Source: an optimization exercise on an open RTL-to-GDS flow (aim: small area). Production flows keep margins and buffers that such runs may drop. The RTL was checked by simulation tests, not by an equivalence proof against the original design. The series may have gaps, and a smaller design here may also do less where the tests do not look. The flow treats the clock pin as an ideal source, which a real chip does not have. Power figures rest on the tool's default switching activity, not on a simulated workload.

[design/flow/flow/run.sh]
#!/bin/bash
# Own flow: the standard layout (standard.sh, unchanged synthesis), with two changes:
# port buffers use the smallest buffer cell, and clock tree synthesis inserts no dummy loads.
set -euo pipefail
bash standard.sh \
  'BUFFER_PORTS_ARGS=-buffer_cell sky130_fd_sc_hd__buf_1' \
  'CTS_ARGS=-sink_clustering_enable -repair_clock_nets -dont_use_dummy_load -buf_list {sky130_fd_sc_hd__clkbuf_4 sky130_fd_sc_hd__clkbuf_8}' \
  finish > standard_flow.log 2>&1
[design/flow/standard.sh]
#!/bin/bash
# synth_recipe.tcl (not shown) runs the flow's synth.tcl, then flattens the netlist and writes it again
# the make line also repeats each setting of config.mk as NAME=value (left out here)
make -C /OpenROAD-flow-scripts/flow DESIGN_CONFIG=/design/flow/config.mk WORK_HOME=/design/flow/orfs CLKGATE_MAP_FILE= SYNTH_SCRIPT=/design/flow/synth_recipe.tcl "${@:-finish}"
[design/flow/config.mk]
export PLATFORM = sky130hd
export DESIGN_NAME = URATE
export DESIGN_NICKNAME = URATE
export VERILOG_FILES = /design/flow/design.v
export SDC_FILE = /design/flow/constraint.sdc
export NUM_CORES = 4
export LEC_CHECK = 0
export CAP_MARGIN = 20
export CORE_MARGIN = 2
export CORE_UTILIZATION = 40
export CTS_BUF_LIST = sky130_fd_sc_hd__clkbuf_4 sky130_fd_sc_hd__clkbuf_8
export CTS_CLUSTER_SIZE = 30
export SLEW_MARGIN = 20
export SYNTH_HIERARCHICAL = 1
export SYNTH_MINIMUM_KEEP_SIZE = 0
[design/flow/constraint.sdc]
create_clock -name core_clock -period 14.0 [get_ports {clk}]
set_input_delay 2.8000 -clock core_clock [delete_from_list [all_inputs] [get_ports {clk}]]
set_output_delay 2.8000 -clock core_clock [all_outputs]
set_load 0.01 [all_outputs]
[design/flow/design.v]
module URATE (
    input clk,
    input rst,
    input signed [15:0] in,
    output signed [15:0] out
);
reg [4:0] cnt;      
reg [15:0] x0, x1, x2, x3;
reg [30:0] r0;
reg [28:0] r1;
reg [25:0] r2;
reg [22:0] r3;
reg [20:0] r4;
wire smp = (cnt == 5'd19);
reg [4:0] cnt_nx;
reg k0r0_s0;
reg k0r0_s1;
reg k0r0_n;
reg k0r1_s2;
reg k0r1_s3;
reg k0r1_n;
reg k1r0_s0;
reg k1r0_s1;
reg k1r0_n;
reg k1r1_s2;
reg k1r1_s3;
reg k1r1_n;
reg k2r0_s0;
reg k2r0_s1;
reg k2r0_n;
reg k2r1_s2;
reg k2r1_s3;
reg k2r1_n;
reg k3r0_s1;
reg k3r0_s2;
reg k3r1_s0;
reg k3r1_s3;
reg kc0;
reg kc1;
reg kc2;
reg kc3;
always @* begin
	cnt_nx = 5'd0;
	k0r0_s0 = 1'b0;
	k0r0_s1 = 1'b0;
	k0r0_n = 1'b0;
	k0r1_s2 = 1'b0;
	k0r1_s3 = 1'b0;
	k0r1_n = 1'b0;
	k1r0_s0 = 1'b0;
	k1r0_s1 = 1'b0;
	k1r0_n = 1'b0;
	k1r1_s2 = 1'b0;
	k1r1_s3 = 1'b0;
	k1r1_n = 1'b0;
	k2r0_s0 = 1'b0;
	k2r0_s1 = 1'b0;
	k2r0_n = 1'b0;
	k2r1_s2 = 1'b0;
	k2r1_s3 = 1'b0;
	k2r1_n = 1'b0;
	k3r0_s1 = 1'b0;
	k3r0_s2 = 1'b0;
	k3r1_s0 = 1'b0;
	k3r1_s3 = 1'b0;
	kc0 = 1'b0;
	kc1 = 1'b0;
	kc2 = 1'b0;
	kc3 = 1'b0;
	case (cnt)
	5'd0: begin
		cnt_nx = 5'd1;
		k0r0_s0 = 1'b1;
		k0r0_n = 1'b1;
		k1r0_s1 = 1'b1;
		k1r1_s3 = 1'b1;
		k1r1_n = 1'b1;
		k2r0_s0 = 1'b1;
		k2r1_s2 = 1'b1;
		k2r1_n = 1'b1;
		k3r0_s1 = 1'b1;
		k3r1_s3 = 1'b1;
		kc0 = 1'b1;
		kc1 = 1'b1;
		kc3 = 1'b1;
	end
	5'd1: begin
		cnt_nx = 5'd2;
		k1r1_s2 = 1'b1;
		k2r0_s1 = 1'b1;
		k2r0_n = 1'b1;
		k3r0_s2 = 1'b1;
		k3r1_s0 = 1'b1;
		kc0 = 1'b1;
		kc1 = 1'b1;
	end
	5'd2: begin
		cnt_nx = 5'd3;
		k0r0_s0 = 1'b1;
		k1r0_s0 = 1'b1;
		k2r0_s0 = 1'b1;
		k2r0_n = 1'b1;
		k3r0_s1 = 1'b1;
		k3r1_s0 = 1'b1;
		kc0 = 1'b1;
		kc1 = 1'b1;
	end
	5'd3: begin
		cnt_nx = 5'd4;
		k0r0_s0 = 1'b1;
		k0r0_n = 1'b1;
		k0r1_s2 = 1'b1;
		k1r0_s1 = 1'b1;
		k2r1_s2 = 1'b1;
		k2r1_n = 1'b1;
		kc0 = 1'b1;
		kc1 = 1'b1;
		kc2 = 1'b1;
	end
	5'd4: begin
		cnt_nx = 5'd5;
		k0r0_s1 = 1'b1;
		k0r1_s3 = 1'b1;
		k0r1_n = 1'b1;
		k1r0_s0 = 1'b1;
		k1r0_n = 1'b1;
		k1r1_s2 = 1'b1;
		k2r0_s1 = 1'b1;
		k2r1_s2 = 1'b1;
		k3r1_s0 = 1'b1;
		kc0 = 1'b1;
		kc1 = 1'b1;
		kc2 = 1'b1;
	end
	5'd5: begin
		cnt_nx = 5'd6;
		k0r0_s0 = 1'b1;
		k0r0_n = 1'b1;
		k0r1_s3 = 1'b1;
		k1r0_s1 = 1'b1;
		k1r1_s2 = 1'b1;
		k2r1_s2 = 1'b1;
		k2r1_n = 1'b1;
		k3r0_s1 = 1'b1;
		k3r1_s0 = 1'b1;
		kc0 = 1'b1;
		kc1 = 1'b1;
		kc2 = 1'b1;
	end
	5'd6: begin
		cnt_nx = 5'd7;
		k0r0_s1 = 1'b1;
		k0r0_n = 1'b1;
		k1r0_s0 = 1'b1;
		k2r0_s0 = 1'b1;
		k2r0_n = 1'b1;
		k2r1_s2 = 1'b1;
		kc2 = 1'b1;
	end
	5'd7: begin
		cnt_nx = 5'd8;
		k0r0_s0 = 1'b1;
		k0r1_s2 = 1'b1;
		k0r1_n = 1'b1;
		k1r0_s0 = 1'b1;
		k1r1_s3 = 1'b1;
		k2r1_s2 = 1'b1;
		kc1 = 1'b1;
		kc2 = 1'b1;
	end
	5'd8: begin
		cnt_nx = 5'd9;
		k0r0_s1 = 1'b1;
		k0r1_s2 = 1'b1;
		k1r0_s0 = 1'b1;
		k1r1_s2 = 1'b1;
		k1r1_n = 1'b1;
		k2r0_s1 = 1'b1;
		k2r0_n = 1'b1;
		kc0 = 1'b1;
		kc1 = 1'b1;
		kc2 = 1'b1;
	end
	5'd9: begin
		cnt_nx = 5'd10;
		k0r1_s2 = 1'b1;
		k0r1_n = 1'b1;
		k1r0_s0 = 1'b1;
		k1r1_s3 = 1'b1;
		k2r0_s0 = 1'b1;
		k2r0_n = 1'b1;
		k2r1_s3 = 1'b1;
		kc0 = 1'b1;
		kc1 = 1'b1;
		kc2 = 1'b1;
	end
	5'd10: begin
		cnt_nx = 5'd11;
		k1r0_s0 = 1'b1;
		k2r0_s0 = 1'b1;
		k2r1_s2 = 1'b1;
		k2r1_n = 1'b1;
		kc1 = 1'b1;
		kc2 = 1'b1;
	end
	5'd11: begin
		cnt_nx = 5'd12;
		k0r0_s0 = 1'b1;
		k0r0_n = 1'b1;
		k2r0_s1 = 1'b1;
		k2r1_s2 = 1'b1;
		kc0 = 1'b1;
		kc1 = 1'b1;
	end
	5'd12: begin
		cnt_nx = 5'd13;
		k0r0_s0 = 1'b1;
		k2r0_s0 = 1'b1;
		k2r0_n = 1'b1;
		kc0 = 1'b1;
		kc1 = 1'b1;
	end
	5'd13: begin
		cnt_nx = 5'd14;
		k0r0_s1 = 1'b1;
		k0r1_s3 = 1'b1;
		k0r1_n = 1'b1;
		k2r0_s0 = 1'b1;
		kc1 = 1'b1;
		kc2 = 1'b1;
	end
	5'd14: begin
		cnt_nx = 5'd15;
		k0r0_s0 = 1'b1;
		k0r0_n = 1'b1;
		k0r1_s2 = 1'b1;
		k1r0_s0 = 1'b1;
		k1r0_n = 1'b1;
		kc2 = 1'b1;
	end
	5'd15: begin
		cnt_nx = 5'd16;
		k0r0_s0 = 1'b1;
		k0r1_s3 = 1'b1;
		k0r1_n = 1'b1;
		k1r0_s0 = 1'b1;
		k1r0_n = 1'b1;
		k1r1_s3 = 1'b1;
		k1r1_n = 1'b1;
		k2r1_s2 = 1'b1;
		kc0 = 1'b1;
		kc1 = 1'b1;
		kc3 = 1'b1;
	end
	5'd16: begin
		cnt_nx = 5'd17;
		k0r0_s1 = 1'b1;
		k1r0_s0 = 1'b1;
		k1r0_n = 1'b1;
		k1r1_s2 = 1'b1;
		k2r0_s1 = 1'b1;
		k2r1_s3 = 1'b1;
		k2r1_n = 1'b1;
		kc0 = 1'b1;
		kc1 = 1'b1;
		kc2 = 1'b1;
	end
	5'd17: begin
		cnt_nx = 5'd18;
		k0r1_s2 = 1'b1;
		k0r1_n = 1'b1;
		k1r0_s0 = 1'b1;
		k1r0_n = 1'b1;
		k1r1_s3 = 1'b1;
		k1r1_n = 1'b1;
		k2r0_s0 = 1'b1;
		k2r0_n = 1'b1;
		k2r1_s2 = 1'b1;
		kc2 = 1'b1;
		kc3 = 1'b1;
	end
	5'd18: begin
		cnt_nx = 5'd19;
		k0r0_s0 = 1'b1;
		k0r1_s2 = 1'b1;
		k0r1_n = 1'b1;
		k1r0_s0 = 1'b1;
		k1r0_n = 1'b1;
		k2r0_s1 = 1'b1;
		kc0 = 1'b1;
		kc1 = 1'b1;
		kc2 = 1'b1;
	end
	5'd19: begin
		cnt_nx = 5'd0;
		k0r1_s2 = 1'b1;
		k1r0_s1 = 1'b1;
		k1r1_s3 = 1'b1;
		k1r1_n = 1'b1;
		k2r0_s0 = 1'b1;
		k2r1_s3 = 1'b1;
		k2r1_n = 1'b1;
		kc1 = 1'b1;
		kc3 = 1'b1;
	end
	default: ;
	endcase
end
wire k0r0_0 = ((k0r0_s0 & x0[0])) ^ k0r0_n;
wire k0r0_1 = ((k0r0_s0 & x0[1]) | (k0r0_s1 & x0[0])) ^ k0r0_n;
wire k0r0_2 = ((k0r0_s0 & x0[2]) | (k0r0_s1 & x0[1])) ^ k0r0_n;
wire k0r0_3 = ((k0r0_s0 & x0[3]) | (k0r0_s1 & x0[2])) ^ k0r0_n;
wire k0r0_4 = ((k0r0_s0 & x0[4]) | (k0r0_s1 & x0[3])) ^ k0r0_n;
wire k0r0_5 = ((k0r0_s0 & x0[5]) | (k0r0_s1 & x0[4])) ^ k0r0_n;
wire k0r0_6 = ((k0r0_s0 & x0[6]) | (k0r0_s1 & x0[5])) ^ k0r0_n;
wire k0r0_7 = ((k0r0_s0 & x0[7]) | (k0r0_s1 & x0[6])) ^ k0r0_n;
wire k0r0_8 = ((k0r0_s0 & x0[8]) | (k0r0_s1 & x0[7])) ^ k0r0_n;
wire k0r0_9 = ((k0r0_s0 & x0[9]) | (k0r0_s1 & x0[8])) ^ k0r0_n;
wire k0r0_10 = ((k0r0_s0 & x0[10]) | (k0r0_s1 & x0[9])) ^ k0r0_n;
wire k0r0_11 = ((k0r0_s0 & x0[11]) | (k0r0_s1 & x0[10])) ^ k0r0_n;
wire k0r0_12 = ((k0r0_s0 & x0[12]) | (k0r0_s1 & x0[11])) ^ k0r0_n;
wire k0r0_13 = ((k0r0_s0 & x0[13]) | (k0r0_s1 & x0[12])) ^ k0r0_n;
wire k0r0_14 = ((k0r0_s0 & x0[14]) | (k0r0_s1 & x0[13])) ^ k0r0_n;
wire k0r0_15 = ((k0r0_s0 & x0[15]) | (k0r0_s1 & x0[14])) ^ k0r0_n;
wire k0r0_16 = ~(((k0r0_s0 & x0[15]) | (k0r0_s1 & x0[15])) ^ k0r0_n);
wire k0r1_2 = ((k0r1_s2 & x0[0])) ^ k0r1_n;
wire k0r1_3 = ((k0r1_s2 & x0[1]) | (k0r1_s3 & x0[0])) ^ k0r1_n;
wire k0r1_4 = ((k0r1_s2 & x0[2]) | (k0r1_s3 & x0[1])) ^ k0r1_n;
wire k0r1_5 = ((k0r1_s2 & x0[3]) | (k0r1_s3 & x0[2])) ^ k0r1_n;
wire k0r1_6 = ((k0r1_s2 & x0[4]) | (k0r1_s3 & x0[3])) ^ k0r1_n;
wire k0r1_7 = ((k0r1_s2 & x0[5]) | (k0r1_s3 & x0[4])) ^ k0r1_n;
wire k0r1_8 = ((k0r1_s2 & x0[6]) | (k0r1_s3 & x0[5])) ^ k0r1_n;
wire k0r1_9 = ((k0r1_s2 & x0[7]) | (k0r1_s3 & x0[6])) ^ k0r1_n;
wire k0r1_10 = ((k0r1_s2 & x0[8]) | (k0r1_s3 & x0[7])) ^ k0r1_n;
wire k0r1_11 = ((k0r1_s2 & x0[9]) | (k0r1_s3 & x0[8])) ^ k0r1_n;
wire k0r1_12 = ((k0r1_s2 & x0[10]) | (k0r1_s3 & x0[9])) ^ k0r1_n;
wire k0r1_13 = ((k0r1_s2 & x0[11]) | (k0r1_s3 & x0[10])) ^ k0r1_n;
wire k0r1_14 = ((k0r1_s2 & x0[12]) | (k0r1_s3 & x0[11])) ^ k0r1_n;
wire k0r1_15 = ((k0r1_s2 & x0[13]) | (k0r1_s3 & x0[12])) ^ k0r1_n;
wire k0r1_16 = ((k0r1_s2 & x0[14]) | (k0r1_s3 & x0[13])) ^ k0r1_n;
wire k0r1_17 = ((k0r1_s2 & x0[15]) | (k0r1_s3 & x0[14])) ^ k0r1_n;
wire k0r1_18 = ~(((k0r1_s2 & x0[15]) | (k0r1_s3 & x0[15])) ^ k0r1_n);
wire k1r0_0 = ((k1r0_s0 & x1[0])) ^ k1r0_n;
wire k1r0_1 = ((k1r0_s0 & x1[1]) | (k1r0_s1 & x1[0])) ^ k1r0_n;
wire k1r0_2 = ((k1r0_s0 & x1[2]) | (k1r0_s1 & x1[1])) ^ k1r0_n;
wire k1r0_3 = ((k1r0_s0 & x1[3]) | (k1r0_s1 & x1[2])) ^ k1r0_n;
wire k1r0_4 = ((k1r0_s0 & x1[4]) | (k1r0_s1 & x1[3])) ^ k1r0_n;
wire k1r0_5 = ((k1r0_s0 & x1[5]) | (k1r0_s1 & x1[4])) ^ k1r0_n;
wire k1r0_6 = ((k1r0_s0 & x1[6]) | (k1r0_s1 & x1[5])) ^ k1r0_n;
wire k1r0_7 = ((k1r0_s0 & x1[7]) | (k1r0_s1 & x1[6])) ^ k1r0_n;
wire k1r0_8 = ((k1r0_s0 & x1[8]) | (k1r0_s1 & x1[7])) ^ k1r0_n;
wire k1r0_9 = ((k1r0_s0 & x1[9]) | (k1r0_s1 & x1[8])) ^ k1r0_n;
wire k1r0_10 = ((k1r0_s0 & x1[10]) | (k1r0_s1 & x1[9])) ^ k1r0_n;
wire k1r0_11 = ((k1r0_s0 & x1[11]) | (k1r0_s1 & x1[10])) ^ k1r0_n;
wire k1r0_12 = ((k1r0_s0 & x1[12]) | (k1r0_s1 & x1[11])) ^ k1r0_n;
wire k1r0_13 = ((k1r0_s0 & x1[13]) | (k1r0_s1 & x1[12])) ^ k1r0_n;
wire k1r0_14 = ((k1r0_s0 & x1[14]) | (k1r0_s1 & x1[13])) ^ k1r0_n;
wire k1r0_15 = ((k1r0_s0 & x1[15]) | (k1r0_s1 & x1[14])) ^ k1r0_n;
wire k1r0_16 = ~(((k1r0_s0 & x1[15]) | (k1r0_s1 & x1[15])) ^ k1r0_n);
wire k1r1_2 = ((k1r1_s2 & x1[0])) ^ k1r1_n;
wire k1r1_3 = ((k1r1_s2 & x1[1]) | (k1r1_s3 & x1[0])) ^ k1r1_n;
wire k1r1_4 = ((k1r1_s2 & x1[2]) | (k1r1_s3 & x1[1])) ^ k1r1_n;
wire k1r1_5 = ((k1r1_s2 & x1[3]) | (k1r1_s3 & x1[2])) ^ k1r1_n;
wire k1r1_6 = ((k1r1_s2 & x1[4]) | (k1r1_s3 & x1[3])) ^ k1r1_n;
wire k1r1_7 = ((k1r1_s2 & x1[5]) | (k1r1_s3 & x1[4])) ^ k1r1_n;
wire k1r1_8 = ((k1r1_s2 & x1[6]) | (k1r1_s3 & x1[5])) ^ k1r1_n;
wire k1r1_9 = ((k1r1_s2 & x1[7]) | (k1r1_s3 & x1[6])) ^ k1r1_n;
wire k1r1_10 = ((k1r1_s2 & x1[8]) | (k1r1_s3 & x1[7])) ^ k1r1_n;
wire k1r1_11 = ((k1r1_s2 & x1[9]) | (k1r1_s3 & x1[8])) ^ k1r1_n;
wire k1r1_12 = ((k1r1_s2 & x1[10]) | (k1r1_s3 & x1[9])) ^ k1r1_n;
wire k1r1_13 = ((k1r1_s2 & x1[11]) | (k1r1_s3 & x1[10])) ^ k1r1_n;
wire k1r1_14 = ((k1r1_s2 & x1[12]) | (k1r1_s3 & x1[11])) ^ k1r1_n;
wire k1r1_15 = ((k1r1_s2 & x1[13]) | (k1r1_s3 & x1[12])) ^ k1r1_n;
wire k1r1_16 = ((k1r1_s2 & x1[14]) | (k1r1_s3 & x1[13])) ^ k1r1_n;
wire k1r1_17 = ((k1r1_s2 & x1[15]) | (k1r1_s3 & x1[14])) ^ k1r1_n;
wire k1r1_18 = ~(((k1r1_s2 & x1[15]) | (k1r1_s3 & x1[15])) ^ k1r1_n);
wire k2r0_0 = ((k2r0_s0 & x2[0])) ^ k2r0_n;
wire k2r0_1 = ((k2r0_s0 & x2[1]) | (k2r0_s1 & x2[0])) ^ k2r0_n;
wire k2r0_2 = ((k2r0_s0 & x2[2]) | (k2r0_s1 & x2[1])) ^ k2r0_n;
wire k2r0_3 = ((k2r0_s0 & x2[3]) | (k2r0_s1 & x2[2])) ^ k2r0_n;
wire k2r0_4 = ((k2r0_s0 & x2[4]) | (k2r0_s1 & x2[3])) ^ k2r0_n;
wire k2r0_5 = ((k2r0_s0 & x2[5]) | (k2r0_s1 & x2[4])) ^ k2r0_n;
wire k2r0_6 = ((k2r0_s0 & x2[6]) | (k2r0_s1 & x2[5])) ^ k2r0_n;
wire k2r0_7 = ((k2r0_s0 & x2[7]) | (k2r0_s1 & x2[6])) ^ k2r0_n;
wire k2r0_8 = ((k2r0_s0 & x2[8]) | (k2r0_s1 & x2[7])) ^ k2r0_n;
wire k2r0_9 = ((k2r0_s0 & x2[9]) | (k2r0_s1 & x2[8])) ^ k2r0_n;
wire k2r0_10 = ((k2r0_s0 & x2[10]) | (k2r0_s1 & x2[9])) ^ k2r0_n;
wire k2r0_11 = ((k2r0_s0 & x2[11]) | (k2r0_s1 & x2[10])) ^ k2r0_n;
wire k2r0_12 = ((k2r0_s0 & x2[12]) | (k2r0_s1 & x2[11])) ^ k2r0_n;
wire k2r0_13 = ((k2r0_s0 & x2[13]) | (k2r0_s1 & x2[12])) ^ k2r0_n;
wire k2r0_14 = ((k2r0_s0 & x2[14]) | (k2r0_s1 & x2[13])) ^ k2r0_n;
wire k2r0_15 = ((k2r0_s0 & x2[15]) | (k2r0_s1 & x2[14])) ^ k2r0_n;
wire k2r0_16 = ~(((k2r0_s0 & x2[15]) | (k2r0_s1 & x2[15])) ^ k2r0_n);
wire k2r1_2 = ((k2r1_s2 & x2[0])) ^ k2r1_n;
wire k2r1_3 = ((k2r1_s2 & x2[1]) | (k2r1_s3 & x2[0])) ^ k2r1_n;
wire k2r1_4 = ((k2r1_s2 & x2[2]) | (k2r1_s3 & x2[1])) ^ k2r1_n;
wire k2r1_5 = ((k2r1_s2 & x2[3]) | (k2r1_s3 & x2[2])) ^ k2r1_n;
wire k2r1_6 = ((k2r1_s2 & x2[4]) | (k2r1_s3 & x2[3])) ^ k2r1_n;
wire k2r1_7 = ((k2r1_s2 & x2[5]) | (k2r1_s3 & x2[4])) ^ k2r1_n;
wire k2r1_8 = ((k2r1_s2 & x2[6]) | (k2r1_s3 & x2[5])) ^ k2r1_n;
wire k2r1_9 = ((k2r1_s2 & x2[7]) | (k2r1_s3 & x2[6])) ^ k2r1_n;
wire k2r1_10 = ((k2r1_s2 & x2[8]) | (k2r1_s3 & x2[7])) ^ k2r1_n;
wire k2r1_11 = ((k2r1_s2 & x2[9]) | (k2r1_s3 & x2[8])) ^ k2r1_n;
wire k2r1_12 = ((k2r1_s2 & x2[10]) | (k2r1_s3 & x2[9])) ^ k2r1_n;
wire k2r1_13 = ((k2r1_s2 & x2[11]) | (k2r1_s3 & x2[10])) ^ k2r1_n;
wire k2r1_14 = ((k2r1_s2 & x2[12]) | (k2r1_s3 & x2[11])) ^ k2r1_n;
wire k2r1_15 = ((k2r1_s2 & x2[13]) | (k2r1_s3 & x2[12])) ^ k2r1_n;
wire k2r1_16 = ((k2r1_s2 & x2[14]) | (k2r1_s3 & x2[13])) ^ k2r1_n;
wire k2r1_17 = ((k2r1_s2 & x2[15]) | (k2r1_s3 & x2[14])) ^ k2r1_n;
wire k2r1_18 = ~(((k2r1_s2 & x2[15]) | (k2r1_s3 & x2[15])) ^ k2r1_n);
wire k3r0_1 = ~((k3r0_s1 & x3[0]));
wire k3r0_2 = ~((k3r0_s1 & x3[1]) | (k3r0_s2 & x3[0]));
wire k3r0_3 = ~((k3r0_s1 & x3[2]) | (k3r0_s2 & x3[1]));
wire k3r0_4 = ~((k3r0_s1 & x3[3]) | (k3r0_s2 & x3[2]));
wire k3r0_5 = ~((k3r0_s1 & x3[4]) | (k3r0_s2 & x3[3]));
wire k3r0_6 = ~((k3r0_s1 & x3[5]) | (k3r0_s2 & x3[4]));
wire k3r0_7 = ~((k3r0_s1 & x3[6]) | (k3r0_s2 & x3[5]));
wire k3r0_8 = ~((k3r0_s1 & x3[7]) | (k3r0_s2 & x3[6]));
wire k3r0_9 = ~((k3r0_s1 & x3[8]) | (k3r0_s2 & x3[7]));
wire k3r0_10 = ~((k3r0_s1 & x3[9]) | (k3r0_s2 & x3[8]));
wire k3r0_11 = ~((k3r0_s1 & x3[10]) | (k3r0_s2 & x3[9]));
wire k3r0_12 = ~((k3r0_s1 & x3[11]) | (k3r0_s2 & x3[10]));
wire k3r0_13 = ~((k3r0_s1 & x3[12]) | (k3r0_s2 & x3[11]));
wire k3r0_14 = ~((k3r0_s1 & x3[13]) | (k3r0_s2 & x3[12]));
wire k3r0_15 = ~((k3r0_s1 & x3[14]) | (k3r0_s2 & x3[13]));
wire k3r0_16 = ~((k3r0_s1 & x3[15]) | (k3r0_s2 & x3[14]));
wire k3r0_17 = (k3r0_s1 & x3[15]) | (k3r0_s2 & x3[15]);
wire k3r1_0 = (smp & in[0]) | (k3r1_s0 & x3[0]);
wire k3r1_1 = (smp & in[1]) | (k3r1_s0 & x3[1]);
wire k3r1_2 = (smp & in[2]) | (k3r1_s0 & x3[2]);
wire k3r1_3 = (smp & in[3]) | (k3r1_s0 & x3[3]) | (k3r1_s3 & x3[0]);
wire k3r1_4 = (smp & in[4]) | (k3r1_s0 & x3[4]) | (k3r1_s3 & x3[1]);
wire k3r1_5 = (smp & in[5]) | (k3r1_s0 & x3[5]) | (k3r1_s3 & x3[2]);
wire k3r1_6 = (smp & in[6]) | (k3r1_s0 & x3[6]) | (k3r1_s3 & x3[3]);
wire k3r1_7 = (smp & in[7]) | (k3r1_s0 & x3[7]) | (k3r1_s3 & x3[4]);
wire k3r1_8 = (smp & in[8]) | (k3r1_s0 & x3[8]) | (k3r1_s3 & x3[5]);
wire k3r1_9 = (smp & in[9]) | (k3r1_s0 & x3[9]) | (k3r1_s3 & x3[6]);
wire k3r1_10 = (smp & in[10]) | (k3r1_s0 & x3[10]) | (k3r1_s3 & x3[7]);
wire k3r1_11 = (smp & in[11]) | (k3r1_s0 & x3[11]) | (k3r1_s3 & x3[8]);
wire k3r1_12 = (smp & in[12]) | (k3r1_s0 & x3[12]) | (k3r1_s3 & x3[9]);
wire k3r1_13 = (smp & in[13]) | (k3r1_s0 & x3[13]) | (k3r1_s3 & x3[10]);
wire k3r1_14 = (smp & in[14]) | (k3r1_s0 & x3[14]) | (k3r1_s3 & x3[11]);
wire k3r1_15 = (smp & in[15]) | (k3r1_s0 & x3[15]) | (k3r1_s3 & x3[12]);
wire k3r1_16 = (smp & in[15]) | (k3r1_s0 & x3[15]) | (k3r1_s3 & x3[13]);
wire k3r1_17 = (smp & in[15]) | (k3r1_s0 & x3[15]) | (k3r1_s3 & x3[14]);
wire k3r1_18 = ~((smp & in[15]) | (k3r1_s0 & x3[15]) | (k3r1_s3 & x3[15]));
wire fs1, fc2;
FA ufs1 (.a(r4[0]), .b(k0r0_0), .c(k1r0_0), .s(fs1), .co(fc2));
wire fs3, fc4;
FA ufs3 (.a(k2r0_0), .b(k3r1_0), .c(kc0), .s(fs3), .co(fc4));
wire fs5, fc6;
FA ufs5 (.a(r4[1]), .b(k0r0_1), .c(k1r0_1), .s(fs5), .co(fc6));
wire fs7, fc8;
FA ufs7 (.a(k2r0_1), .b(k3r0_1), .c(k3r1_1), .s(fs7), .co(fc8));
wire fs9, fc10;
FA ufs9 (.a(r4[2]), .b(k0r0_2), .c(k0r1_2), .s(fs9), .co(fc10));
wire fs11, fc12;
FA ufs11 (.a(k1r0_2), .b(k1r1_2), .c(k2r0_2), .s(fs11), .co(fc12));
wire fs13, fc14;
FA ufs13 (.a(k2r1_2), .b(k3r0_2), .c(k3r1_2), .s(fs13), .co(fc14));
wire fs15, fc16;
FA ufs15 (.a(r4[3]), .b(k0r0_3), .c(k0r1_3), .s(fs15), .co(fc16));
wire fs17, fc18;
FA ufs17 (.a(k1r0_3), .b(k1r1_3), .c(k2r0_3), .s(fs17), .co(fc18));
wire fs19, fc20;
FA ufs19 (.a(k2r1_3), .b(k3r0_3), .c(k3r1_3), .s(fs19), .co(fc20));
wire fs21, fc22;
FA ufs21 (.a(r4[4]), .b(k0r0_4), .c(k0r1_4), .s(fs21), .co(fc22));
wire fs23, fc24;
FA ufs23 (.a(k1r0_4), .b(k1r1_4), .c(k2r0_4), .s(fs23), .co(fc24));
wire fs25, fc26;
FA ufs25 (.a(k2r1_4), .b(k3r0_4), .c(k3r1_4), .s(fs25), .co(fc26));
wire fs27, fc28;
FA ufs27 (.a(r4[5]), .b(k0r0_5), .c(k0r1_5), .s(fs27), .co(fc28));
wire fs29, fc30;
FA ufs29 (.a(k1r0_5), .b(k1r1_5), .c(k2r0_5), .s(fs29), .co(fc30));
wire fs31, fc32;
FA ufs31 (.a(k2r1_5), .b(k3r0_5), .c(k3r1_5), .s(fs31), .co(fc32));
wire fs33, fc34;
FA ufs33 (.a(r4[6]), .b(k0r0_6), .c(k0r1_6), .s(fs33), .co(fc34));
wire fs35, fc36;
FA ufs35 (.a(k1r0_6), .b(k1r1_6), .c(k2r0_6), .s(fs35), .co(fc36));
wire fs37, fc38;
FA ufs37 (.a(k2r1_6), .b(k3r0_6), .c(k3r1_6), .s(fs37), .co(fc38));
wire fs39, fc40;
FA ufs39 (.a(r4[7]), .b(k0r0_7), .c(k0r1_7), .s(fs39), .co(fc40));
wire fs41, fc42;
FA ufs41 (.a(k1r0_7), .b(k1r1_7), .c(k2r0_7), .s(fs41), .co(fc42));
wire fs43, fc44;
FA ufs43 (.a(k2r1_7), .b(k3r0_7), .c(k3r1_7), .s(fs43), .co(fc44));
wire fs45, fc46;
FA ufs45 (.a(r4[8]), .b(k0r0_8), .c(k0r1_8), .s(fs45), .co(fc46));
wire fs47, fc48;
FA ufs47 (.a(k1r0_8), .b(k1r1_8), .c(k2r0_8), .s(fs47), .co(fc48));
wire fs49, fc50;
FA ufs49 (.a(k2r1_8), .b(k3r0_8), .c(k3r1_8), .s(fs49), .co(fc50));
wire fs51, fc52;
FA ufs51 (.a(r4[9]), .b(k0r0_9), .c(k0r1_9), .s(fs51), .co(fc52));
wire fs53, fc54;
FA ufs53 (.a(k1r0_9), .b(k1r1_9), .c(k2r0_9), .s(fs53), .co(fc54));
wire fs55, fc56;
FA ufs55 (.a(k2r1_9), .b(k3r0_9), .c(k3r1_9), .s(fs55), .co(fc56));
wire fs57, fc58;
FA ufs57 (.a(r4[10]), .b(k0r0_10), .c(k0r1_10), .s(fs57), .co(fc58));
wire fs59, fc60;
FA ufs59 (.a(k1r0_10), .b(k1r1_10), .c(k2r0_10), .s(fs59), .co(fc60));
wire fs61, fc62;
FA ufs61 (.a(k2r1_10), .b(k3r0_10), .c(k3r1_10), .s(fs61), .co(fc62));
wire fs63, fc64;
FA ufs63 (.a(r4[11]), .b(k0r0_11), .c(k0r1_11), .s(fs63), .co(fc64));
wire fs65, fc66;
FA ufs65 (.a(k1r0_11), .b(k1r1_11), .c(k2r0_11), .s(fs65), .co(fc66));
wire fs67, fc68;
FA ufs67 (.a(k2r1_11), .b(k3r0_11), .c(k3r1_11), .s(fs67), .co(fc68));
wire fs69, fc70;
FA ufs69 (.a(r4[12]), .b(k0r0_12), .c(k0r1_12), .s(fs69), .co(fc70));
wire fs71, fc72;
FA ufs71 (.a(k1r0_12), .b(k1r1_12), .c(k2r0_12), .s(fs71), .co(fc72));
wire fs73, fc74;
FA ufs73 (.a(k2r1_12), .b(k3r0_12), .c(k3r1_12), .s(fs73), .co(fc74));
wire fs75, fc76;
FA ufs75 (.a(r4[13]), .b(k0r0_13), .c(k0r1_13), .s(fs75), .co(fc76));
wire fs77, fc78;
FA ufs77 (.a(k1r0_13), .b(k1r1_13), .c(k2r0_13), .s(fs77), .co(fc78));
wire fs79, fc80;
FA ufs79 (.a(k2r1_13), .b(k3r0_13), .c(k3r1_13), .s(fs79), .co(fc80));
wire fs81, fc82;
FA ufs81 (.a(r4[14]), .b(k0r0_14), .c(k0r1_14), .s(fs81), .co(fc82));
wire fs83, fc84;
FA ufs83 (.a(k1r0_14), .b(k1r1_14), .c(k2r0_14), .s(fs83), .co(fc84));
wire fs85, fc86;
FA ufs85 (.a(k2r1_14), .b(k3r0_14), .c(k3r1_14), .s(fs85), .co(fc86));
wire fs87, fc88;
FA ufs87 (.a(r4[15]), .b(k0r0_15), .c(k0r1_15), .s(fs87), .co(fc88));
wire fs89, fc90;
FA ufs89 (.a(k1r0_15), .b(k1r1_15), .c(k2r0_15), .s(fs89), .co(fc90));
wire fs91, fc92;
FA ufs91 (.a(k2r1_15), .b(k3r0_15), .c(k3r1_15), .s(fs91), .co(fc92));
wire fs93, fc94;
FA ufs93 (.a(r4[16]), .b(k0r0_16), .c(k0r1_16), .s(fs93), .co(fc94));
wire fs95, fc96;
FA ufs95 (.a(k1r0_16), .b(k1r1_16), .c(k2r0_16), .s(fs95), .co(fc96));
wire fs97, fc98;
FA ufs97 (.a(k2r1_16), .b(k3r0_16), .c(k3r1_16), .s(fs97), .co(fc98));
wire fs99, fc100;
FA ufs99 (.a(r4[17]), .b(k0r1_17), .c(k1r1_17), .s(fs99), .co(fc100));
wire fs101, fc102;
FA ufs101 (.a(k2r1_17), .b(k3r0_17), .c(k3r1_17), .s(fs101), .co(fc102));
wire fs103, fc104;
FA ufs103 (.a(r4[18]), .b(k0r1_18), .c(k1r1_18), .s(fs103), .co(fc104));
wire fs105, fc106;
FA ufs105 (.a(fc2), .b(fc4), .c(fs5), .s(fs105), .co(fc106));
wire fs107, fc108;
FA ufs107 (.a(fc6), .b(fc8), .c(fs9), .s(fs107), .co(fc108));
wire fs109, fc110;
FA ufs109 (.a(fs11), .b(fs13), .c(kc2), .s(fs109), .co(fc110));
wire fs111, fc112;
FA ufs111 (.a(fc10), .b(fc12), .c(fc14), .s(fs111), .co(fc112));
wire fs113, fc114;
FA ufs113 (.a(fs15), .b(fs17), .c(fs19), .s(fs113), .co(fc114));
wire fs115, fc116;
FA ufs115 (.a(fc16), .b(fc18), .c(fc20), .s(fs115), .co(fc116));
wire fs117, fc118;
FA ufs117 (.a(fs21), .b(fs23), .c(fs25), .s(fs117), .co(fc118));
wire fs119, fc120;
FA ufs119 (.a(fc22), .b(fc24), .c(fc26), .s(fs119), .co(fc120));
wire fs121, fc122;
FA ufs121 (.a(fs27), .b(fs29), .c(fs31), .s(fs121), .co(fc122));
wire fs123, fc124;
FA ufs123 (.a(fc28), .b(fc30), .c(fc32), .s(fs123), .co(fc124));
wire fs125, fc126;
FA ufs125 (.a(fs33), .b(fs35), .c(fs37), .s(fs125), .co(fc126));
wire fs127, fc128;
FA ufs127 (.a(fc34), .b(fc36), .c(fc38), .s(fs127), .co(fc128));
wire fs129, fc130;
FA ufs129 (.a(fs39), .b(fs41), .c(fs43), .s(fs129), .co(fc130));
wire fs131, fc132;
FA ufs131 (.a(fc40), .b(fc42), .c(fc44), .s(fs131), .co(fc132));
wire fs133, fc134;
FA ufs133 (.a(fs45), .b(fs47), .c(fs49), .s(fs133), .co(fc134));
wire fs135, fc136;
FA ufs135 (.a(fc46), .b(fc48), .c(fc50), .s(fs135), .co(fc136));
wire fs137, fc138;
FA ufs137 (.a(fs51), .b(fs53), .c(fs55), .s(fs137), .co(fc138));
wire fs139, fc140;
FA ufs139 (.a(fc52), .b(fc54), .c(fc56), .s(fs139), .co(fc140));
wire fs141, fc142;
FA ufs141 (.a(fs57), .b(fs59), .c(fs61), .s(fs141), .co(fc142));
wire fs143, fc144;
FA ufs143 (.a(fc58), .b(fc60), .c(fc62), .s(fs143), .co(fc144));
wire fs145, fc146;
FA ufs145 (.a(fs63), .b(fs65), .c(fs67), .s(fs145), .co(fc146));
wire fs147, fc148;
FA ufs147 (.a(fc64), .b(fc66), .c(fc68), .s(fs147), .co(fc148));
wire fs149, fc150;
FA ufs149 (.a(fs69), .b(fs71), .c(fs73), .s(fs149), .co(fc150));
wire fs151, fc152;
FA ufs151 (.a(fc70), .b(fc72), .c(fc74), .s(fs151), .co(fc152));
wire fs153, fc154;
FA ufs153 (.a(fs75), .b(fs77), .c(fs79), .s(fs153), .co(fc154));
wire fs155, fc156;
FA ufs155 (.a(fc76), .b(fc78), .c(fc80), .s(fs155), .co(fc156));
wire fs157, fc158;
FA ufs157 (.a(fs81), .b(fs83), .c(fs85), .s(fs157), .co(fc158));
wire fs159, fc160;
FA ufs159 (.a(fc82), .b(fc84), .c(fc86), .s(fs159), .co(fc160));
wire fs161, fc162;
FA ufs161 (.a(fs87), .b(fs89), .c(fs91), .s(fs161), .co(fc162));
wire fs163, fc164;
FA ufs163 (.a(fc88), .b(fc90), .c(fc92), .s(fs163), .co(fc164));
wire fs165, fc166;
FA ufs165 (.a(fs93), .b(fs95), .c(fs97), .s(fs165), .co(fc166));
wire fs167, fc168;
FA ufs167 (.a(fc94), .b(fc96), .c(fc98), .s(fs167), .co(fc168));
wire fs169, fc170;
FA ufs169 (.a(fs99), .b(fs101), .c(1'b1), .s(fs169), .co(fc170));
wire fs171, fc172;
FA ufs171 (.a(fc100), .b(fc102), .c(fs103), .s(fs171), .co(fc172));
wire fs173, fc174;
FA ufs173 (.a(fc104), .b(r4[19]), .c(1'b1), .s(fs173), .co(fc174));
wire fs175, fc176;
FA ufs175 (.a(fs105), .b(fs7), .c(kc1), .s(fs175), .co(fc176));
wire fs177, fc178;
FA ufs177 (.a(fc106), .b(fs107), .c(fs109), .s(fs177), .co(fc178));
wire fs179, fc180;
FA ufs179 (.a(fc108), .b(fc110), .c(fs111), .s(fs179), .co(fc180));
wire fs181, fc182;
FA ufs181 (.a(fc112), .b(fc114), .c(fs115), .s(fs181), .co(fc182));
wire fs183, fc184;
FA ufs183 (.a(fc116), .b(fc118), .c(fs119), .s(fs183), .co(fc184));
wire fs185, fc186;
FA ufs185 (.a(fc120), .b(fc122), .c(fs123), .s(fs185), .co(fc186));
wire fs187, fc188;
FA ufs187 (.a(fc124), .b(fc126), .c(fs127), .s(fs187), .co(fc188));
wire fs189, fc190;
FA ufs189 (.a(fc128), .b(fc130), .c(fs131), .s(fs189), .co(fc190));
wire fs191, fc192;
FA ufs191 (.a(fc132), .b(fc134), .c(fs135), .s(fs191), .co(fc192));
wire fs193, fc194;
FA ufs193 (.a(fc136), .b(fc138), .c(fs139), .s(fs193), .co(fc194));
wire fs195, fc196;
FA ufs195 (.a(fc140), .b(fc142), .c(fs143), .s(fs195), .co(fc196));
wire fs197, fc198;
FA ufs197 (.a(fc144), .b(fc146), .c(fs147), .s(fs197), .co(fc198));
wire fs199, fc200;
FA ufs199 (.a(fc148), .b(fc150), .c(fs151), .s(fs199), .co(fc200));
wire fs201, fc202;
FA ufs201 (.a(fc152), .b(fc154), .c(fs155), .s(fs201), .co(fc202));
wire fs203, fc204;
FA ufs203 (.a(fc156), .b(fc158), .c(fs159), .s(fs203), .co(fc204));
wire fs205, fc206;
FA ufs205 (.a(fc160), .b(fc162), .c(fs163), .s(fs205), .co(fc206));
wire fs207, fc208;
FA ufs207 (.a(fc164), .b(fc166), .c(fs167), .s(fs207), .co(fc208));
wire fs209, fc210;
FA ufs209 (.a(fc168), .b(fc170), .c(fs171), .s(fs209), .co(fc210));
wire fs211, fc212;
FA ufs211 (.a(fc178), .b(fs179), .c(fs113), .s(fs211), .co(fc212));
wire fs213, fc214;
FA ufs213 (.a(fc180), .b(fs181), .c(fs117), .s(fs213), .co(fc214));
wire fs215, fc216;
FA ufs215 (.a(fc182), .b(fs183), .c(fs121), .s(fs215), .co(fc216));
wire fs217, fc218;
FA ufs217 (.a(fc184), .b(fs185), .c(fs125), .s(fs217), .co(fc218));
wire fs219, fc220;
FA ufs219 (.a(fc186), .b(fs187), .c(fs129), .s(fs219), .co(fc220));
wire fs221, fc222;
FA ufs221 (.a(fc188), .b(fs189), .c(fs133), .s(fs221), .co(fc222));
wire fs223, fc224;
FA ufs223 (.a(fc190), .b(fs191), .c(fs137), .s(fs223), .co(fc224));
wire fs225, fc226;
FA ufs225 (.a(fc192), .b(fs193), .c(fs141), .s(fs225), .co(fc226));
wire fs227, fc228;
FA ufs227 (.a(fc194), .b(fs195), .c(fs145), .s(fs227), .co(fc228));
wire fs229, fc230;
FA ufs229 (.a(fc196), .b(fs197), .c(fs149), .s(fs229), .co(fc230));
wire fs231, fc232;
FA ufs231 (.a(fc198), .b(fs199), .c(fs153), .s(fs231), .co(fc232));
wire fs233, fc234;
FA ufs233 (.a(fc200), .b(fs201), .c(fs157), .s(fs233), .co(fc234));
wire fs235, fc236;
FA ufs235 (.a(fc202), .b(fs203), .c(fs161), .s(fs235), .co(fc236));
wire fs237, fc238;
FA ufs237 (.a(fc204), .b(fs205), .c(fs165), .s(fs237), .co(fc238));
wire fs239, fc240;
FA ufs239 (.a(fc206), .b(fs207), .c(fs169), .s(fs239), .co(fc240));
wire fs241, fc242;
FA ufs241 (.a(fc208), .b(fs209), .c(k2r1_18), .s(fs241), .co(fc242));
wire fs243, fc244;
FA ufs243 (.a(fc210), .b(fc172), .c(fs173), .s(fs243), .co(fc244));
wire fs245, fc246;
FA ufs245 (.a(fc236), .b(fs237), .c(1'b1), .s(fs245), .co(fc246));
wire fs247, fc248;
FA ufs247 (.a(fc240), .b(fs241), .c(k3r1_18), .s(fs247), .co(fc248));
wire fs249, fc250;
FA ufs249 (.a(fc244), .b(fc174), .c(r4[20]), .s(fs249), .co(fc250));
wire fs251, fc252;
FA ufs251 (.a(fc246), .b(fc238), .c(fs239), .s(fs251), .co(fc252));
wire fs253, fc254;
FA ufs253 (.a(fc248), .b(fc242), .c(fs243), .s(fs253), .co(fc254));
wire fs255, fc256;
HA ufs255 (.a(fs1), .b(fs3), .s(fs255), .co(fc256));
wire fs257, fc258;
HA ufs257 (.a(fs175), .b(fc256), .s(fs257), .co(fc258));
wire fs259, fc260;
FA ufs259 (.a(fc176), .b(fs177), .c(fc258), .s(fs259), .co(fc260));
wire fs261, fc262;
FA ufs261 (.a(fs211), .b(kc3), .c(fc260), .s(fs261), .co(fc262));
wire fs263, fc264;
FA ufs263 (.a(fc212), .b(fs213), .c(fc262), .s(fs263), .co(fc264));
wire fs265, fc266;
FA ufs265 (.a(fc214), .b(fs215), .c(fc264), .s(fs265), .co(fc266));
wire fs267, fc268;
FA ufs267 (.a(fc216), .b(fs217), .c(fc266), .s(fs267), .co(fc268));
wire fs269, fc270;
FA ufs269 (.a(fc218), .b(fs219), .c(fc268), .s(fs269), .co(fc270));
wire fs271, fc272;
FA ufs271 (.a(fc220), .b(fs221), .c(fc270), .s(fs271), .co(fc272));
wire fs273, fc274;
FA ufs273 (.a(fc222), .b(fs223), .c(fc272), .s(fs273), .co(fc274));
wire fs275, fc276;
FA ufs275 (.a(fc224), .b(fs225), .c(fc274), .s(fs275), .co(fc276));
wire fs277, fc278;
FA ufs277 (.a(fc226), .b(fs227), .c(fc276), .s(fs277), .co(fc278));
wire fs279, fc280;
FA ufs279 (.a(fc228), .b(fs229), .c(fc278), .s(fs279), .co(fc280));
wire fs281, fc282;
FA ufs281 (.a(fc230), .b(fs231), .c(fc280), .s(fs281), .co(fc282));
wire fs283, fc284;
FA ufs283 (.a(fc232), .b(fs233), .c(fc282), .s(fs283), .co(fc284));
wire fs285, fc286;
FA ufs285 (.a(fc234), .b(fs235), .c(fc284), .s(fs285), .co(fc286));
wire fs287, fc288;
HA ufs287 (.a(fs245), .b(fc286), .s(fs287), .co(fc288));
wire fs289, fc290;
HA ufs289 (.a(fs251), .b(fc288), .s(fs289), .co(fc290));
wire fs291, fc292;
FA ufs291 (.a(fc252), .b(fs247), .c(fc290), .s(fs291), .co(fc292));
wire fs293, fc294;
HA ufs293 (.a(fs253), .b(fc292), .s(fs293), .co(fc294));
wire [20:0] nx4 = {(fc254 ^ fs249 ^ fc294), fs293, fs291, fs289, fs287, fs285, fs283, fs281, fs279, fs277, fs275, fs273, fs271, fs269, fs267, fs265, fs263, fs261, fs259, fs257, fs255};
wire fs295, fc296;
HA ufs295 (.a(r0[0]), .b(r1[0]), .s(fs295), .co(fc296));
wire fs297, fc298;
FA ufs297 (.a(r0[1]), .b(r1[1]), .c(fc296), .s(fs297), .co(fc298));
wire fs299, fc300;
FA ufs299 (.a(r0[2]), .b(r1[2]), .c(fc298), .s(fs299), .co(fc300));
wire fs301, fc302;
FA ufs301 (.a(r0[3]), .b(r1[3]), .c(fc300), .s(fs301), .co(fc302));
wire fs303, fc304;
FA ufs303 (.a(r0[4]), .b(r1[4]), .c(fc302), .s(fs303), .co(fc304));
wire fs305, fc306;
FA ufs305 (.a(r0[5]), .b(r1[5]), .c(fc304), .s(fs305), .co(fc306));
wire fs307, fc308;
FA ufs307 (.a(r0[6]), .b(r1[6]), .c(fc306), .s(fs307), .co(fc308));
wire fs309, fc310;
FA ufs309 (.a(r0[7]), .b(r1[7]), .c(fc308), .s(fs309), .co(fc310));
wire fs311, fc312;
FA ufs311 (.a(r0[8]), .b(r1[8]), .c(fc310), .s(fs311), .co(fc312));
wire fs313, fc314;
FA ufs313 (.a(r0[9]), .b(r1[9]), .c(fc312), .s(fs313), .co(fc314));
wire fs315, fc316;
FA ufs315 (.a(r0[10]), .b(r1[10]), .c(fc314), .s(fs315), .co(fc316));
wire fs317, fc318;
FA ufs317 (.a(r0[11]), .b(r1[11]), .c(fc316), .s(fs317), .co(fc318));
wire fs319, fc320;
FA ufs319 (.a(r0[12]), .b(r1[12]), .c(fc318), .s(fs319), .co(fc320));
wire fs321, fc322;
FA ufs321 (.a(r0[13]), .b(r1[13]), .c(fc320), .s(fs321), .co(fc322));
wire fs323, fc324;
FA ufs323 (.a(r0[14]), .b(r1[14]), .c(fc322), .s(fs323), .co(fc324));
wire fs325, fc326;
FA ufs325 (.a(r0[15]), .b(r1[15]), .c(fc324), .s(fs325), .co(fc326));
wire fs327, fc328;
FA ufs327 (.a(r0[16]), .b(r1[16]), .c(fc326), .s(fs327), .co(fc328));
wire fs329, fc330;
FA ufs329 (.a(r0[17]), .b(r1[17]), .c(fc328), .s(fs329), .co(fc330));
wire fs331, fc332;
FA ufs331 (.a(r0[18]), .b(r1[18]), .c(fc330), .s(fs331), .co(fc332));
wire fs333, fc334;
FA ufs333 (.a(r0[19]), .b(r1[19]), .c(fc332), .s(fs333), .co(fc334));
wire fs335, fc336;
FA ufs335 (.a(r0[20]), .b(r1[20]), .c(fc334), .s(fs335), .co(fc336));
wire fs337, fc338;
FA ufs337 (.a(r0[21]), .b(r1[21]), .c(fc336), .s(fs337), .co(fc338));
wire fs339, fc340;
FA ufs339 (.a(r0[22]), .b(r1[22]), .c(fc338), .s(fs339), .co(fc340));
wire fs341, fc342;
FA ufs341 (.a(r0[23]), .b(r1[23]), .c(fc340), .s(fs341), .co(fc342));
wire fs343, fc344;
FA ufs343 (.a(r0[24]), .b(r1[24]), .c(fc342), .s(fs343), .co(fc344));
wire fs345, fc346;
FA ufs345 (.a(r0[25]), .b(r1[25]), .c(fc344), .s(fs345), .co(fc346));
wire fs347, fc348;
FA ufs347 (.a(r0[26]), .b(r1[26]), .c(fc346), .s(fs347), .co(fc348));
wire fs349, fc350;
FA ufs349 (.a(r0[27]), .b(r1[27]), .c(fc348), .s(fs349), .co(fc350));
wire fs351, fc352;
FA ufs351 (.a(r0[28]), .b(r1[28]), .c(fc350), .s(fs351), .co(fc352));
wire fs353, fc354;
FA ufs353 (.a(r0[29]), .b(r1[28]), .c(fc352), .s(fs353), .co(fc354));
wire [30:0] nx0 = {(r0[30] ^ r1[28] ^ fc354), fs353, fs351, fs349, fs347, fs345, fs343, fs341, fs339, fs337, fs335, fs333, fs331, fs329, fs327, fs325, fs323, fs321, fs319, fs317, fs315, fs313, fs311, fs309, fs307, fs305, fs303, fs301, fs299, fs297, fs295};
wire fs355, fc356;
HA ufs355 (.a(r1[0]), .b(r2[0]), .s(fs355), .co(fc356));
wire fs357, fc358;
FA ufs357 (.a(r1[1]), .b(r2[1]), .c(fc356), .s(fs357), .co(fc358));
wire fs359, fc360;
FA ufs359 (.a(r1[2]), .b(r2[2]), .c(fc358), .s(fs359), .co(fc360));
wire fs361, fc362;
FA ufs361 (.a(r1[3]), .b(r2[3]), .c(fc360), .s(fs361), .co(fc362));
wire fs363, fc364;
FA ufs363 (.a(r1[4]), .b(r2[4]), .c(fc362), .s(fs363), .co(fc364));
wire fs365, fc366;
FA ufs365 (.a(r1[5]), .b(r2[5]), .c(fc364), .s(fs365), .co(fc366));
wire fs367, fc368;
FA ufs367 (.a(r1[6]), .b(r2[6]), .c(fc366), .s(fs367), .co(fc368));
wire fs369, fc370;
FA ufs369 (.a(r1[7]), .b(r2[7]), .c(fc368), .s(fs369), .co(fc370));
wire fs371, fc372;
FA ufs371 (.a(r1[8]), .b(r2[8]), .c(fc370), .s(fs371), .co(fc372));
wire fs373, fc374;
FA ufs373 (.a(r1[9]), .b(r2[9]), .c(fc372), .s(fs373), .co(fc374));
wire fs375, fc376;
FA ufs375 (.a(r1[10]), .b(r2[10]), .c(fc374), .s(fs375), .co(fc376));
wire fs377, fc378;
FA ufs377 (.a(r1[11]), .b(r2[11]), .c(fc376), .s(fs377), .co(fc378));
wire fs379, fc380;
FA ufs379 (.a(r1[12]), .b(r2[12]), .c(fc378), .s(fs379), .co(fc380));
wire fs381, fc382;
FA ufs381 (.a(r1[13]), .b(r2[13]), .c(fc380), .s(fs381), .co(fc382));
wire fs383, fc384;
FA ufs383 (.a(r1[14]), .b(r2[14]), .c(fc382), .s(fs383), .co(fc384));
wire fs385, fc386;
FA ufs385 (.a(r1[15]), .b(r2[15]), .c(fc384), .s(fs385), .co(fc386));
wire fs387, fc388;
FA ufs387 (.a(r1[16]), .b(r2[16]), .c(fc386), .s(fs387), .co(fc388));
wire fs389, fc390;
FA ufs389 (.a(r1[17]), .b(r2[17]), .c(fc388), .s(fs389), .co(fc390));
wire fs391, fc392;
FA ufs391 (.a(r1[18]), .b(r2[18]), .c(fc390), .s(fs391), .co(fc392));
wire fs393, fc394;
FA ufs393 (.a(r1[19]), .b(r2[19]), .c(fc392), .s(fs393), .co(fc394));
wire fs395, fc396;
FA ufs395 (.a(r1[20]), .b(r2[20]), .c(fc394), .s(fs395), .co(fc396));
wire fs397, fc398;
FA ufs397 (.a(r1[21]), .b(r2[21]), .c(fc396), .s(fs397), .co(fc398));
wire fs399, fc400;
FA ufs399 (.a(r1[22]), .b(r2[22]), .c(fc398), .s(fs399), .co(fc400));
wire fs401, fc402;
FA ufs401 (.a(r1[23]), .b(r2[23]), .c(fc400), .s(fs401), .co(fc402));
wire fs403, fc404;
FA ufs403 (.a(r1[24]), .b(r2[24]), .c(fc402), .s(fs403), .co(fc404));
wire fs405, fc406;
FA ufs405 (.a(r1[25]), .b(r2[25]), .c(fc404), .s(fs405), .co(fc406));
wire fs407, fc408;
FA ufs407 (.a(r1[26]), .b(r2[25]), .c(fc406), .s(fs407), .co(fc408));
wire fs409, fc410;
FA ufs409 (.a(r1[27]), .b(r2[25]), .c(fc408), .s(fs409), .co(fc410));
wire [28:0] nx1 = {(r1[28] ^ r2[25] ^ fc410), fs409, fs407, fs405, fs403, fs401, fs399, fs397, fs395, fs393, fs391, fs389, fs387, fs385, fs383, fs381, fs379, fs377, fs375, fs373, fs371, fs369, fs367, fs365, fs363, fs361, fs359, fs357, fs355};
wire fs411, fc412;
HA ufs411 (.a(r2[0]), .b(r3[0]), .s(fs411), .co(fc412));
wire fs413, fc414;
FA ufs413 (.a(r2[1]), .b(r3[1]), .c(fc412), .s(fs413), .co(fc414));
wire fs415, fc416;
FA ufs415 (.a(r2[2]), .b(r3[2]), .c(fc414), .s(fs415), .co(fc416));
wire fs417, fc418;
FA ufs417 (.a(r2[3]), .b(r3[3]), .c(fc416), .s(fs417), .co(fc418));
wire fs419, fc420;
FA ufs419 (.a(r2[4]), .b(r3[4]), .c(fc418), .s(fs419), .co(fc420));
wire fs421, fc422;
FA ufs421 (.a(r2[5]), .b(r3[5]), .c(fc420), .s(fs421), .co(fc422));
wire fs423, fc424;
FA ufs423 (.a(r2[6]), .b(r3[6]), .c(fc422), .s(fs423), .co(fc424));
wire fs425, fc426;
FA ufs425 (.a(r2[7]), .b(r3[7]), .c(fc424), .s(fs425), .co(fc426));
wire fs427, fc428;
FA ufs427 (.a(r2[8]), .b(r3[8]), .c(fc426), .s(fs427), .co(fc428));
wire fs429, fc430;
FA ufs429 (.a(r2[9]), .b(r3[9]), .c(fc428), .s(fs429), .co(fc430));
wire fs431, fc432;
FA ufs431 (.a(r2[10]), .b(r3[10]), .c(fc430), .s(fs431), .co(fc432));
wire fs433, fc434;
FA ufs433 (.a(r2[11]), .b(r3[11]), .c(fc432), .s(fs433), .co(fc434));
wire fs435, fc436;
FA ufs435 (.a(r2[12]), .b(r3[12]), .c(fc434), .s(fs435), .co(fc436));
wire fs437, fc438;
FA ufs437 (.a(r2[13]), .b(r3[13]), .c(fc436), .s(fs437), .co(fc438));
wire fs439, fc440;
FA ufs439 (.a(r2[14]), .b(r3[14]), .c(fc438), .s(fs439), .co(fc440));
wire fs441, fc442;
FA ufs441 (.a(r2[15]), .b(r3[15]), .c(fc440), .s(fs441), .co(fc442));
wire fs443, fc444;
FA ufs443 (.a(r2[16]), .b(r3[16]), .c(fc442), .s(fs443), .co(fc444));
wire fs445, fc446;
FA ufs445 (.a(r2[17]), .b(r3[17]), .c(fc444), .s(fs445), .co(fc446));
wire fs447, fc448;
FA ufs447 (.a(r2[18]), .b(r3[18]), .c(fc446), .s(fs447), .co(fc448));
wire fs449, fc450;
FA ufs449 (.a(r2[19]), .b(r3[19]), .c(fc448), .s(fs449), .co(fc450));
wire fs451, fc452;
FA ufs451 (.a(r2[20]), .b(r3[20]), .c(fc450), .s(fs451), .co(fc452));
wire fs453, fc454;
FA ufs453 (.a(r2[21]), .b(r3[21]), .c(fc452), .s(fs453), .co(fc454));
wire fs455, fc456;
FA ufs455 (.a(r2[22]), .b(r3[22]), .c(fc454), .s(fs455), .co(fc456));
wire fs457, fc458;
FA ufs457 (.a(r2[23]), .b(r3[22]), .c(fc456), .s(fs457), .co(fc458));
wire fs459, fc460;
FA ufs459 (.a(r2[24]), .b(r3[22]), .c(fc458), .s(fs459), .co(fc460));
wire [25:0] nx2 = {(r2[25] ^ r3[22] ^ fc460), fs459, fs457, fs455, fs453, fs451, fs449, fs447, fs445, fs443, fs441, fs439, fs437, fs435, fs433, fs431, fs429, fs427, fs425, fs423, fs421, fs419, fs417, fs415, fs413, fs411};
wire fs461, fc462;
HA ufs461 (.a(r3[0]), .b(r4[0]), .s(fs461), .co(fc462));
wire fs463, fc464;
FA ufs463 (.a(r3[1]), .b(r4[1]), .c(fc462), .s(fs463), .co(fc464));
wire fs465, fc466;
FA ufs465 (.a(r3[2]), .b(r4[2]), .c(fc464), .s(fs465), .co(fc466));
wire fs467, fc468;
FA ufs467 (.a(r3[3]), .b(r4[3]), .c(fc466), .s(fs467), .co(fc468));
wire fs469, fc470;
FA ufs469 (.a(r3[4]), .b(r4[4]), .c(fc468), .s(fs469), .co(fc470));
wire fs471, fc472;
FA ufs471 (.a(r3[5]), .b(r4[5]), .c(fc470), .s(fs471), .co(fc472));
wire fs473, fc474;
FA ufs473 (.a(r3[6]), .b(r4[6]), .c(fc472), .s(fs473), .co(fc474));
wire fs475, fc476;
FA ufs475 (.a(r3[7]), .b(r4[7]), .c(fc474), .s(fs475), .co(fc476));
wire fs477, fc478;
FA ufs477 (.a(r3[8]), .b(r4[8]), .c(fc476), .s(fs477), .co(fc478));
wire fs479, fc480;
FA ufs479 (.a(r3[9]), .b(r4[9]), .c(fc478), .s(fs479), .co(fc480));
wire fs481, fc482;
FA ufs481 (.a(r3[10]), .b(r4[10]), .c(fc480), .s(fs481), .co(fc482));
wire fs483, fc484;
FA ufs483 (.a(r3[11]), .b(r4[11]), .c(fc482), .s(fs483), .co(fc484));
wire fs485, fc486;
FA ufs485 (.a(r3[12]), .b(r4[12]), .c(fc484), .s(fs485), .co(fc486));
wire fs487, fc488;
FA ufs487 (.a(r3[13]), .b(r4[13]), .c(fc486), .s(fs487), .co(fc488));
wire fs489, fc490;
FA ufs489 (.a(r3[14]), .b(r4[14]), .c(fc488), .s(fs489), .co(fc490));
wire fs491, fc492;
FA ufs491 (.a(r3[15]), .b(r4[15]), .c(fc490), .s(fs491), .co(fc492));
wire fs493, fc494;
FA ufs493 (.a(r3[16]), .b(r4[16]), .c(fc492), .s(fs493), .co(fc494));
wire fs495, fc496;
FA ufs495 (.a(r3[17]), .b(r4[17]), .c(fc494), .s(fs495), .co(fc496));
wire fs497, fc498;
FA ufs497 (.a(r3[18]), .b(r4[18]), .c(fc496), .s(fs497), .co(fc498));
wire fs499, fc500;
FA ufs499 (.a(r3[19]), .b(r4[19]), .c(fc498), .s(fs499), .co(fc500));
wire fs501, fc502;
FA ufs501 (.a(r3[20]), .b(r4[20]), .c(fc500), .s(fs501), .co(fc502));
wire fs503, fc504;
FA ufs503 (.a(r3[21]), .b(r4[20]), .c(fc502), .s(fs503), .co(fc504));
wire [22:0] nx3 = {(r3[22] ^ r4[20] ^ fc504), fs503, fs501, fs499, fs497, fs495, fs493, fs491, fs489, fs487, fs485, fs483, fs481, fs479, fs477, fs475, fs473, fs471, fs469, fs467, fs465, fs463, fs461};
always @(posedge clk or posedge rst) begin
	if (rst) begin
		cnt <= 5'd0;
		r0 <= 31'd0;
		r1 <= 29'd0;
		r2 <= 26'd0;
		r3 <= 23'd0;
		r4 <= 21'd0;
	end else begin
		cnt <= cnt_nx;
		r0 <= nx0;
		r1 <= nx1;
		r2 <= nx2;
		r3 <= nx3;
		r4 <= nx4;
	end
end
always @(posedge clk) begin
	if (smp | rst) begin
		x0 <= rst ? 16'd0 : in; x1 <= x0; x2 <= x1; x3 <= x2;
	end
end
assign out = r0[30:15];
endmodule
module FA (input a, input b, input c, output s, output co);
assign s = a ^ b ^ c;
assign co = (a & b) | (a & c) | (b & c);
endmodule
module HA (input a, input b, output s, output co);
assign s = a ^ b;
assign co = a & b;
endmodule
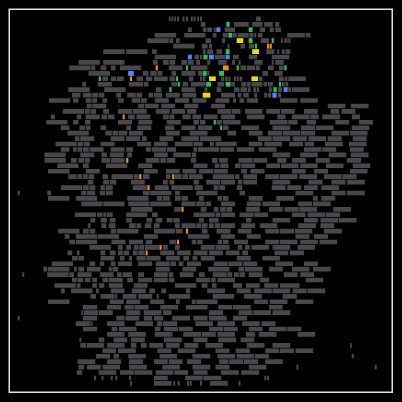
(run_1/logic_types.png)
Drawn at 2 px/um.
NAND gates -> green  # cells 23, where north
AND and OR gates -> blue  # cells 7, where north
inverters -> orange  # cells 15
multiplexers -> yellow  # cells 5, where north
multi-input combinational area share: 56.0%
most common cell after layout, fill and taps aside: fa_1

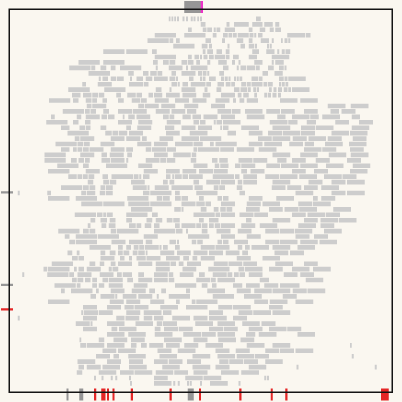
(run_1/io_placement.png)
Drawn at 2 px/um. Pins as bars across the die edge, other pins in grey.
rst -> magenta  # pins 1, direction input, edge north
out -> red  # pins 16, direction output, edge 15 south, 1 west
all pins by edge = 21 south, 10 north, 3 west
Die Height: 191 um
Die X-Extent: 191 um
port buffer count: 33

==> results.txt, run 1 <==
Initial Utilization=40.5%; Num CTS Buffers=17; Commonest cells post-synth=fa_1, dfrtp_1, a22oi_1; GRT overflow=0; vias in the first global route=between 8,000 and 9,000; Post-Place Worst Slack=1.64 ns; Post-Synthesis Cells=923; Mapped Area=14,000 um^2; Slew Limit Fails=0; Worst Hold Class=reg -> reg; final setup margin=~1.8 ns; Post-CTS Setup Inserts=0; Compound-Gate Fraction of Synth Area=12.1%; worst slew pin tran=1.12 ns; PwrDens=214 nW/um^2; unrepaired setup endpoints after global routing=no; asr flop ratio synth=67.8%; Post-synth EDFFs=64; Period Utilization, post-route=between 80% and 90%; Clock transition at path regs=roughly 0.080 ns; antenna violations before repair=0; Worst slew margin=25.5%; clock sinks=199; Leakage=5.52 nW; most common cell in the netlist=fa_1; Routability Congestion=0.854; Clock group=0.292 mW; YS warnings=7; Pre-antenna DRT Iters=6; vias per inst=5.54; largest family of logic cells by synthesized area=adder cells; I/O pin total=34; nets=1,199; setup TNS=0 ns; mux contribution to synthesized area=0.368%; Peak VDD IR=between 0.0001 and 0.00015 V; CP most frequent cell=fa_1; sequential share of power=37.2%; hpwl dp=21,900 um; Psw=1.26 mW; register area share after synthesis=38.0%; CP startpoint kind=flop; first-pass GRT wire length=48,900 um; Avg WL per Cell=between 20 and 25 um; max-cap violations=0; post-synthesis simple-gate area fraction=roughly 3.1%; routed via count=7,611; GRT Overall Usage=approximately 18%; fill count=~3,100; num rows=68; xor/xnor share of the synthesized area=under 10%; Final min period=12.23 ns; status=timing/DRC/antenna clean; adder-cell area share of the yosys netlist=36.3%; ranking of synthesized cells by area=fa_1, dfrtp_1, edfxtp_1; number of distinct library cells after synthesis=60; DRC=0; Switching Fraction=40.4%; worst clock skew=around 0.035 ns; CP peak stage delay=0.40 ns; Crit. End Element=flop; area of the core=34,500 um^2; CTS tree=yes; leading register cell type out of synthesis=dfrtp_1; largest net degree at the start of global routing=79
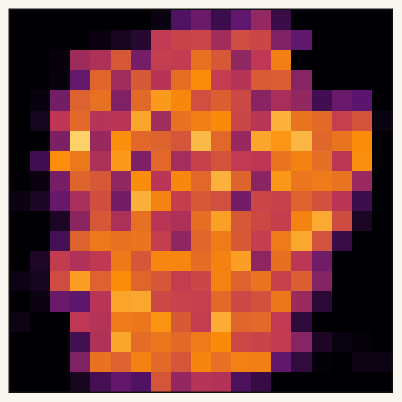
(run_1/cell_density.png)
Drawn at 2 px/um. The die is cut into 19 by 19 equal tiles; black is low, pale yellow is high, 0 to 100% covered.
fullest tile = 90%
emptiest ninth of the die = south-east
mean over tiles = 38%
nearly empty tiles = 24%

run 1: routing by layer:
metal | track usage [%] | routed length, um | vias to the layer above
met4 | 4.71 | 340 | 0
met3 | 3.35 | 2060 | 26
met5 | 0 | 0 | -
met2 | 25.7 | 13700 | 290
li1 | - | - | 3218
met1 | 27.8 | 13900 | 4077
run 1: path summary, 6_finish.rpt:
path | start | end | cells after the start
min | r0[0] | r0[0] | 1
max | r1[0] | r0[30] | 32
min reg2reg | r0[0] | r0[0] | 1
min in group asynchronous | rst | r2[5] | 3
max reg2reg | r1[0] | r0[30] | 32
max in group asynchronous | rst | r2[17] | 5
run 1: layout by cell type, fill, tap and decap left out, types with 3 or more instances in the layout:
cell type,synthesis,layout
a21o_1,3,3
ha_1,16,16
or2_1,3,3
nand2_1,12,12
a221o_1,15,15
clkbuf_8,0,17
buf_1,0,33
a221oi_1,15,15
a222oi_1,12,12
mux2i_1,4,4
o21ai_1,8,8
xnor2_1,31,31
a22oi_2,18,18
a21oi_1,17,17
a22o_1,5,5
a211o_1,3,3
fa_1,243,243
inv_1,15,14
a22oi_1,73,73
nor2b_1,24,23
dfrtp_1,135,135
buf_4,29,11
edfxtp_1,64,64
nor2_1,16,15
nand2b_1,5,5
o21a_1,3,3
nand3b_1,3,3
conb_1,1,3
nor2_2,3,4
xor2_1,67,67
o21ai_0,5,5
run 1: sequential cells by signal, summed over array words and instances, names as in the netlist:
| register | flops |
|---|---|
| r1 | 29 |
| r4 | 21 |
| r2 | 26 |
| x1 | 16 |
| cnt | 5 |
| x0 | 16 |
| r3 | 23 |
| r0 | 31 |
| x2 | 16 |
| x3 | 16 |
run 1: modules after synthesis, one instance, submodules excluded:
module	flip-flops and latches	cells inside
URATE	199	671
HA	0	1
FA	0	1
run 1: worst max-delay path: cells and delay by family (launching register included):
family     cells  cell delay (ns)
xor+xnor       2             0.26
fa+ha+maj     30            11.47
flops          1             0.39
run 1: metrics by stage:
step	instance area, um^2	std cells	total power, mW
after floorplan	14000	925	2.44
after global placement	14300	1357	2.77
after detailed placement	14300	1357	2.91
after CTS	14500	1374	3.21
after global routing	14500	1375	3.54
final	14500	1375	3.11
run 1: area by class of cell:
cell class,instances,area share [%]
timing repair buffer,45,1.61
multi-input combinational,644,56.0
sequential,199,36.4
inverter,15,0.421
clock buffer,17,1.61
tap,455,3.91
==> run_1/flops_by_reg.png <==
Drawn at 2 px/um. Other sequential cells in the stronger grey, the rest of the logic in the fainter grey.
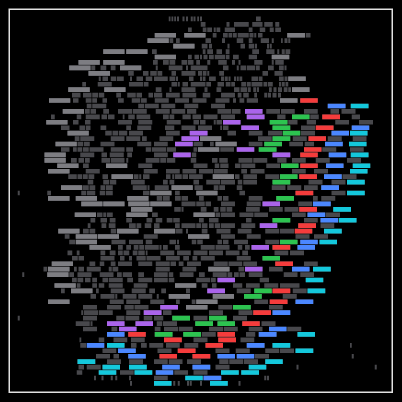

==> run 2, diff against run 1 <==
==> design/flow/flow/run.sh (replaced) <==
#!/bin/bash
# Own flow: the standard layout (standard.sh) with three changes:
#  - synthesis is the standard synthesis script with one difference: the ABC
#    technology-mapping step uses an area-oriented script (flow/abc_area.script)
#    instead of ORFS's speed script; registers, flattening and renaming are unchanged;
#  - port buffers use the smallest buffer cell;
#  - clock tree synthesis inserts no dummy loads.
set -euo pipefail
here=$PWD
# ORFS's synth.tcl with only the ABC script replaced
sed 's|^\(\s*\)log_cmd abc {\*}\$abc_args$|\1set abc_args [lreplace $abc_args 1 1 '"$here"'/flow/abc_area.script]\n\1log_cmd abc {*}$abc_args|' \
  "$FLOW_HOME/scripts/synth.tcl" > "$here/synth_area.tcl"
grep -q 'flow/abc_area.script' "$here/synth_area.tcl"
# The standard flow's synthesis wrapper, sourcing that copy
sed 's|source \$::env(SCRIPTS_DIR)/synth.tcl|source '"$here"'/synth_area.tcl|' synth_recipe.tcl > "$here/synth_own.tcl"
grep -q 'synth_area.tcl' "$here/synth_own.tcl"
bash standard.sh \
  "SYNTH_SCRIPT=$here/synth_own.tcl" \
  'BUFFER_PORTS_ARGS=-buffer_cell sky130_fd_sc_hd__buf_1' \
  'CTS_ARGS=-sink_clustering_enable -repair_clock_nets -dont_use_dummy_load -buf_list {sky130_fd_sc_hd__clkbuf_4 sky130_fd_sc_hd__clkbuf_8}' \
  finish > standard_flow.log 2>&1
==> design/flow/flow/abc_area.script (new file) <==
&get -n
&st
&dch -f
&nf -a -R 1000
&put
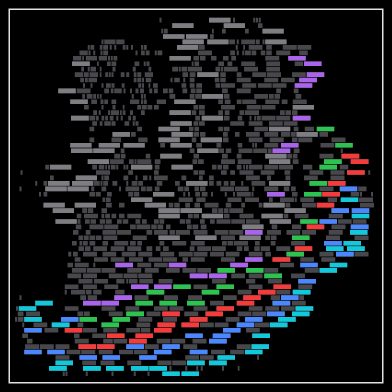
(run_2/flops_by_reg.png)
Drawn at 2 px/um. Other sequential cells in the stronger grey, the rest of the logic in the fainter grey.
r0 -> cyan  # sequential cells 31
r3 -> green  # sequential cells 23
r4 -> purple  # sequential cells 21
r1 -> blue  # sequential cells 29
r2 -> red  # sequential cells 26

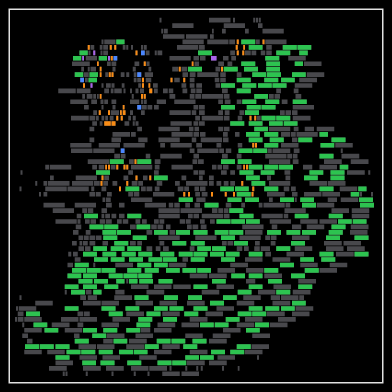
(run_2/logic_types.png)
Drawn at 2 px/um.
AND and OR gates -> blue  # cells 6
adder and majority cells -> green  # cells 259
inverters -> purple  # cells 5, where north-west
NAND gates -> orange  # cells 65

==> results.txt, run 2 <==
Max clock buf depth=2; crit path kind=reg -> reg; Switching Fraction=39.7%; number of distinct library cells after synthesis=31; Post-CTS Setup Inserts=0; vias per inst=~5.4; CP most frequent cell=fa_1; Crit. End Element=flop; GRT overflow=0; final setup fails=0; ranking of synthesized cells by area=fa_1, dfrtp_1, edfxtp_1; crit path max fanout=2; largest net degree at the start of global routing=74; final setup margin=1.70 ns; Clock transition at path regs=0.09 ns; Hold Path Origin=r0[30]; Num CTS Buffers=17; PwrDens=214 nW/um^2; Routability Congestion=0.882; status=timing/DRC/antenna clean; clock sinks=199; Peak VDD IR=0.000134 V; most frequent cells in the layout=fa_1, dfrtp_1, a22oi_1; total power=3.05 mW; internal cell power=roughly 1.8 mW; hpwl dp=20,900 um; YS warnings=7; num rows=66; Worst Hold End=r0[30]; CP startpoint kind=flop; R2R Path End=r0[30]; sequential share of power=a little under two fifths; most common cell after layout, fill and taps aside=fa_1; Yosys top cell area share=~37%; Largest register FFs=31; slack of the worst reg-to-reg path=1.70 ns; register area share after synthesis=between 40% and 50%; R2R depth=32; Avg WL per Cell=between 20 and 25 um; CTS resizes=0; fill count=3,004; largest area contributor in the netlist=fa_1; I/O pin total=34; DRC=0; Worst Hold Class=reg -> reg; Commonest cells post-synth=fa_1, dfrtp_1, a22oi_1; asr flop ratio synth=67.8%; CP peak stage delay=0.41 ns; GRT Overall Usage=17.7%; unrepaired setup endpoints after global routing=no; Final min period=12.30 ns; Worst slew margin=28.6%; worst slew pin tran=1.07 ns; Psw=1.21 mW; clk root buf=clkbuf_8; Iter 0 DRT Violations=768; slowest CP cell=fa_1; crit path DAT=12.67 ns; area of the core=32,500 um^2; worst clock skew=0.0425 ns; Post-Synthesis Cells=884; f_max=81.3 MHz; Clock Latency Late Sink=around 0.5 ns; Data required, critical path=14.37 ns; first-pass GRT wire length=45,400 um; met3 Usage GRT=3.11%; Leakage=5.46 nW; antenna violations before repair=0; routed via count=about 7,400; worst hold slack=0.480 ns; multi-input logic area=7880 um^2; Pre-antenna DRT Iters=6; Period Utilization, post-route=between 80% and 90%; proportion of layout cells with a drive suffix above 1=5.01%; diode count=0; clock share of power=9.5%; CTS tree=yes; Initial Utilization=approximately two fifths; Hold Crit Depth=1; setup TNS=0 ns; leading register cell type out of synthesis=dfrtp_1; Comb power frac=52.9%; routing usage on met2=26.9%; port buffer count=33; grt met1 use=26.4%; FF+latch count, synth=199; DIE AREA=34,600 um^2; nets=around 1,200; syn avg cell area=15.0 um^2; hold buffer count at cts=0; H-tree Lvls=4; DRT antenna net count=0; Fin. Hold Viols=0; Post-synth EDFFs=64; Post-Place Worst Slack=roughly 1.5 ns; most used routing layer=met2; max-cap violations=0; vias in the first global route=7,859; Reg with most FFs=r0; Mapped Area=13,200 um^2; most common cell in the netlist=fa_1; Largest regs=r0 (31), r1 (29), r2 (26); Slew Limit Fails=0; Reg-to-Reg Start=r1[0]
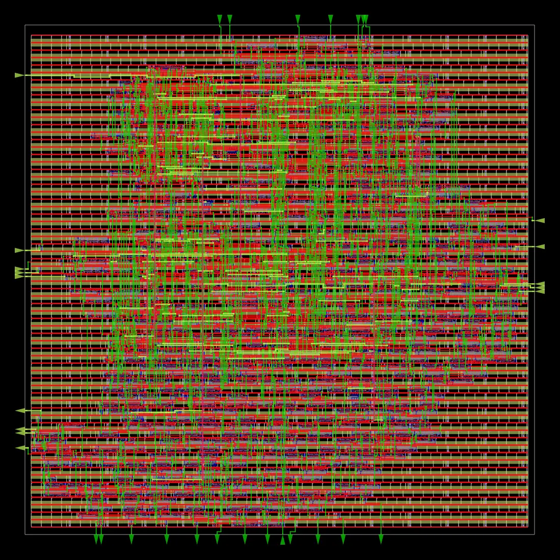
(run_2/routing.png)
top layer in use: met4
Post-Route WL: 27,900 um
DR WL met2: 13,200 um
M1 wire length: 12,700 um
Met3 Wirelength: 1600 um

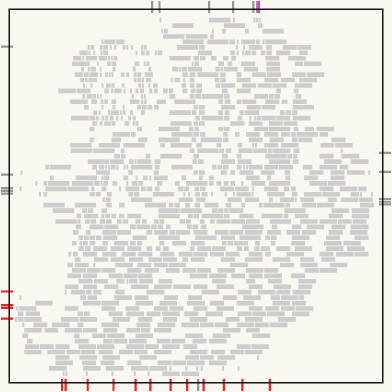
(run_2/io_placement.png)
Drawn at 2 px/um. Pins as bars across the die edge, other pins in grey.
out -> red  # pins 16, direction output, edge 12 south, 4 west
rst -> magenta  # pins 1, direction input, edge north
Die Height: 186 um
Die X-Extent: 186 um

[run 2: cell types whose count changed after synthesis, moves of 9 or more]
cell	delta
clkbuf_1	-9
nand2_1	+49
a22oi_2	-18
xnor2_1	+15
o21ai_0	+15
buf_2	-13
buf_4	-13
inv_1	-15
a221oi_1	-15
a222oi_1	-12
buf_6	-15
a22oi_1	+46
a221o_1	-15
[run 2: power groups by stage]
stage          Sequential (mW)  Combinational (mW)  Clock [mW]
3_3_place_gp              1.17                1.57           0
6_report                  1.15                1.61       0.289
5_1_grt                   1.20                1.97       0.323
2_1_floorplan             1.11                1.33           0
4_1_cts                   1.16                1.70       0.304
3_5_place_dp              1.17                1.70           0
[run 2: critical path: cells and delay by family, from the launching register on]
family	cells	cell delay [ns]
adder cells (fa/ha/maj)	30	11.50
flip-flops	1	0.39
XOR/XNOR	2	0.28
[run 2: how the worst max path moves through the flow]
| stage | startpoint | slack (ns) | to | cells after the start |
|---|---|---|---|---|
| finish | r1[0] | 1.70 | r0[30] | 32 |
| detailed placement | r1[0] | 1.55 | r0[30] | 32 |
| global route | r1[0] | 1.30 | r0[30] | 32 |
| global placement | r1[0] | 1.73 | r0[30] | 32 |
| CTS | r1[0] | 1.56 | r0[30] | 32 |
| floorplan | r1[0] | 2.07 | r0[30] | 32 |
[run 2: per-stage QoR]
stage	cell area [um^2]	utilization, %	instances
after floorplan	13300	-	886
after global placement	14000	43.0	1364
after detailed placement	14000	43.1	1364
after CTS	14200	43.8	1381
after global routing	14300	43.8	1381
final	14300	43.8	1381
[run 2: cells by family after synthesis]
kind of cell / Yosys count / synth area share (%)
AND/OR/NAND/NOR: 107 / 3.56
flip-flops: 199 / 40.0
buffers and inverters: 21 / 1.05
XOR/XNOR: 112 / 7.41
adder cells (fa/ha/maj): 259 / 38.2
other: 1 / 0.0283
AO/OA/AOI/OAI: 185 / 9.70
[run 2: cell type report]
type / instances / share of cell area [%]
Tap cell: 442 / 3.88
Timing Repair Buffer: 52 / 1.87
Multi-Input combinational cell: 666 / 55.3
Clock buffer: 17 / 1.64
Sequential cell: 199 / 37.2
Inverter: 5 / 0.167
[run 2: Yosys stat by module, one instance, submodules excluded]
module / area, um^2 / flops+latches / cells inside
HA: 12.5 / 0 / 1
FA: 20.0 / 0 / 1
URATE: 8270 / 199 / 632
==> run_2/cell_density.png <==
Drawn at 2 px/um. The die is cut into 19 by 19 equal tiles; black is low, pale yellow is high, 0 to 100% covered.
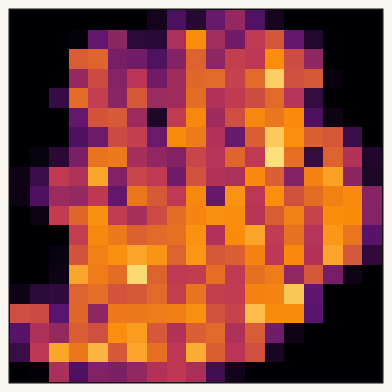

==> run 3, diff against run 2 <==
--- a/design/flow/flow/run.sh
+++ b/design/flow/flow/run.sh
@@ -17,5 +17,5 @@
 bash standard.sh \
   "SYNTH_SCRIPT=$here/synth_own.tcl" \
   'BUFFER_PORTS_ARGS=-buffer_cell sky130_fd_sc_hd__buf_1' \
-  'CTS_ARGS=-sink_clustering_enable -repair_clock_nets -dont_use_dummy_load -buf_list {sky130_fd_sc_hd__clkbuf_4 sky130_fd_sc_hd__clkbuf_8}' \
+  'CTS_ARGS=-sink_clustering_enable -repair_clock_nets -dont_use_dummy_load -buf_list {sky130_fd_sc_hd__clkbuf_4 sky130_fd_sc_hd__clkbuf_8} -sink_buffer_max_cap_derate 0.5' \
   finish > standard_flow.log 2>&1
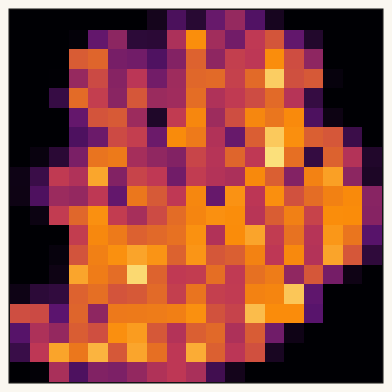
(run_3/cell_density.png)
Drawn at 2 px/um. The die is cut into 19 by 19 equal tiles; black is low, pale yellow is high, 0 to 100% covered.
mean over tiles = 40%
nearly empty tiles = 22%
fullest tile = 93%
tiles over 75% full = 10%

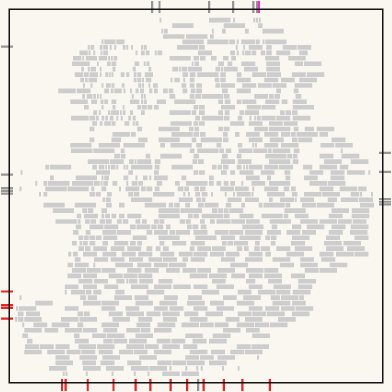
(run_3/io_placement.png)
Drawn at 2 px/um. Pins as bars across the die edge, other pins in grey.
out -> red  # pins 16, direction output, edge 12 south, 4 west
rst -> magenta  # pins 1, direction input, edge north
all pins by edge = 13 south, 9 west, 7 north, 5 east

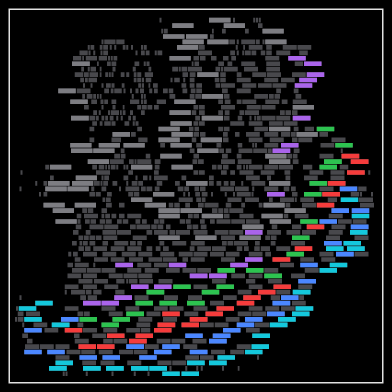
(run_3/flops_by_reg.png)
Drawn at 2 px/um. Other sequential cells in the stronger grey, the rest of the logic in the fainter grey.
r1 -> blue  # sequential cells 29
r3 -> green  # sequential cells 23
r2 -> red  # sequential cells 26
r4 -> purple  # sequential cells 21
r0 -> cyan  # sequential cells 31
not coloured = 69

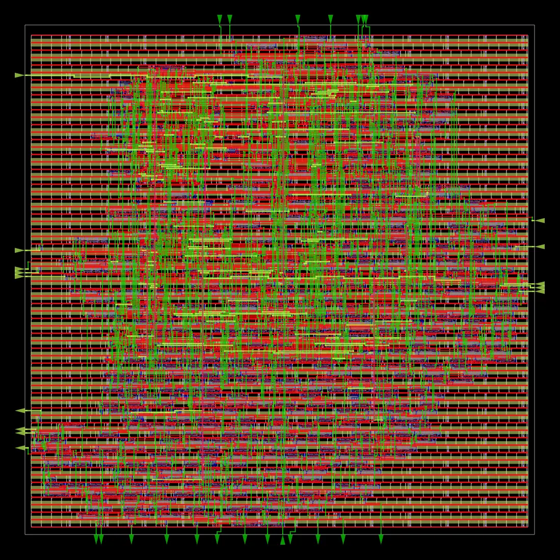
(run_3/routing.png)
DR WL met2: 13,200 um
Avg WL per Cell: 20.2 um
Met3 Wirelength: 1420 um
GRT Overall Usage: 17.7%
Post-Route WL: 28,000 um

==> results.txt, run 3 <==
status=timing/DRC/antenna clean; clock sinks=199; most used routing layer=met2; Die Height=186 um; vias in the first global route=7,861; Reg with most FFs=r0; Data required, critical path=around 15 ns; FF+latch count, synth=199; number of distinct library cells after synthesis=31; Peak VDD IR=0.000134 V; final setup margin=~1.7 ns; most common cell after layout, fill and taps aside=fa_1; largest area contributor in the netlist=fa_1; area of the core=32,500 um^2; final setup fails=0; Worst Hold Class=reg -> reg; H-tree Lvls=4; worst slew pin tran=1.07 ns; PwrDens=214 nW/um^2; Largest regs=r0 (31), r1 (29), r2 (26); Commonest cells post-synth=fa_1, dfrtp_1, a22oi_1; Leakage=5.45 nW; f_max=slightly above 80 MHz; met3 Usage GRT=3.11%; vias per inst=5.38; Crit. End Element=flop; Initial Utilization=40.7%; most common cell in the netlist=fa_1; clk root buf=clkbuf_4; Clock Latency Late Sink=0.66 ns; grt met1 use=a little over a quarter; Worst Hold End=r0[30]; crit path DAT=12.83 ns; DRC=0; Die X-Extent=~190 um; antenna violations before repair=1; Iter 0 DRT Violations=711; Slew Limit Fails=0; CP peak stage delay=0.41 ns; register area share after synthesis=40.0%; Yosys top cell area share=a little under two fifths; R2R depth=32; Post-synth EDFFs=64; Post-Synthesis Cells=884; worst hold slack=a little under 0.5 ns; CP startpoint kind=flop; Post-Place Worst Slack=about 1.5 ns; Routability Congestion=between 0.8 and 0.9; Pre-antenna DRT Iters=5; I/O pin total=34; hold buffer count at cts=0; Hold Crit Depth=1; GRT overflow=0; slack of the worst reg-to-reg path=1.70 ns; hpwl dp=approximately 21,000 um; Worst slew margin=between 20% and 30%; setup TNS=0 ns; ranking of synthesized cells by area=fa_1, dfrtp_1, edfxtp_1; proportion of layout cells with a drive suffix above 1=5.01%; Largest register FFs=31; Mapped Area=approximately 13,000 um^2; crit path kind=reg -> reg; area added between synthesis and finish=7.59%; DIE AREA=34,600 um^2; routed via count=7,429; syn avg cell area=15.0 um^2; port buffer count=33; max-cap violations=0; Max clock buf depth=2; leading register cell type out of synthesis=dfrtp_1; worst clock skew=0.0441 ns; CP most frequent cell=fa_1; R2R Path End=r0[30]; Fin. Hold Viols=0; CTS tree=yes; first-pass GRT wire length=45,400 um; Hold Path Origin=r0[30]; asr flop ratio synth=67.8%; YS warnings=7; unrepaired setup endpoints after global routing=no; Clock transition at path regs=0.09 ns; nets=1,218; most frequent cells in the layout=fa_1, dfrtp_1, a22oi_1; Num CTS Buffers=17; num rows=66; largest net degree at the start of global routing=74; Period Utilization, post-route=87.8%; crit path max fanout=2; Post-CTS Setup Inserts=0; Reg-to-Reg Start=r1[0]; CTS resizes=0; routing usage on met2=26.8%; DRT antenna net count=0; slowest CP cell=fa_1; Final min period=roughly 12 ns
run 3: worst max path at each step:
stage | startpoint | end | slack (ns) | cells after the start
2_1_floorplan | r1[0] | r0[30] | 2.07 | 32
3_3_place_gp | r1[0] | r0[30] | 1.73 | 32
3_5_place_dp | r1[0] | r0[30] | 1.55 | 32
4_1_cts | r1[0] | r0[30] | 1.56 | 32
5_1_grt | r1[0] | r0[30] | 1.30 | 32
6_report | r1[0] | r0[30] | 1.70 | 32
run 3: cell families after synthesis:
kind of cell / Yosys count / share of synthesized area, %
AO/OA/AOI/OAI: 185 / 9.70
XOR/XNOR: 112 / 7.41
adder cells (fa/ha/maj): 259 / 38.2
buffers and inverters: 21 / 1.05
flip-flops: 199 / 40.0
other: 1 / 0.0283
AND/OR/NAND/NOR: 107 / 3.56
run 3: per-module statistics from Yosys, one instance, submodules excluded:
module  times used  area [um^2]
FA             243         20.0
HA               9         12.5
URATE            1         8270
run 3: where the power goes:
group	leakage (nW)	switching, mW	internal, mW	total, mW
logic	3.13	0.787	0.825	1.61
clock network	0.120	0.183	0.104	0.287
registers	2.21	0.243	0.906	1.15
total	5.45	1.21	1.84	3.05
run 3: metal layers:
metal / share of wire, % / wire [um]
met4: 1.7 / 466
met1: 46 / 12900
met5: 0 / 0
met3: 5.1 / 1420
met2: 47 / 13200
run 3: final cells by class:
type / instances / area (um^2)
fill: 3004 / 18300
multi-input combinational: 666 / 7880
sequential: 199 / 5300
tap: 442 / 553
timing repair buffer: 52 / 267
clock buffer: 17 / 228
inverter: 5 / 23.8
antenna: 1 / 2.50
run 3: stage by stage:
step                power [mW]  util, %  area [um^2]  instances
detailed placement        2.87     43.1        14000       1364
global route              3.49     43.8        14200       1382
floorplan                 2.44        -        13300        886
global placement          2.74     43.0        14000       1364
CTS                       3.17     43.8        14200       1381
finish                    3.05     43.8        14200       1382
run 3: critical path, delay by kind of cell, from the launching register on:
family                     cells  cell delay [ns]
xor gates and xnor gates       2             0.28
adders and majority gates     30            11.50
DFF                            1             0.39
==> run_3/logic_types.png <==
Drawn at 2 px/um.
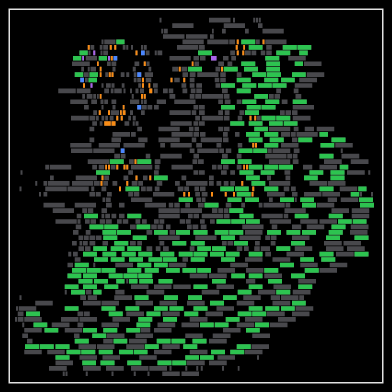

==> run 4, diff against run 3 <==
--- a/design/flow/design.v
+++ b/design/flow/design.v
@@ -195,7 +195,7 @@
 		kc2 = 1'b1;
 	end
 	5'd10: begin
-		cnt_nx = 5'd11;
+		cnt_nx = 5'd13;
 		k1r0_s0 = 1'b1;
 		k2r0_s0 = 1'b1;
 		k2r1_s2 = 1'b1;
@@ -203,8 +203,8 @@
 		kc1 = 1'b1;
 		kc2 = 1'b1;
 	end
-	5'd11: begin
-		cnt_nx = 5'd12;
+	5'd13: begin
+		cnt_nx = 5'd18;
 		k0r0_s0 = 1'b1;
 		k0r0_n = 1'b1;
 		k2r0_s1 = 1'b1;
@@ -212,15 +212,15 @@
 		kc0 = 1'b1;
 		kc1 = 1'b1;
 	end
-	5'd12: begin
-		cnt_nx = 5'd13;
+	5'd18: begin
+		cnt_nx = 5'd16;
 		k0r0_s0 = 1'b1;
 		k2r0_s0 = 1'b1;
 		k2r0_n = 1'b1;
 		kc0 = 1'b1;
 		kc1 = 1'b1;
 	end
-	5'd13: begin
+	5'd16: begin
 		cnt_nx = 5'd14;
 		k0r0_s1 = 1'b1;
 		k0r1_s3 = 1'b1;
@@ -239,7 +239,7 @@
 		kc2 = 1'b1;
 	end
 	5'd15: begin
-		cnt_nx = 5'd16;
+		cnt_nx = 5'd11;
 		k0r0_s0 = 1'b1;
 		k0r1_s3 = 1'b1;
 		k0r1_n = 1'b1;
@@ -252,8 +252,8 @@
 		kc1 = 1'b1;
 		kc3 = 1'b1;
 	end
-	5'd16: begin
-		cnt_nx = 5'd17;
+	5'd11: begin
+		cnt_nx = 5'd25;
 		k0r0_s1 = 1'b1;
 		k1r0_s0 = 1'b1;
 		k1r0_n = 1'b1;
@@ -265,8 +265,8 @@
 		kc1 = 1'b1;
 		kc2 = 1'b1;
 	end
-	5'd17: begin
-		cnt_nx = 5'd18;
+	5'd25: begin
+		cnt_nx = 5'd12;
 		k0r1_s2 = 1'b1;
 		k0r1_n = 1'b1;
 		k1r0_s0 = 1'b1;
@@ -279,7 +279,7 @@
 		kc2 = 1'b1;
 		kc3 = 1'b1;
 	end
-	5'd18: begin
+	5'd12: begin
 		cnt_nx = 5'd19;
 		k0r0_s0 = 1'b1;
 		k0r1_s2 = 1'b1;
--- a/design/flow/flow/run.sh
+++ b/design/flow/flow/run.sh
@@ -4,7 +4,8 @@
 #    technology-mapping step uses an area-oriented script (flow/abc_area.script)
 #    instead of ORFS's speed script; registers, flattening and renaming are unchanged;
 #  - port buffers use the smallest buffer cell;
-#  - clock tree synthesis inserts no dummy loads.
+#  - clock tree synthesis inserts no dummy loads, and clock buffers that drive many
+#    flip-flops are then upsized (flow/post_cts.tcl).
 set -euo pipefail
 here=$PWD
 # ORFS's synth.tcl with only the ABC script replaced
@@ -16,6 +17,7 @@
 grep -q 'synth_area.tcl' "$here/synth_own.tcl"
 bash standard.sh \
   "SYNTH_SCRIPT=$here/synth_own.tcl" \
+  "POST_CTS_TCL=$here/flow/post_cts.tcl" \
   'BUFFER_PORTS_ARGS=-buffer_cell sky130_fd_sc_hd__buf_1' \
-  'CTS_ARGS=-sink_clustering_enable -repair_clock_nets -dont_use_dummy_load -buf_list {sky130_fd_sc_hd__clkbuf_4 sky130_fd_sc_hd__clkbuf_8} -sink_buffer_max_cap_derate 0.5' \
+  'CTS_ARGS=-sink_clustering_enable -repair_clock_nets -dont_use_dummy_load -buf_list {sky130_fd_sc_hd__clkbuf_4 sky130_fd_sc_hd__clkbuf_8}' \
   finish > standard_flow.log 2>&1
==> design/flow/flow/post_cts.tcl (new file) <==
set block [ord::get_db_block]
set n 0
foreach inst [$block getInsts] {
  if {[[$inst getMaster] getName] ne "sky130_fd_sc_hd__clkbuf_8"} { continue }
  set it [$inst findITerm X]
  if {$it eq "NULL"} { continue }
  set net [$it getNet]
  if {$net eq "NULL"} { continue }
  if {[$net getSigType] ne "CLOCK" && ![string match "clknet_*" [$net getName]]} { continue }
  set fo [expr {[llength [$net getITerms]] - 1}]
  if {$fo >= 14} {
    puts "post_cts: [$inst getName] drives $fo pins, now clkbuf_16"
    replace_cell [$inst getName] sky130_fd_sc_hd__clkbuf_16
    incr n
  }
}
puts "post_cts: upsized $n clock buffers"
if {$n > 0} {
  detailed_placement
  check_placement -verbose
}
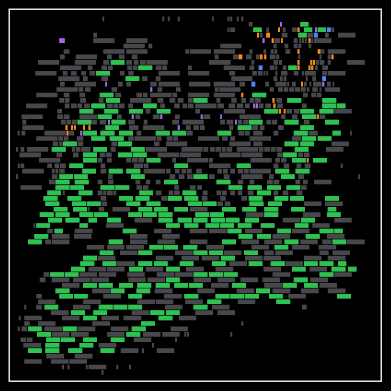
(run_4/logic_types.png)
Drawn at 2 px/um.
NAND gates -> orange  # cells 33, where a band across the top
inverters -> purple  # cells 17
adder and majority cells -> green  # cells 258
AND and OR gates -> blue  # cells 5, where north-east
Final Non-Filler Cells: 1,349
multi-input combinational area share: 54.4%

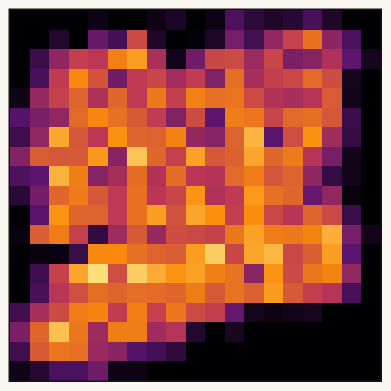
(run_4/cell_density.png)
Drawn at 2 px/um. The die is cut into 19 by 19 equal tiles; black is low, pale yellow is high, 0 to 100% covered.
nearly empty tiles = 18%
tiles over 75% full = 9.1%
densest ninth of the die = centre
final core occ: 43.8%
Initial Utilization: 40.5%

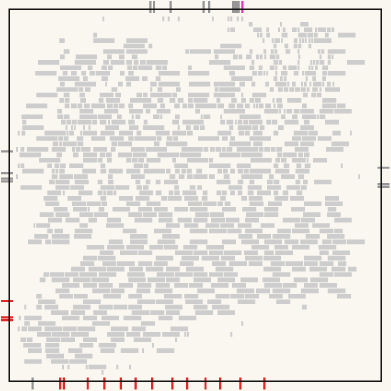
(run_4/io_placement.png)
Drawn at 2 px/um. Pins as bars across the die edge, other pins in grey.
rst -> magenta  # pins 1, direction input, edge north
out -> red  # pins 16, direction output, edge 13 south, 3 west
all pins by edge = 14 south, 10 north, 7 west, 3 east
Die Height: 185 um
Die X-Extent: 185 um

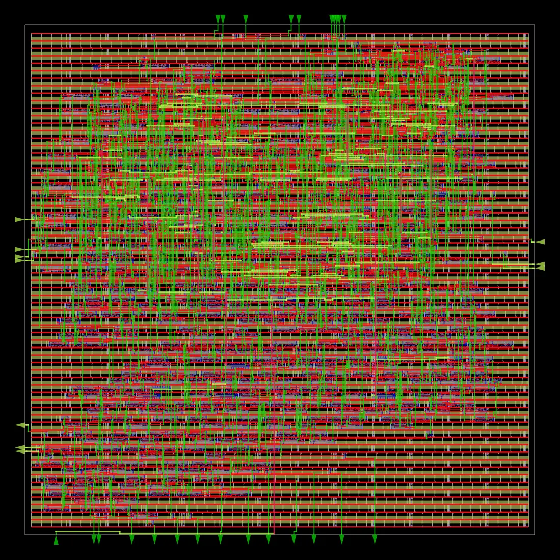
(run_4/routing.png)
Met3 Wirelength: 1530 um
DR WL met2: 14,700 um
M1 wire length: 11,900 um
Avg WL per Cell: 21.3 um
GRT Overall Usage: 18.5%

==> results.txt, run 4 <==
status=timing/DRC/antenna clean; Post-synth EDFFs=64; PwrDens=223 nW/um^2; Post-Synthesis Cells=856; GRT overflow=0; Largest register FFs=31; Commonest cells post-synth=fa_1, dfrtp_1, a22oi_1; most common cell after layout, fill and taps aside=fa_1; CP most frequent cell=fa_1; first-pass GRT wire length=46,900 um; Post-Route WL=28,800 um; largest area contributor in the netlist=fa_1; max-cap violations=0; setup TNS=0 ns; Largest regs=r0 (31), r1 (29), r2 (26); area of the core=32,500 um^2; worst slew pin tran=~1.2 ns; worst clock skew=0.0298 ns; leading register cell type out of synthesis=dfrtp_1; I/O pin total=34; Worst slew margin=between 15 and 20%; Cell Area, Placed=13,900 um^2; port buffer count=33; Iter 0 DRT Violations=around 750; CP startpoint kind=flop; largest net degree at the start of global routing=83; vias per inst=~5.5; diode count=0; Routability Congestion=roughly 0.85; syn avg cell area=15.4 um^2; CTS tree=yes; Yosys top cell area share=37.0%; Final min period=approximately 12 ns; most common cell in the netlist=fa_1; crit path kind=reg -> reg; DRC=0; Fin. Hold Viols=0; most frequent cells in the layout=fa_1, dfrtp_1, a22oi_1; DRT antenna net count=0; proportion of layout cells with a drive suffix above 1=5.07%; Leakage=around 5.3 nW; vias in the first global route=8,043; clock sinks=199; nets=1,185; multi-input logic area=7730 um^2; slowest CP cell=fa_1; Slew Limit Fails=0; final setup fails=0; Clock transition at path regs=0.09 ns; hpwl dp=21,600 um; crit path DAT=12.45 ns; DIE AREA=around 34,000 um^2; crit path max fanout=2; Mapped Area=around 13,000 um^2; ranking of synthesized cells by area=fa_1, dfrtp_1, edfxtp_1; unrepaired setup endpoints after global routing=no; routed via count=7,381; num rows=66; asr flop ratio synth=67.8%; register area share after synthesis=40.3%; Design Area, Final=14,200 um^2; Crit. End Element=flop; Peak VDD IR=0.000132 V; number of distinct library cells after synthesis=38; Worst Hold Class=reg -> reg; antenna violations before repair=0; f_max=82.4 MHz; Data required, critical path=14.31 ns; Pre-antenna DRT Iters=6; area added between synthesis and finish=8.05%; Clock Latency Late Sink=0.42 ns; Period Utilization, post-route=86.7%; CP peak stage delay=0.40 ns; Reg area=5300 um^2; Reg with most FFs=r0; YS warnings=7; FF+latch count, synth=199; fill count=2,937; worst hold slack=approximately 0.48 ns
run 4: cell count changes after synthesis, sizes merged, moves of 6 or more:
cell,previous run,this run
a22oi,119,107
a21oi,21,15
clkinv,5,17
xor2,66,51
nand2,61,30
a222oi,0,12
xnor2,46,61
run 4: path summary, 6_finish.rpt:
path | start | endpoint | slack [ns] | cells after the start
min | r0[30] | r0[30] | 0.48 | 1
max | r1[0] | r0[30] | 1.86 | 32
max in group asynchronous | rst | r0[10] | 9.99 | 4
min in group asynchronous | rst | cnt[1] | 2.77 | 3
min reg2reg | r0[30] | r0[30] | 0.48 | 1
max reg2reg | r1[0] | r0[30] | 1.86 | 32
run 4: final cells by class:
cell class	count	area share, %
inverters	17	0.484
well taps	442	3.89
clock buffers	17	2.20
flip-flops and latches	199	37.3
multi-input cells	626	54.4
repair buffers	48	1.66
run 4: per-module statistics from Yosys, one instance, submodules excluded:
module | flops+latches | copies in the design | cells
HA | 0 | 9 | 1
URATE | 199 | 1 | 604
FA | 0 | 243 | 1
run 4: logic make-up after synthesis:
group / Yosys count / share of synthesized area (%)
flops: 199 / 40.3
other cells: 1 / 0.0285
fa+ha+maj: 258 / 38.4
simple gates: 79 / 2.80
xor+xnor: 112 / 7.46
compound gates: 174 / 9.57
buf+inv: 33 / 1.40
run 4: worst max-delay path, delay by kind of cell, from the launching register on:
family / cells / cell delay, ns
adder cells (fa/ha/maj): 30 / 11.37
flip-flops: 1 / 0.39
XOR/XNOR: 2 / 0.27
run 4: routing by layer:
layer  global-route usage (%)  routed length, um  share of wire [%]  vias up
met3                     3.17               1530                5.3       44
met4                     5.56                600                2.1        0
li1                         -                  -                  -     3080
met2                     29.9              14700                 51      261
met5                        0                  0                  0        -
met1                     25.8              11900                 41     3996
run 4: power by group:
| group | internal [mW] | switching (mW) |
|---|---|---|
| sequential | 0.907 | 0.246 |
| clock | 0.152 | 0.189 |
| combinational | 0.849 | 0.819 |
| total | 1.91 | 1.25 |
run 4: stage by stage:
step / util, % / total power [mW] / cells / setup slack [ns]
floorplan: - / 2.44 / 858 / 1.91
global route: 43.8 / 3.63 / 1349 / 1.34
detailed placement: 42.8 / 2.93 / 1332 / 1.66
finish: 43.8 / 3.16 / 1349 / 1.86
global placement: 42.8 / 2.78 / 1332 / 1.85
==> run 5, diff against run 4 <==
--- a/design/flow/flow/run.sh
+++ b/design/flow/flow/run.sh
@@ -1,5 +1,5 @@
 #!/bin/bash
-# Own flow: the standard layout (standard.sh) with three changes:
+# Own flow: the standard layout (standard.sh) with these changes:
 #  - synthesis is the standard synthesis script with one difference: the ABC
 #    technology-mapping step uses an area-oriented script (flow/abc_area.script)
 #    instead of ORFS's speed script; registers, flattening and renaming are unchanged;
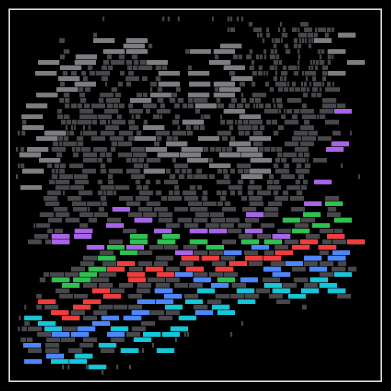
(run_5/flops_by_reg.png)
Drawn at 2 px/um. Other sequential cells in the stronger grey, the rest of the logic in the fainter grey.
r4 -> purple  # sequential cells 21
r1 -> blue  # sequential cells 29
r3 -> green  # sequential cells 23
r0 -> cyan  # sequential cells 31, where a band across the bottom
r2 -> red  # sequential cells 26
not coloured = 69

==> results.txt, run 5 <==
final core occ=a little over two fifths; f_max=82.4 MHz; Post-synth EDFFs=64; Initial Utilization=40.5%; FF+latch count, synth=199; I/O pin total=34; mux contribution to synthesized area=0%; Commonest cells post-synth=fa_1, dfrtp_1, a22oi_1; worst slew pin tran=1.25 ns; Reg with most FFs=r0; crit path DAT=12.45 ns; area of the core=32,500 um^2; Pre-antenna DRT Iters=6; Data required, critical path=14.31 ns; Die Height=185 um; leading register cell type out of synthesis=dfrtp_1; final setup fails=0; DIE AREA=34,300 um^2; largest net degree at the start of global routing=between 80 and 90; setup TNS=0 ns; YS warnings=7; asr flop ratio synth=67.8%; Final min period=about 12 ns; slowest CP cell=fa_1; most frequent cells in the layout=fa_1, dfrtp_1, a22oi_1; GRT overflow=0; num rows=66; Largest regs=r0 (31), r1 (29), r2 (26); Post-Route WL=28,800 um; final setup margin=1.86 ns; xor/xnor share of the synthesized area=7.46%; Die X-Extent=185 um; crit path max fanout=2; Peak VDD IR=between 0.0001 and 0.00015 V; Worst Hold Class=reg -> reg; Worst slew margin=16.9%; Fin. Hold Viols=0; GRT Overall Usage=a little under a fifth; antenna violations before repair=0; Yosys top cell area share=37.0%; Slew Limit Fails=0; ranking of synthesized cells by area=fa_1, dfrtp_1, edfxtp_1; port buffer count=33; proportion of layout cells with a drive suffix above 1=5.07%; vias in the first global route=8,043; PwrDens=roughly 220 nW/um^2; register area share after synthesis=40.3%; CP most frequent cell=fa_1; status=timing/DRC/antenna clean; CP peak stage delay=0.40 ns; max-cap violations=0; Avg WL per Cell=about 21 um; largest family of logic cells by synthesized area=adder cells; most common cell in the netlist=fa_1; CP startpoint kind=flop; Largest register FFs=31
[run 5: cell counts after synthesis]
Identical to the previous run, type by type.
[run 5: worst register-to-register path: cells and delay by family (launching register included)]
family | cells | cell delay (ns)
flops | 1 | 0.39
xor+xnor | 2 | 0.27
fa+ha+maj | 30 | 11.37
[run 5: per-stage QoR]
| step | hold WS, ns | std cells | instance area, um^2 | power, mW |
|---|---|---|---|---|
| 2_1_floorplan | 0.447 | 858 | 13200 | 2.44 |
| 3_3_place_gp | 0.468 | 1332 | 13900 | 2.78 |
| 3_5_place_dp | 0.469 | 1332 | 13900 | 2.93 |
| 5_1_grt | 0.503 | 1349 | 14200 | 3.63 |
| 6_report | 0.483 | 1349 | 14200 | 3.16 |
[run 5: cells by family (layout without fill, tap and decap cells)]
logic type,count (synthesis),count (layout)
fa+ha+maj,258,258
other cells,1,3
xor+xnor,112,112
compound gates,174,174
simple gates,79,79
buf+inv,33,82
flops,199,199
[run 5: worst paths after layout]
| kind | end | cells past startpoint | slack (ns) | from |
|---|---|---|---|---|
| max | r0[30] | 32 | 1.86 | r1[0] |
| min | r0[30] | 1 | 0.48 | r0[30] |
| max reg2reg | r0[30] | 32 | 1.86 | r1[0] |
| min reg2reg | r0[30] | 1 | 0.48 | r0[30] |
| max in group asynchronous | r0[10] | 4 | 9.99 | rst |
| min in group asynchronous | cnt[1] | 3 | 2.77 | rst |
[run 5: area by class of cell]
type	count	area, um^2
inverter	17	68.8
fill	2937	18200
tap	442	553
clock buffer	17	313
multi-input combinational	626	7730
timing repair buffer	48	236
sequential	199	5300
[run 5: Yosys stat by module, one instance, submodules excluded]
module / flip-flops and latches / cells inside / copies in the design / area (um^2)
URATE: 199 / 604 / 1 / 8170
HA: 0 / 1 / 9 / 12.5
FA: 0 / 1 / 243 / 20.0
[run 5: layer usage]
layer  wire, um  vias to the layer above  GRT usage (%)  part of all wire [%]
li1           -                     3080              -                     -
met1      11900                     3996           25.8                    41
met2      14700                      261           29.9                    51
met3       1530                       44           3.17                   5.3
met4        600                        0           5.56                   2.1
met5          0                        -              0                     0
[run 5: power breakdown]
| group | switching [mW] | internal, mW |
|---|---|---|
| Sequential | 0.246 | 0.907 |
| Clock | 0.189 | 0.152 |
| Combinational | 0.819 | 0.849 |

==> afterwards: timing with drivers on the ports <==
The flow's constraints put no driver on any port. The routed layouts listed below were extracted and timed again, unchanged, in two steps. Step 1: set_driving_cell puts a clkbuf_16 on clk and a buf_2 on each other input, an assumption about the parent block. Step 2 times the ports against the registers' clock, not the clock port: input delays grow and output delays shrink by t, the midpoint of the rising clock arrivals with the driver on. Slacks: ideal / step 1 / step 2; pairs: ideal / step 1.
run	t, ns	slack for setup (ns)	worst hold slack (ns)	pins driven straight from the clock port
run 1	0.508	1.766 / 1.766 / 1.766	0.492 / 0.492 / 0.492	1
run 2	0.526	1.704 / 1.704 / 1.704	0.480 / 0.480 / 0.480	1
run 3	0.688	1.703 / 1.703 / 1.703	0.480 / 0.480 / 0.480	1
run 4	0.447	1.863 / 1.863 / 1.863	0.483 / 0.483 / 0.483	1
run 5	0.447	1.863 / 1.863 / 1.863	0.483 / 0.483 / 0.483	1
After both steps setup and hold are still met in every run listed.
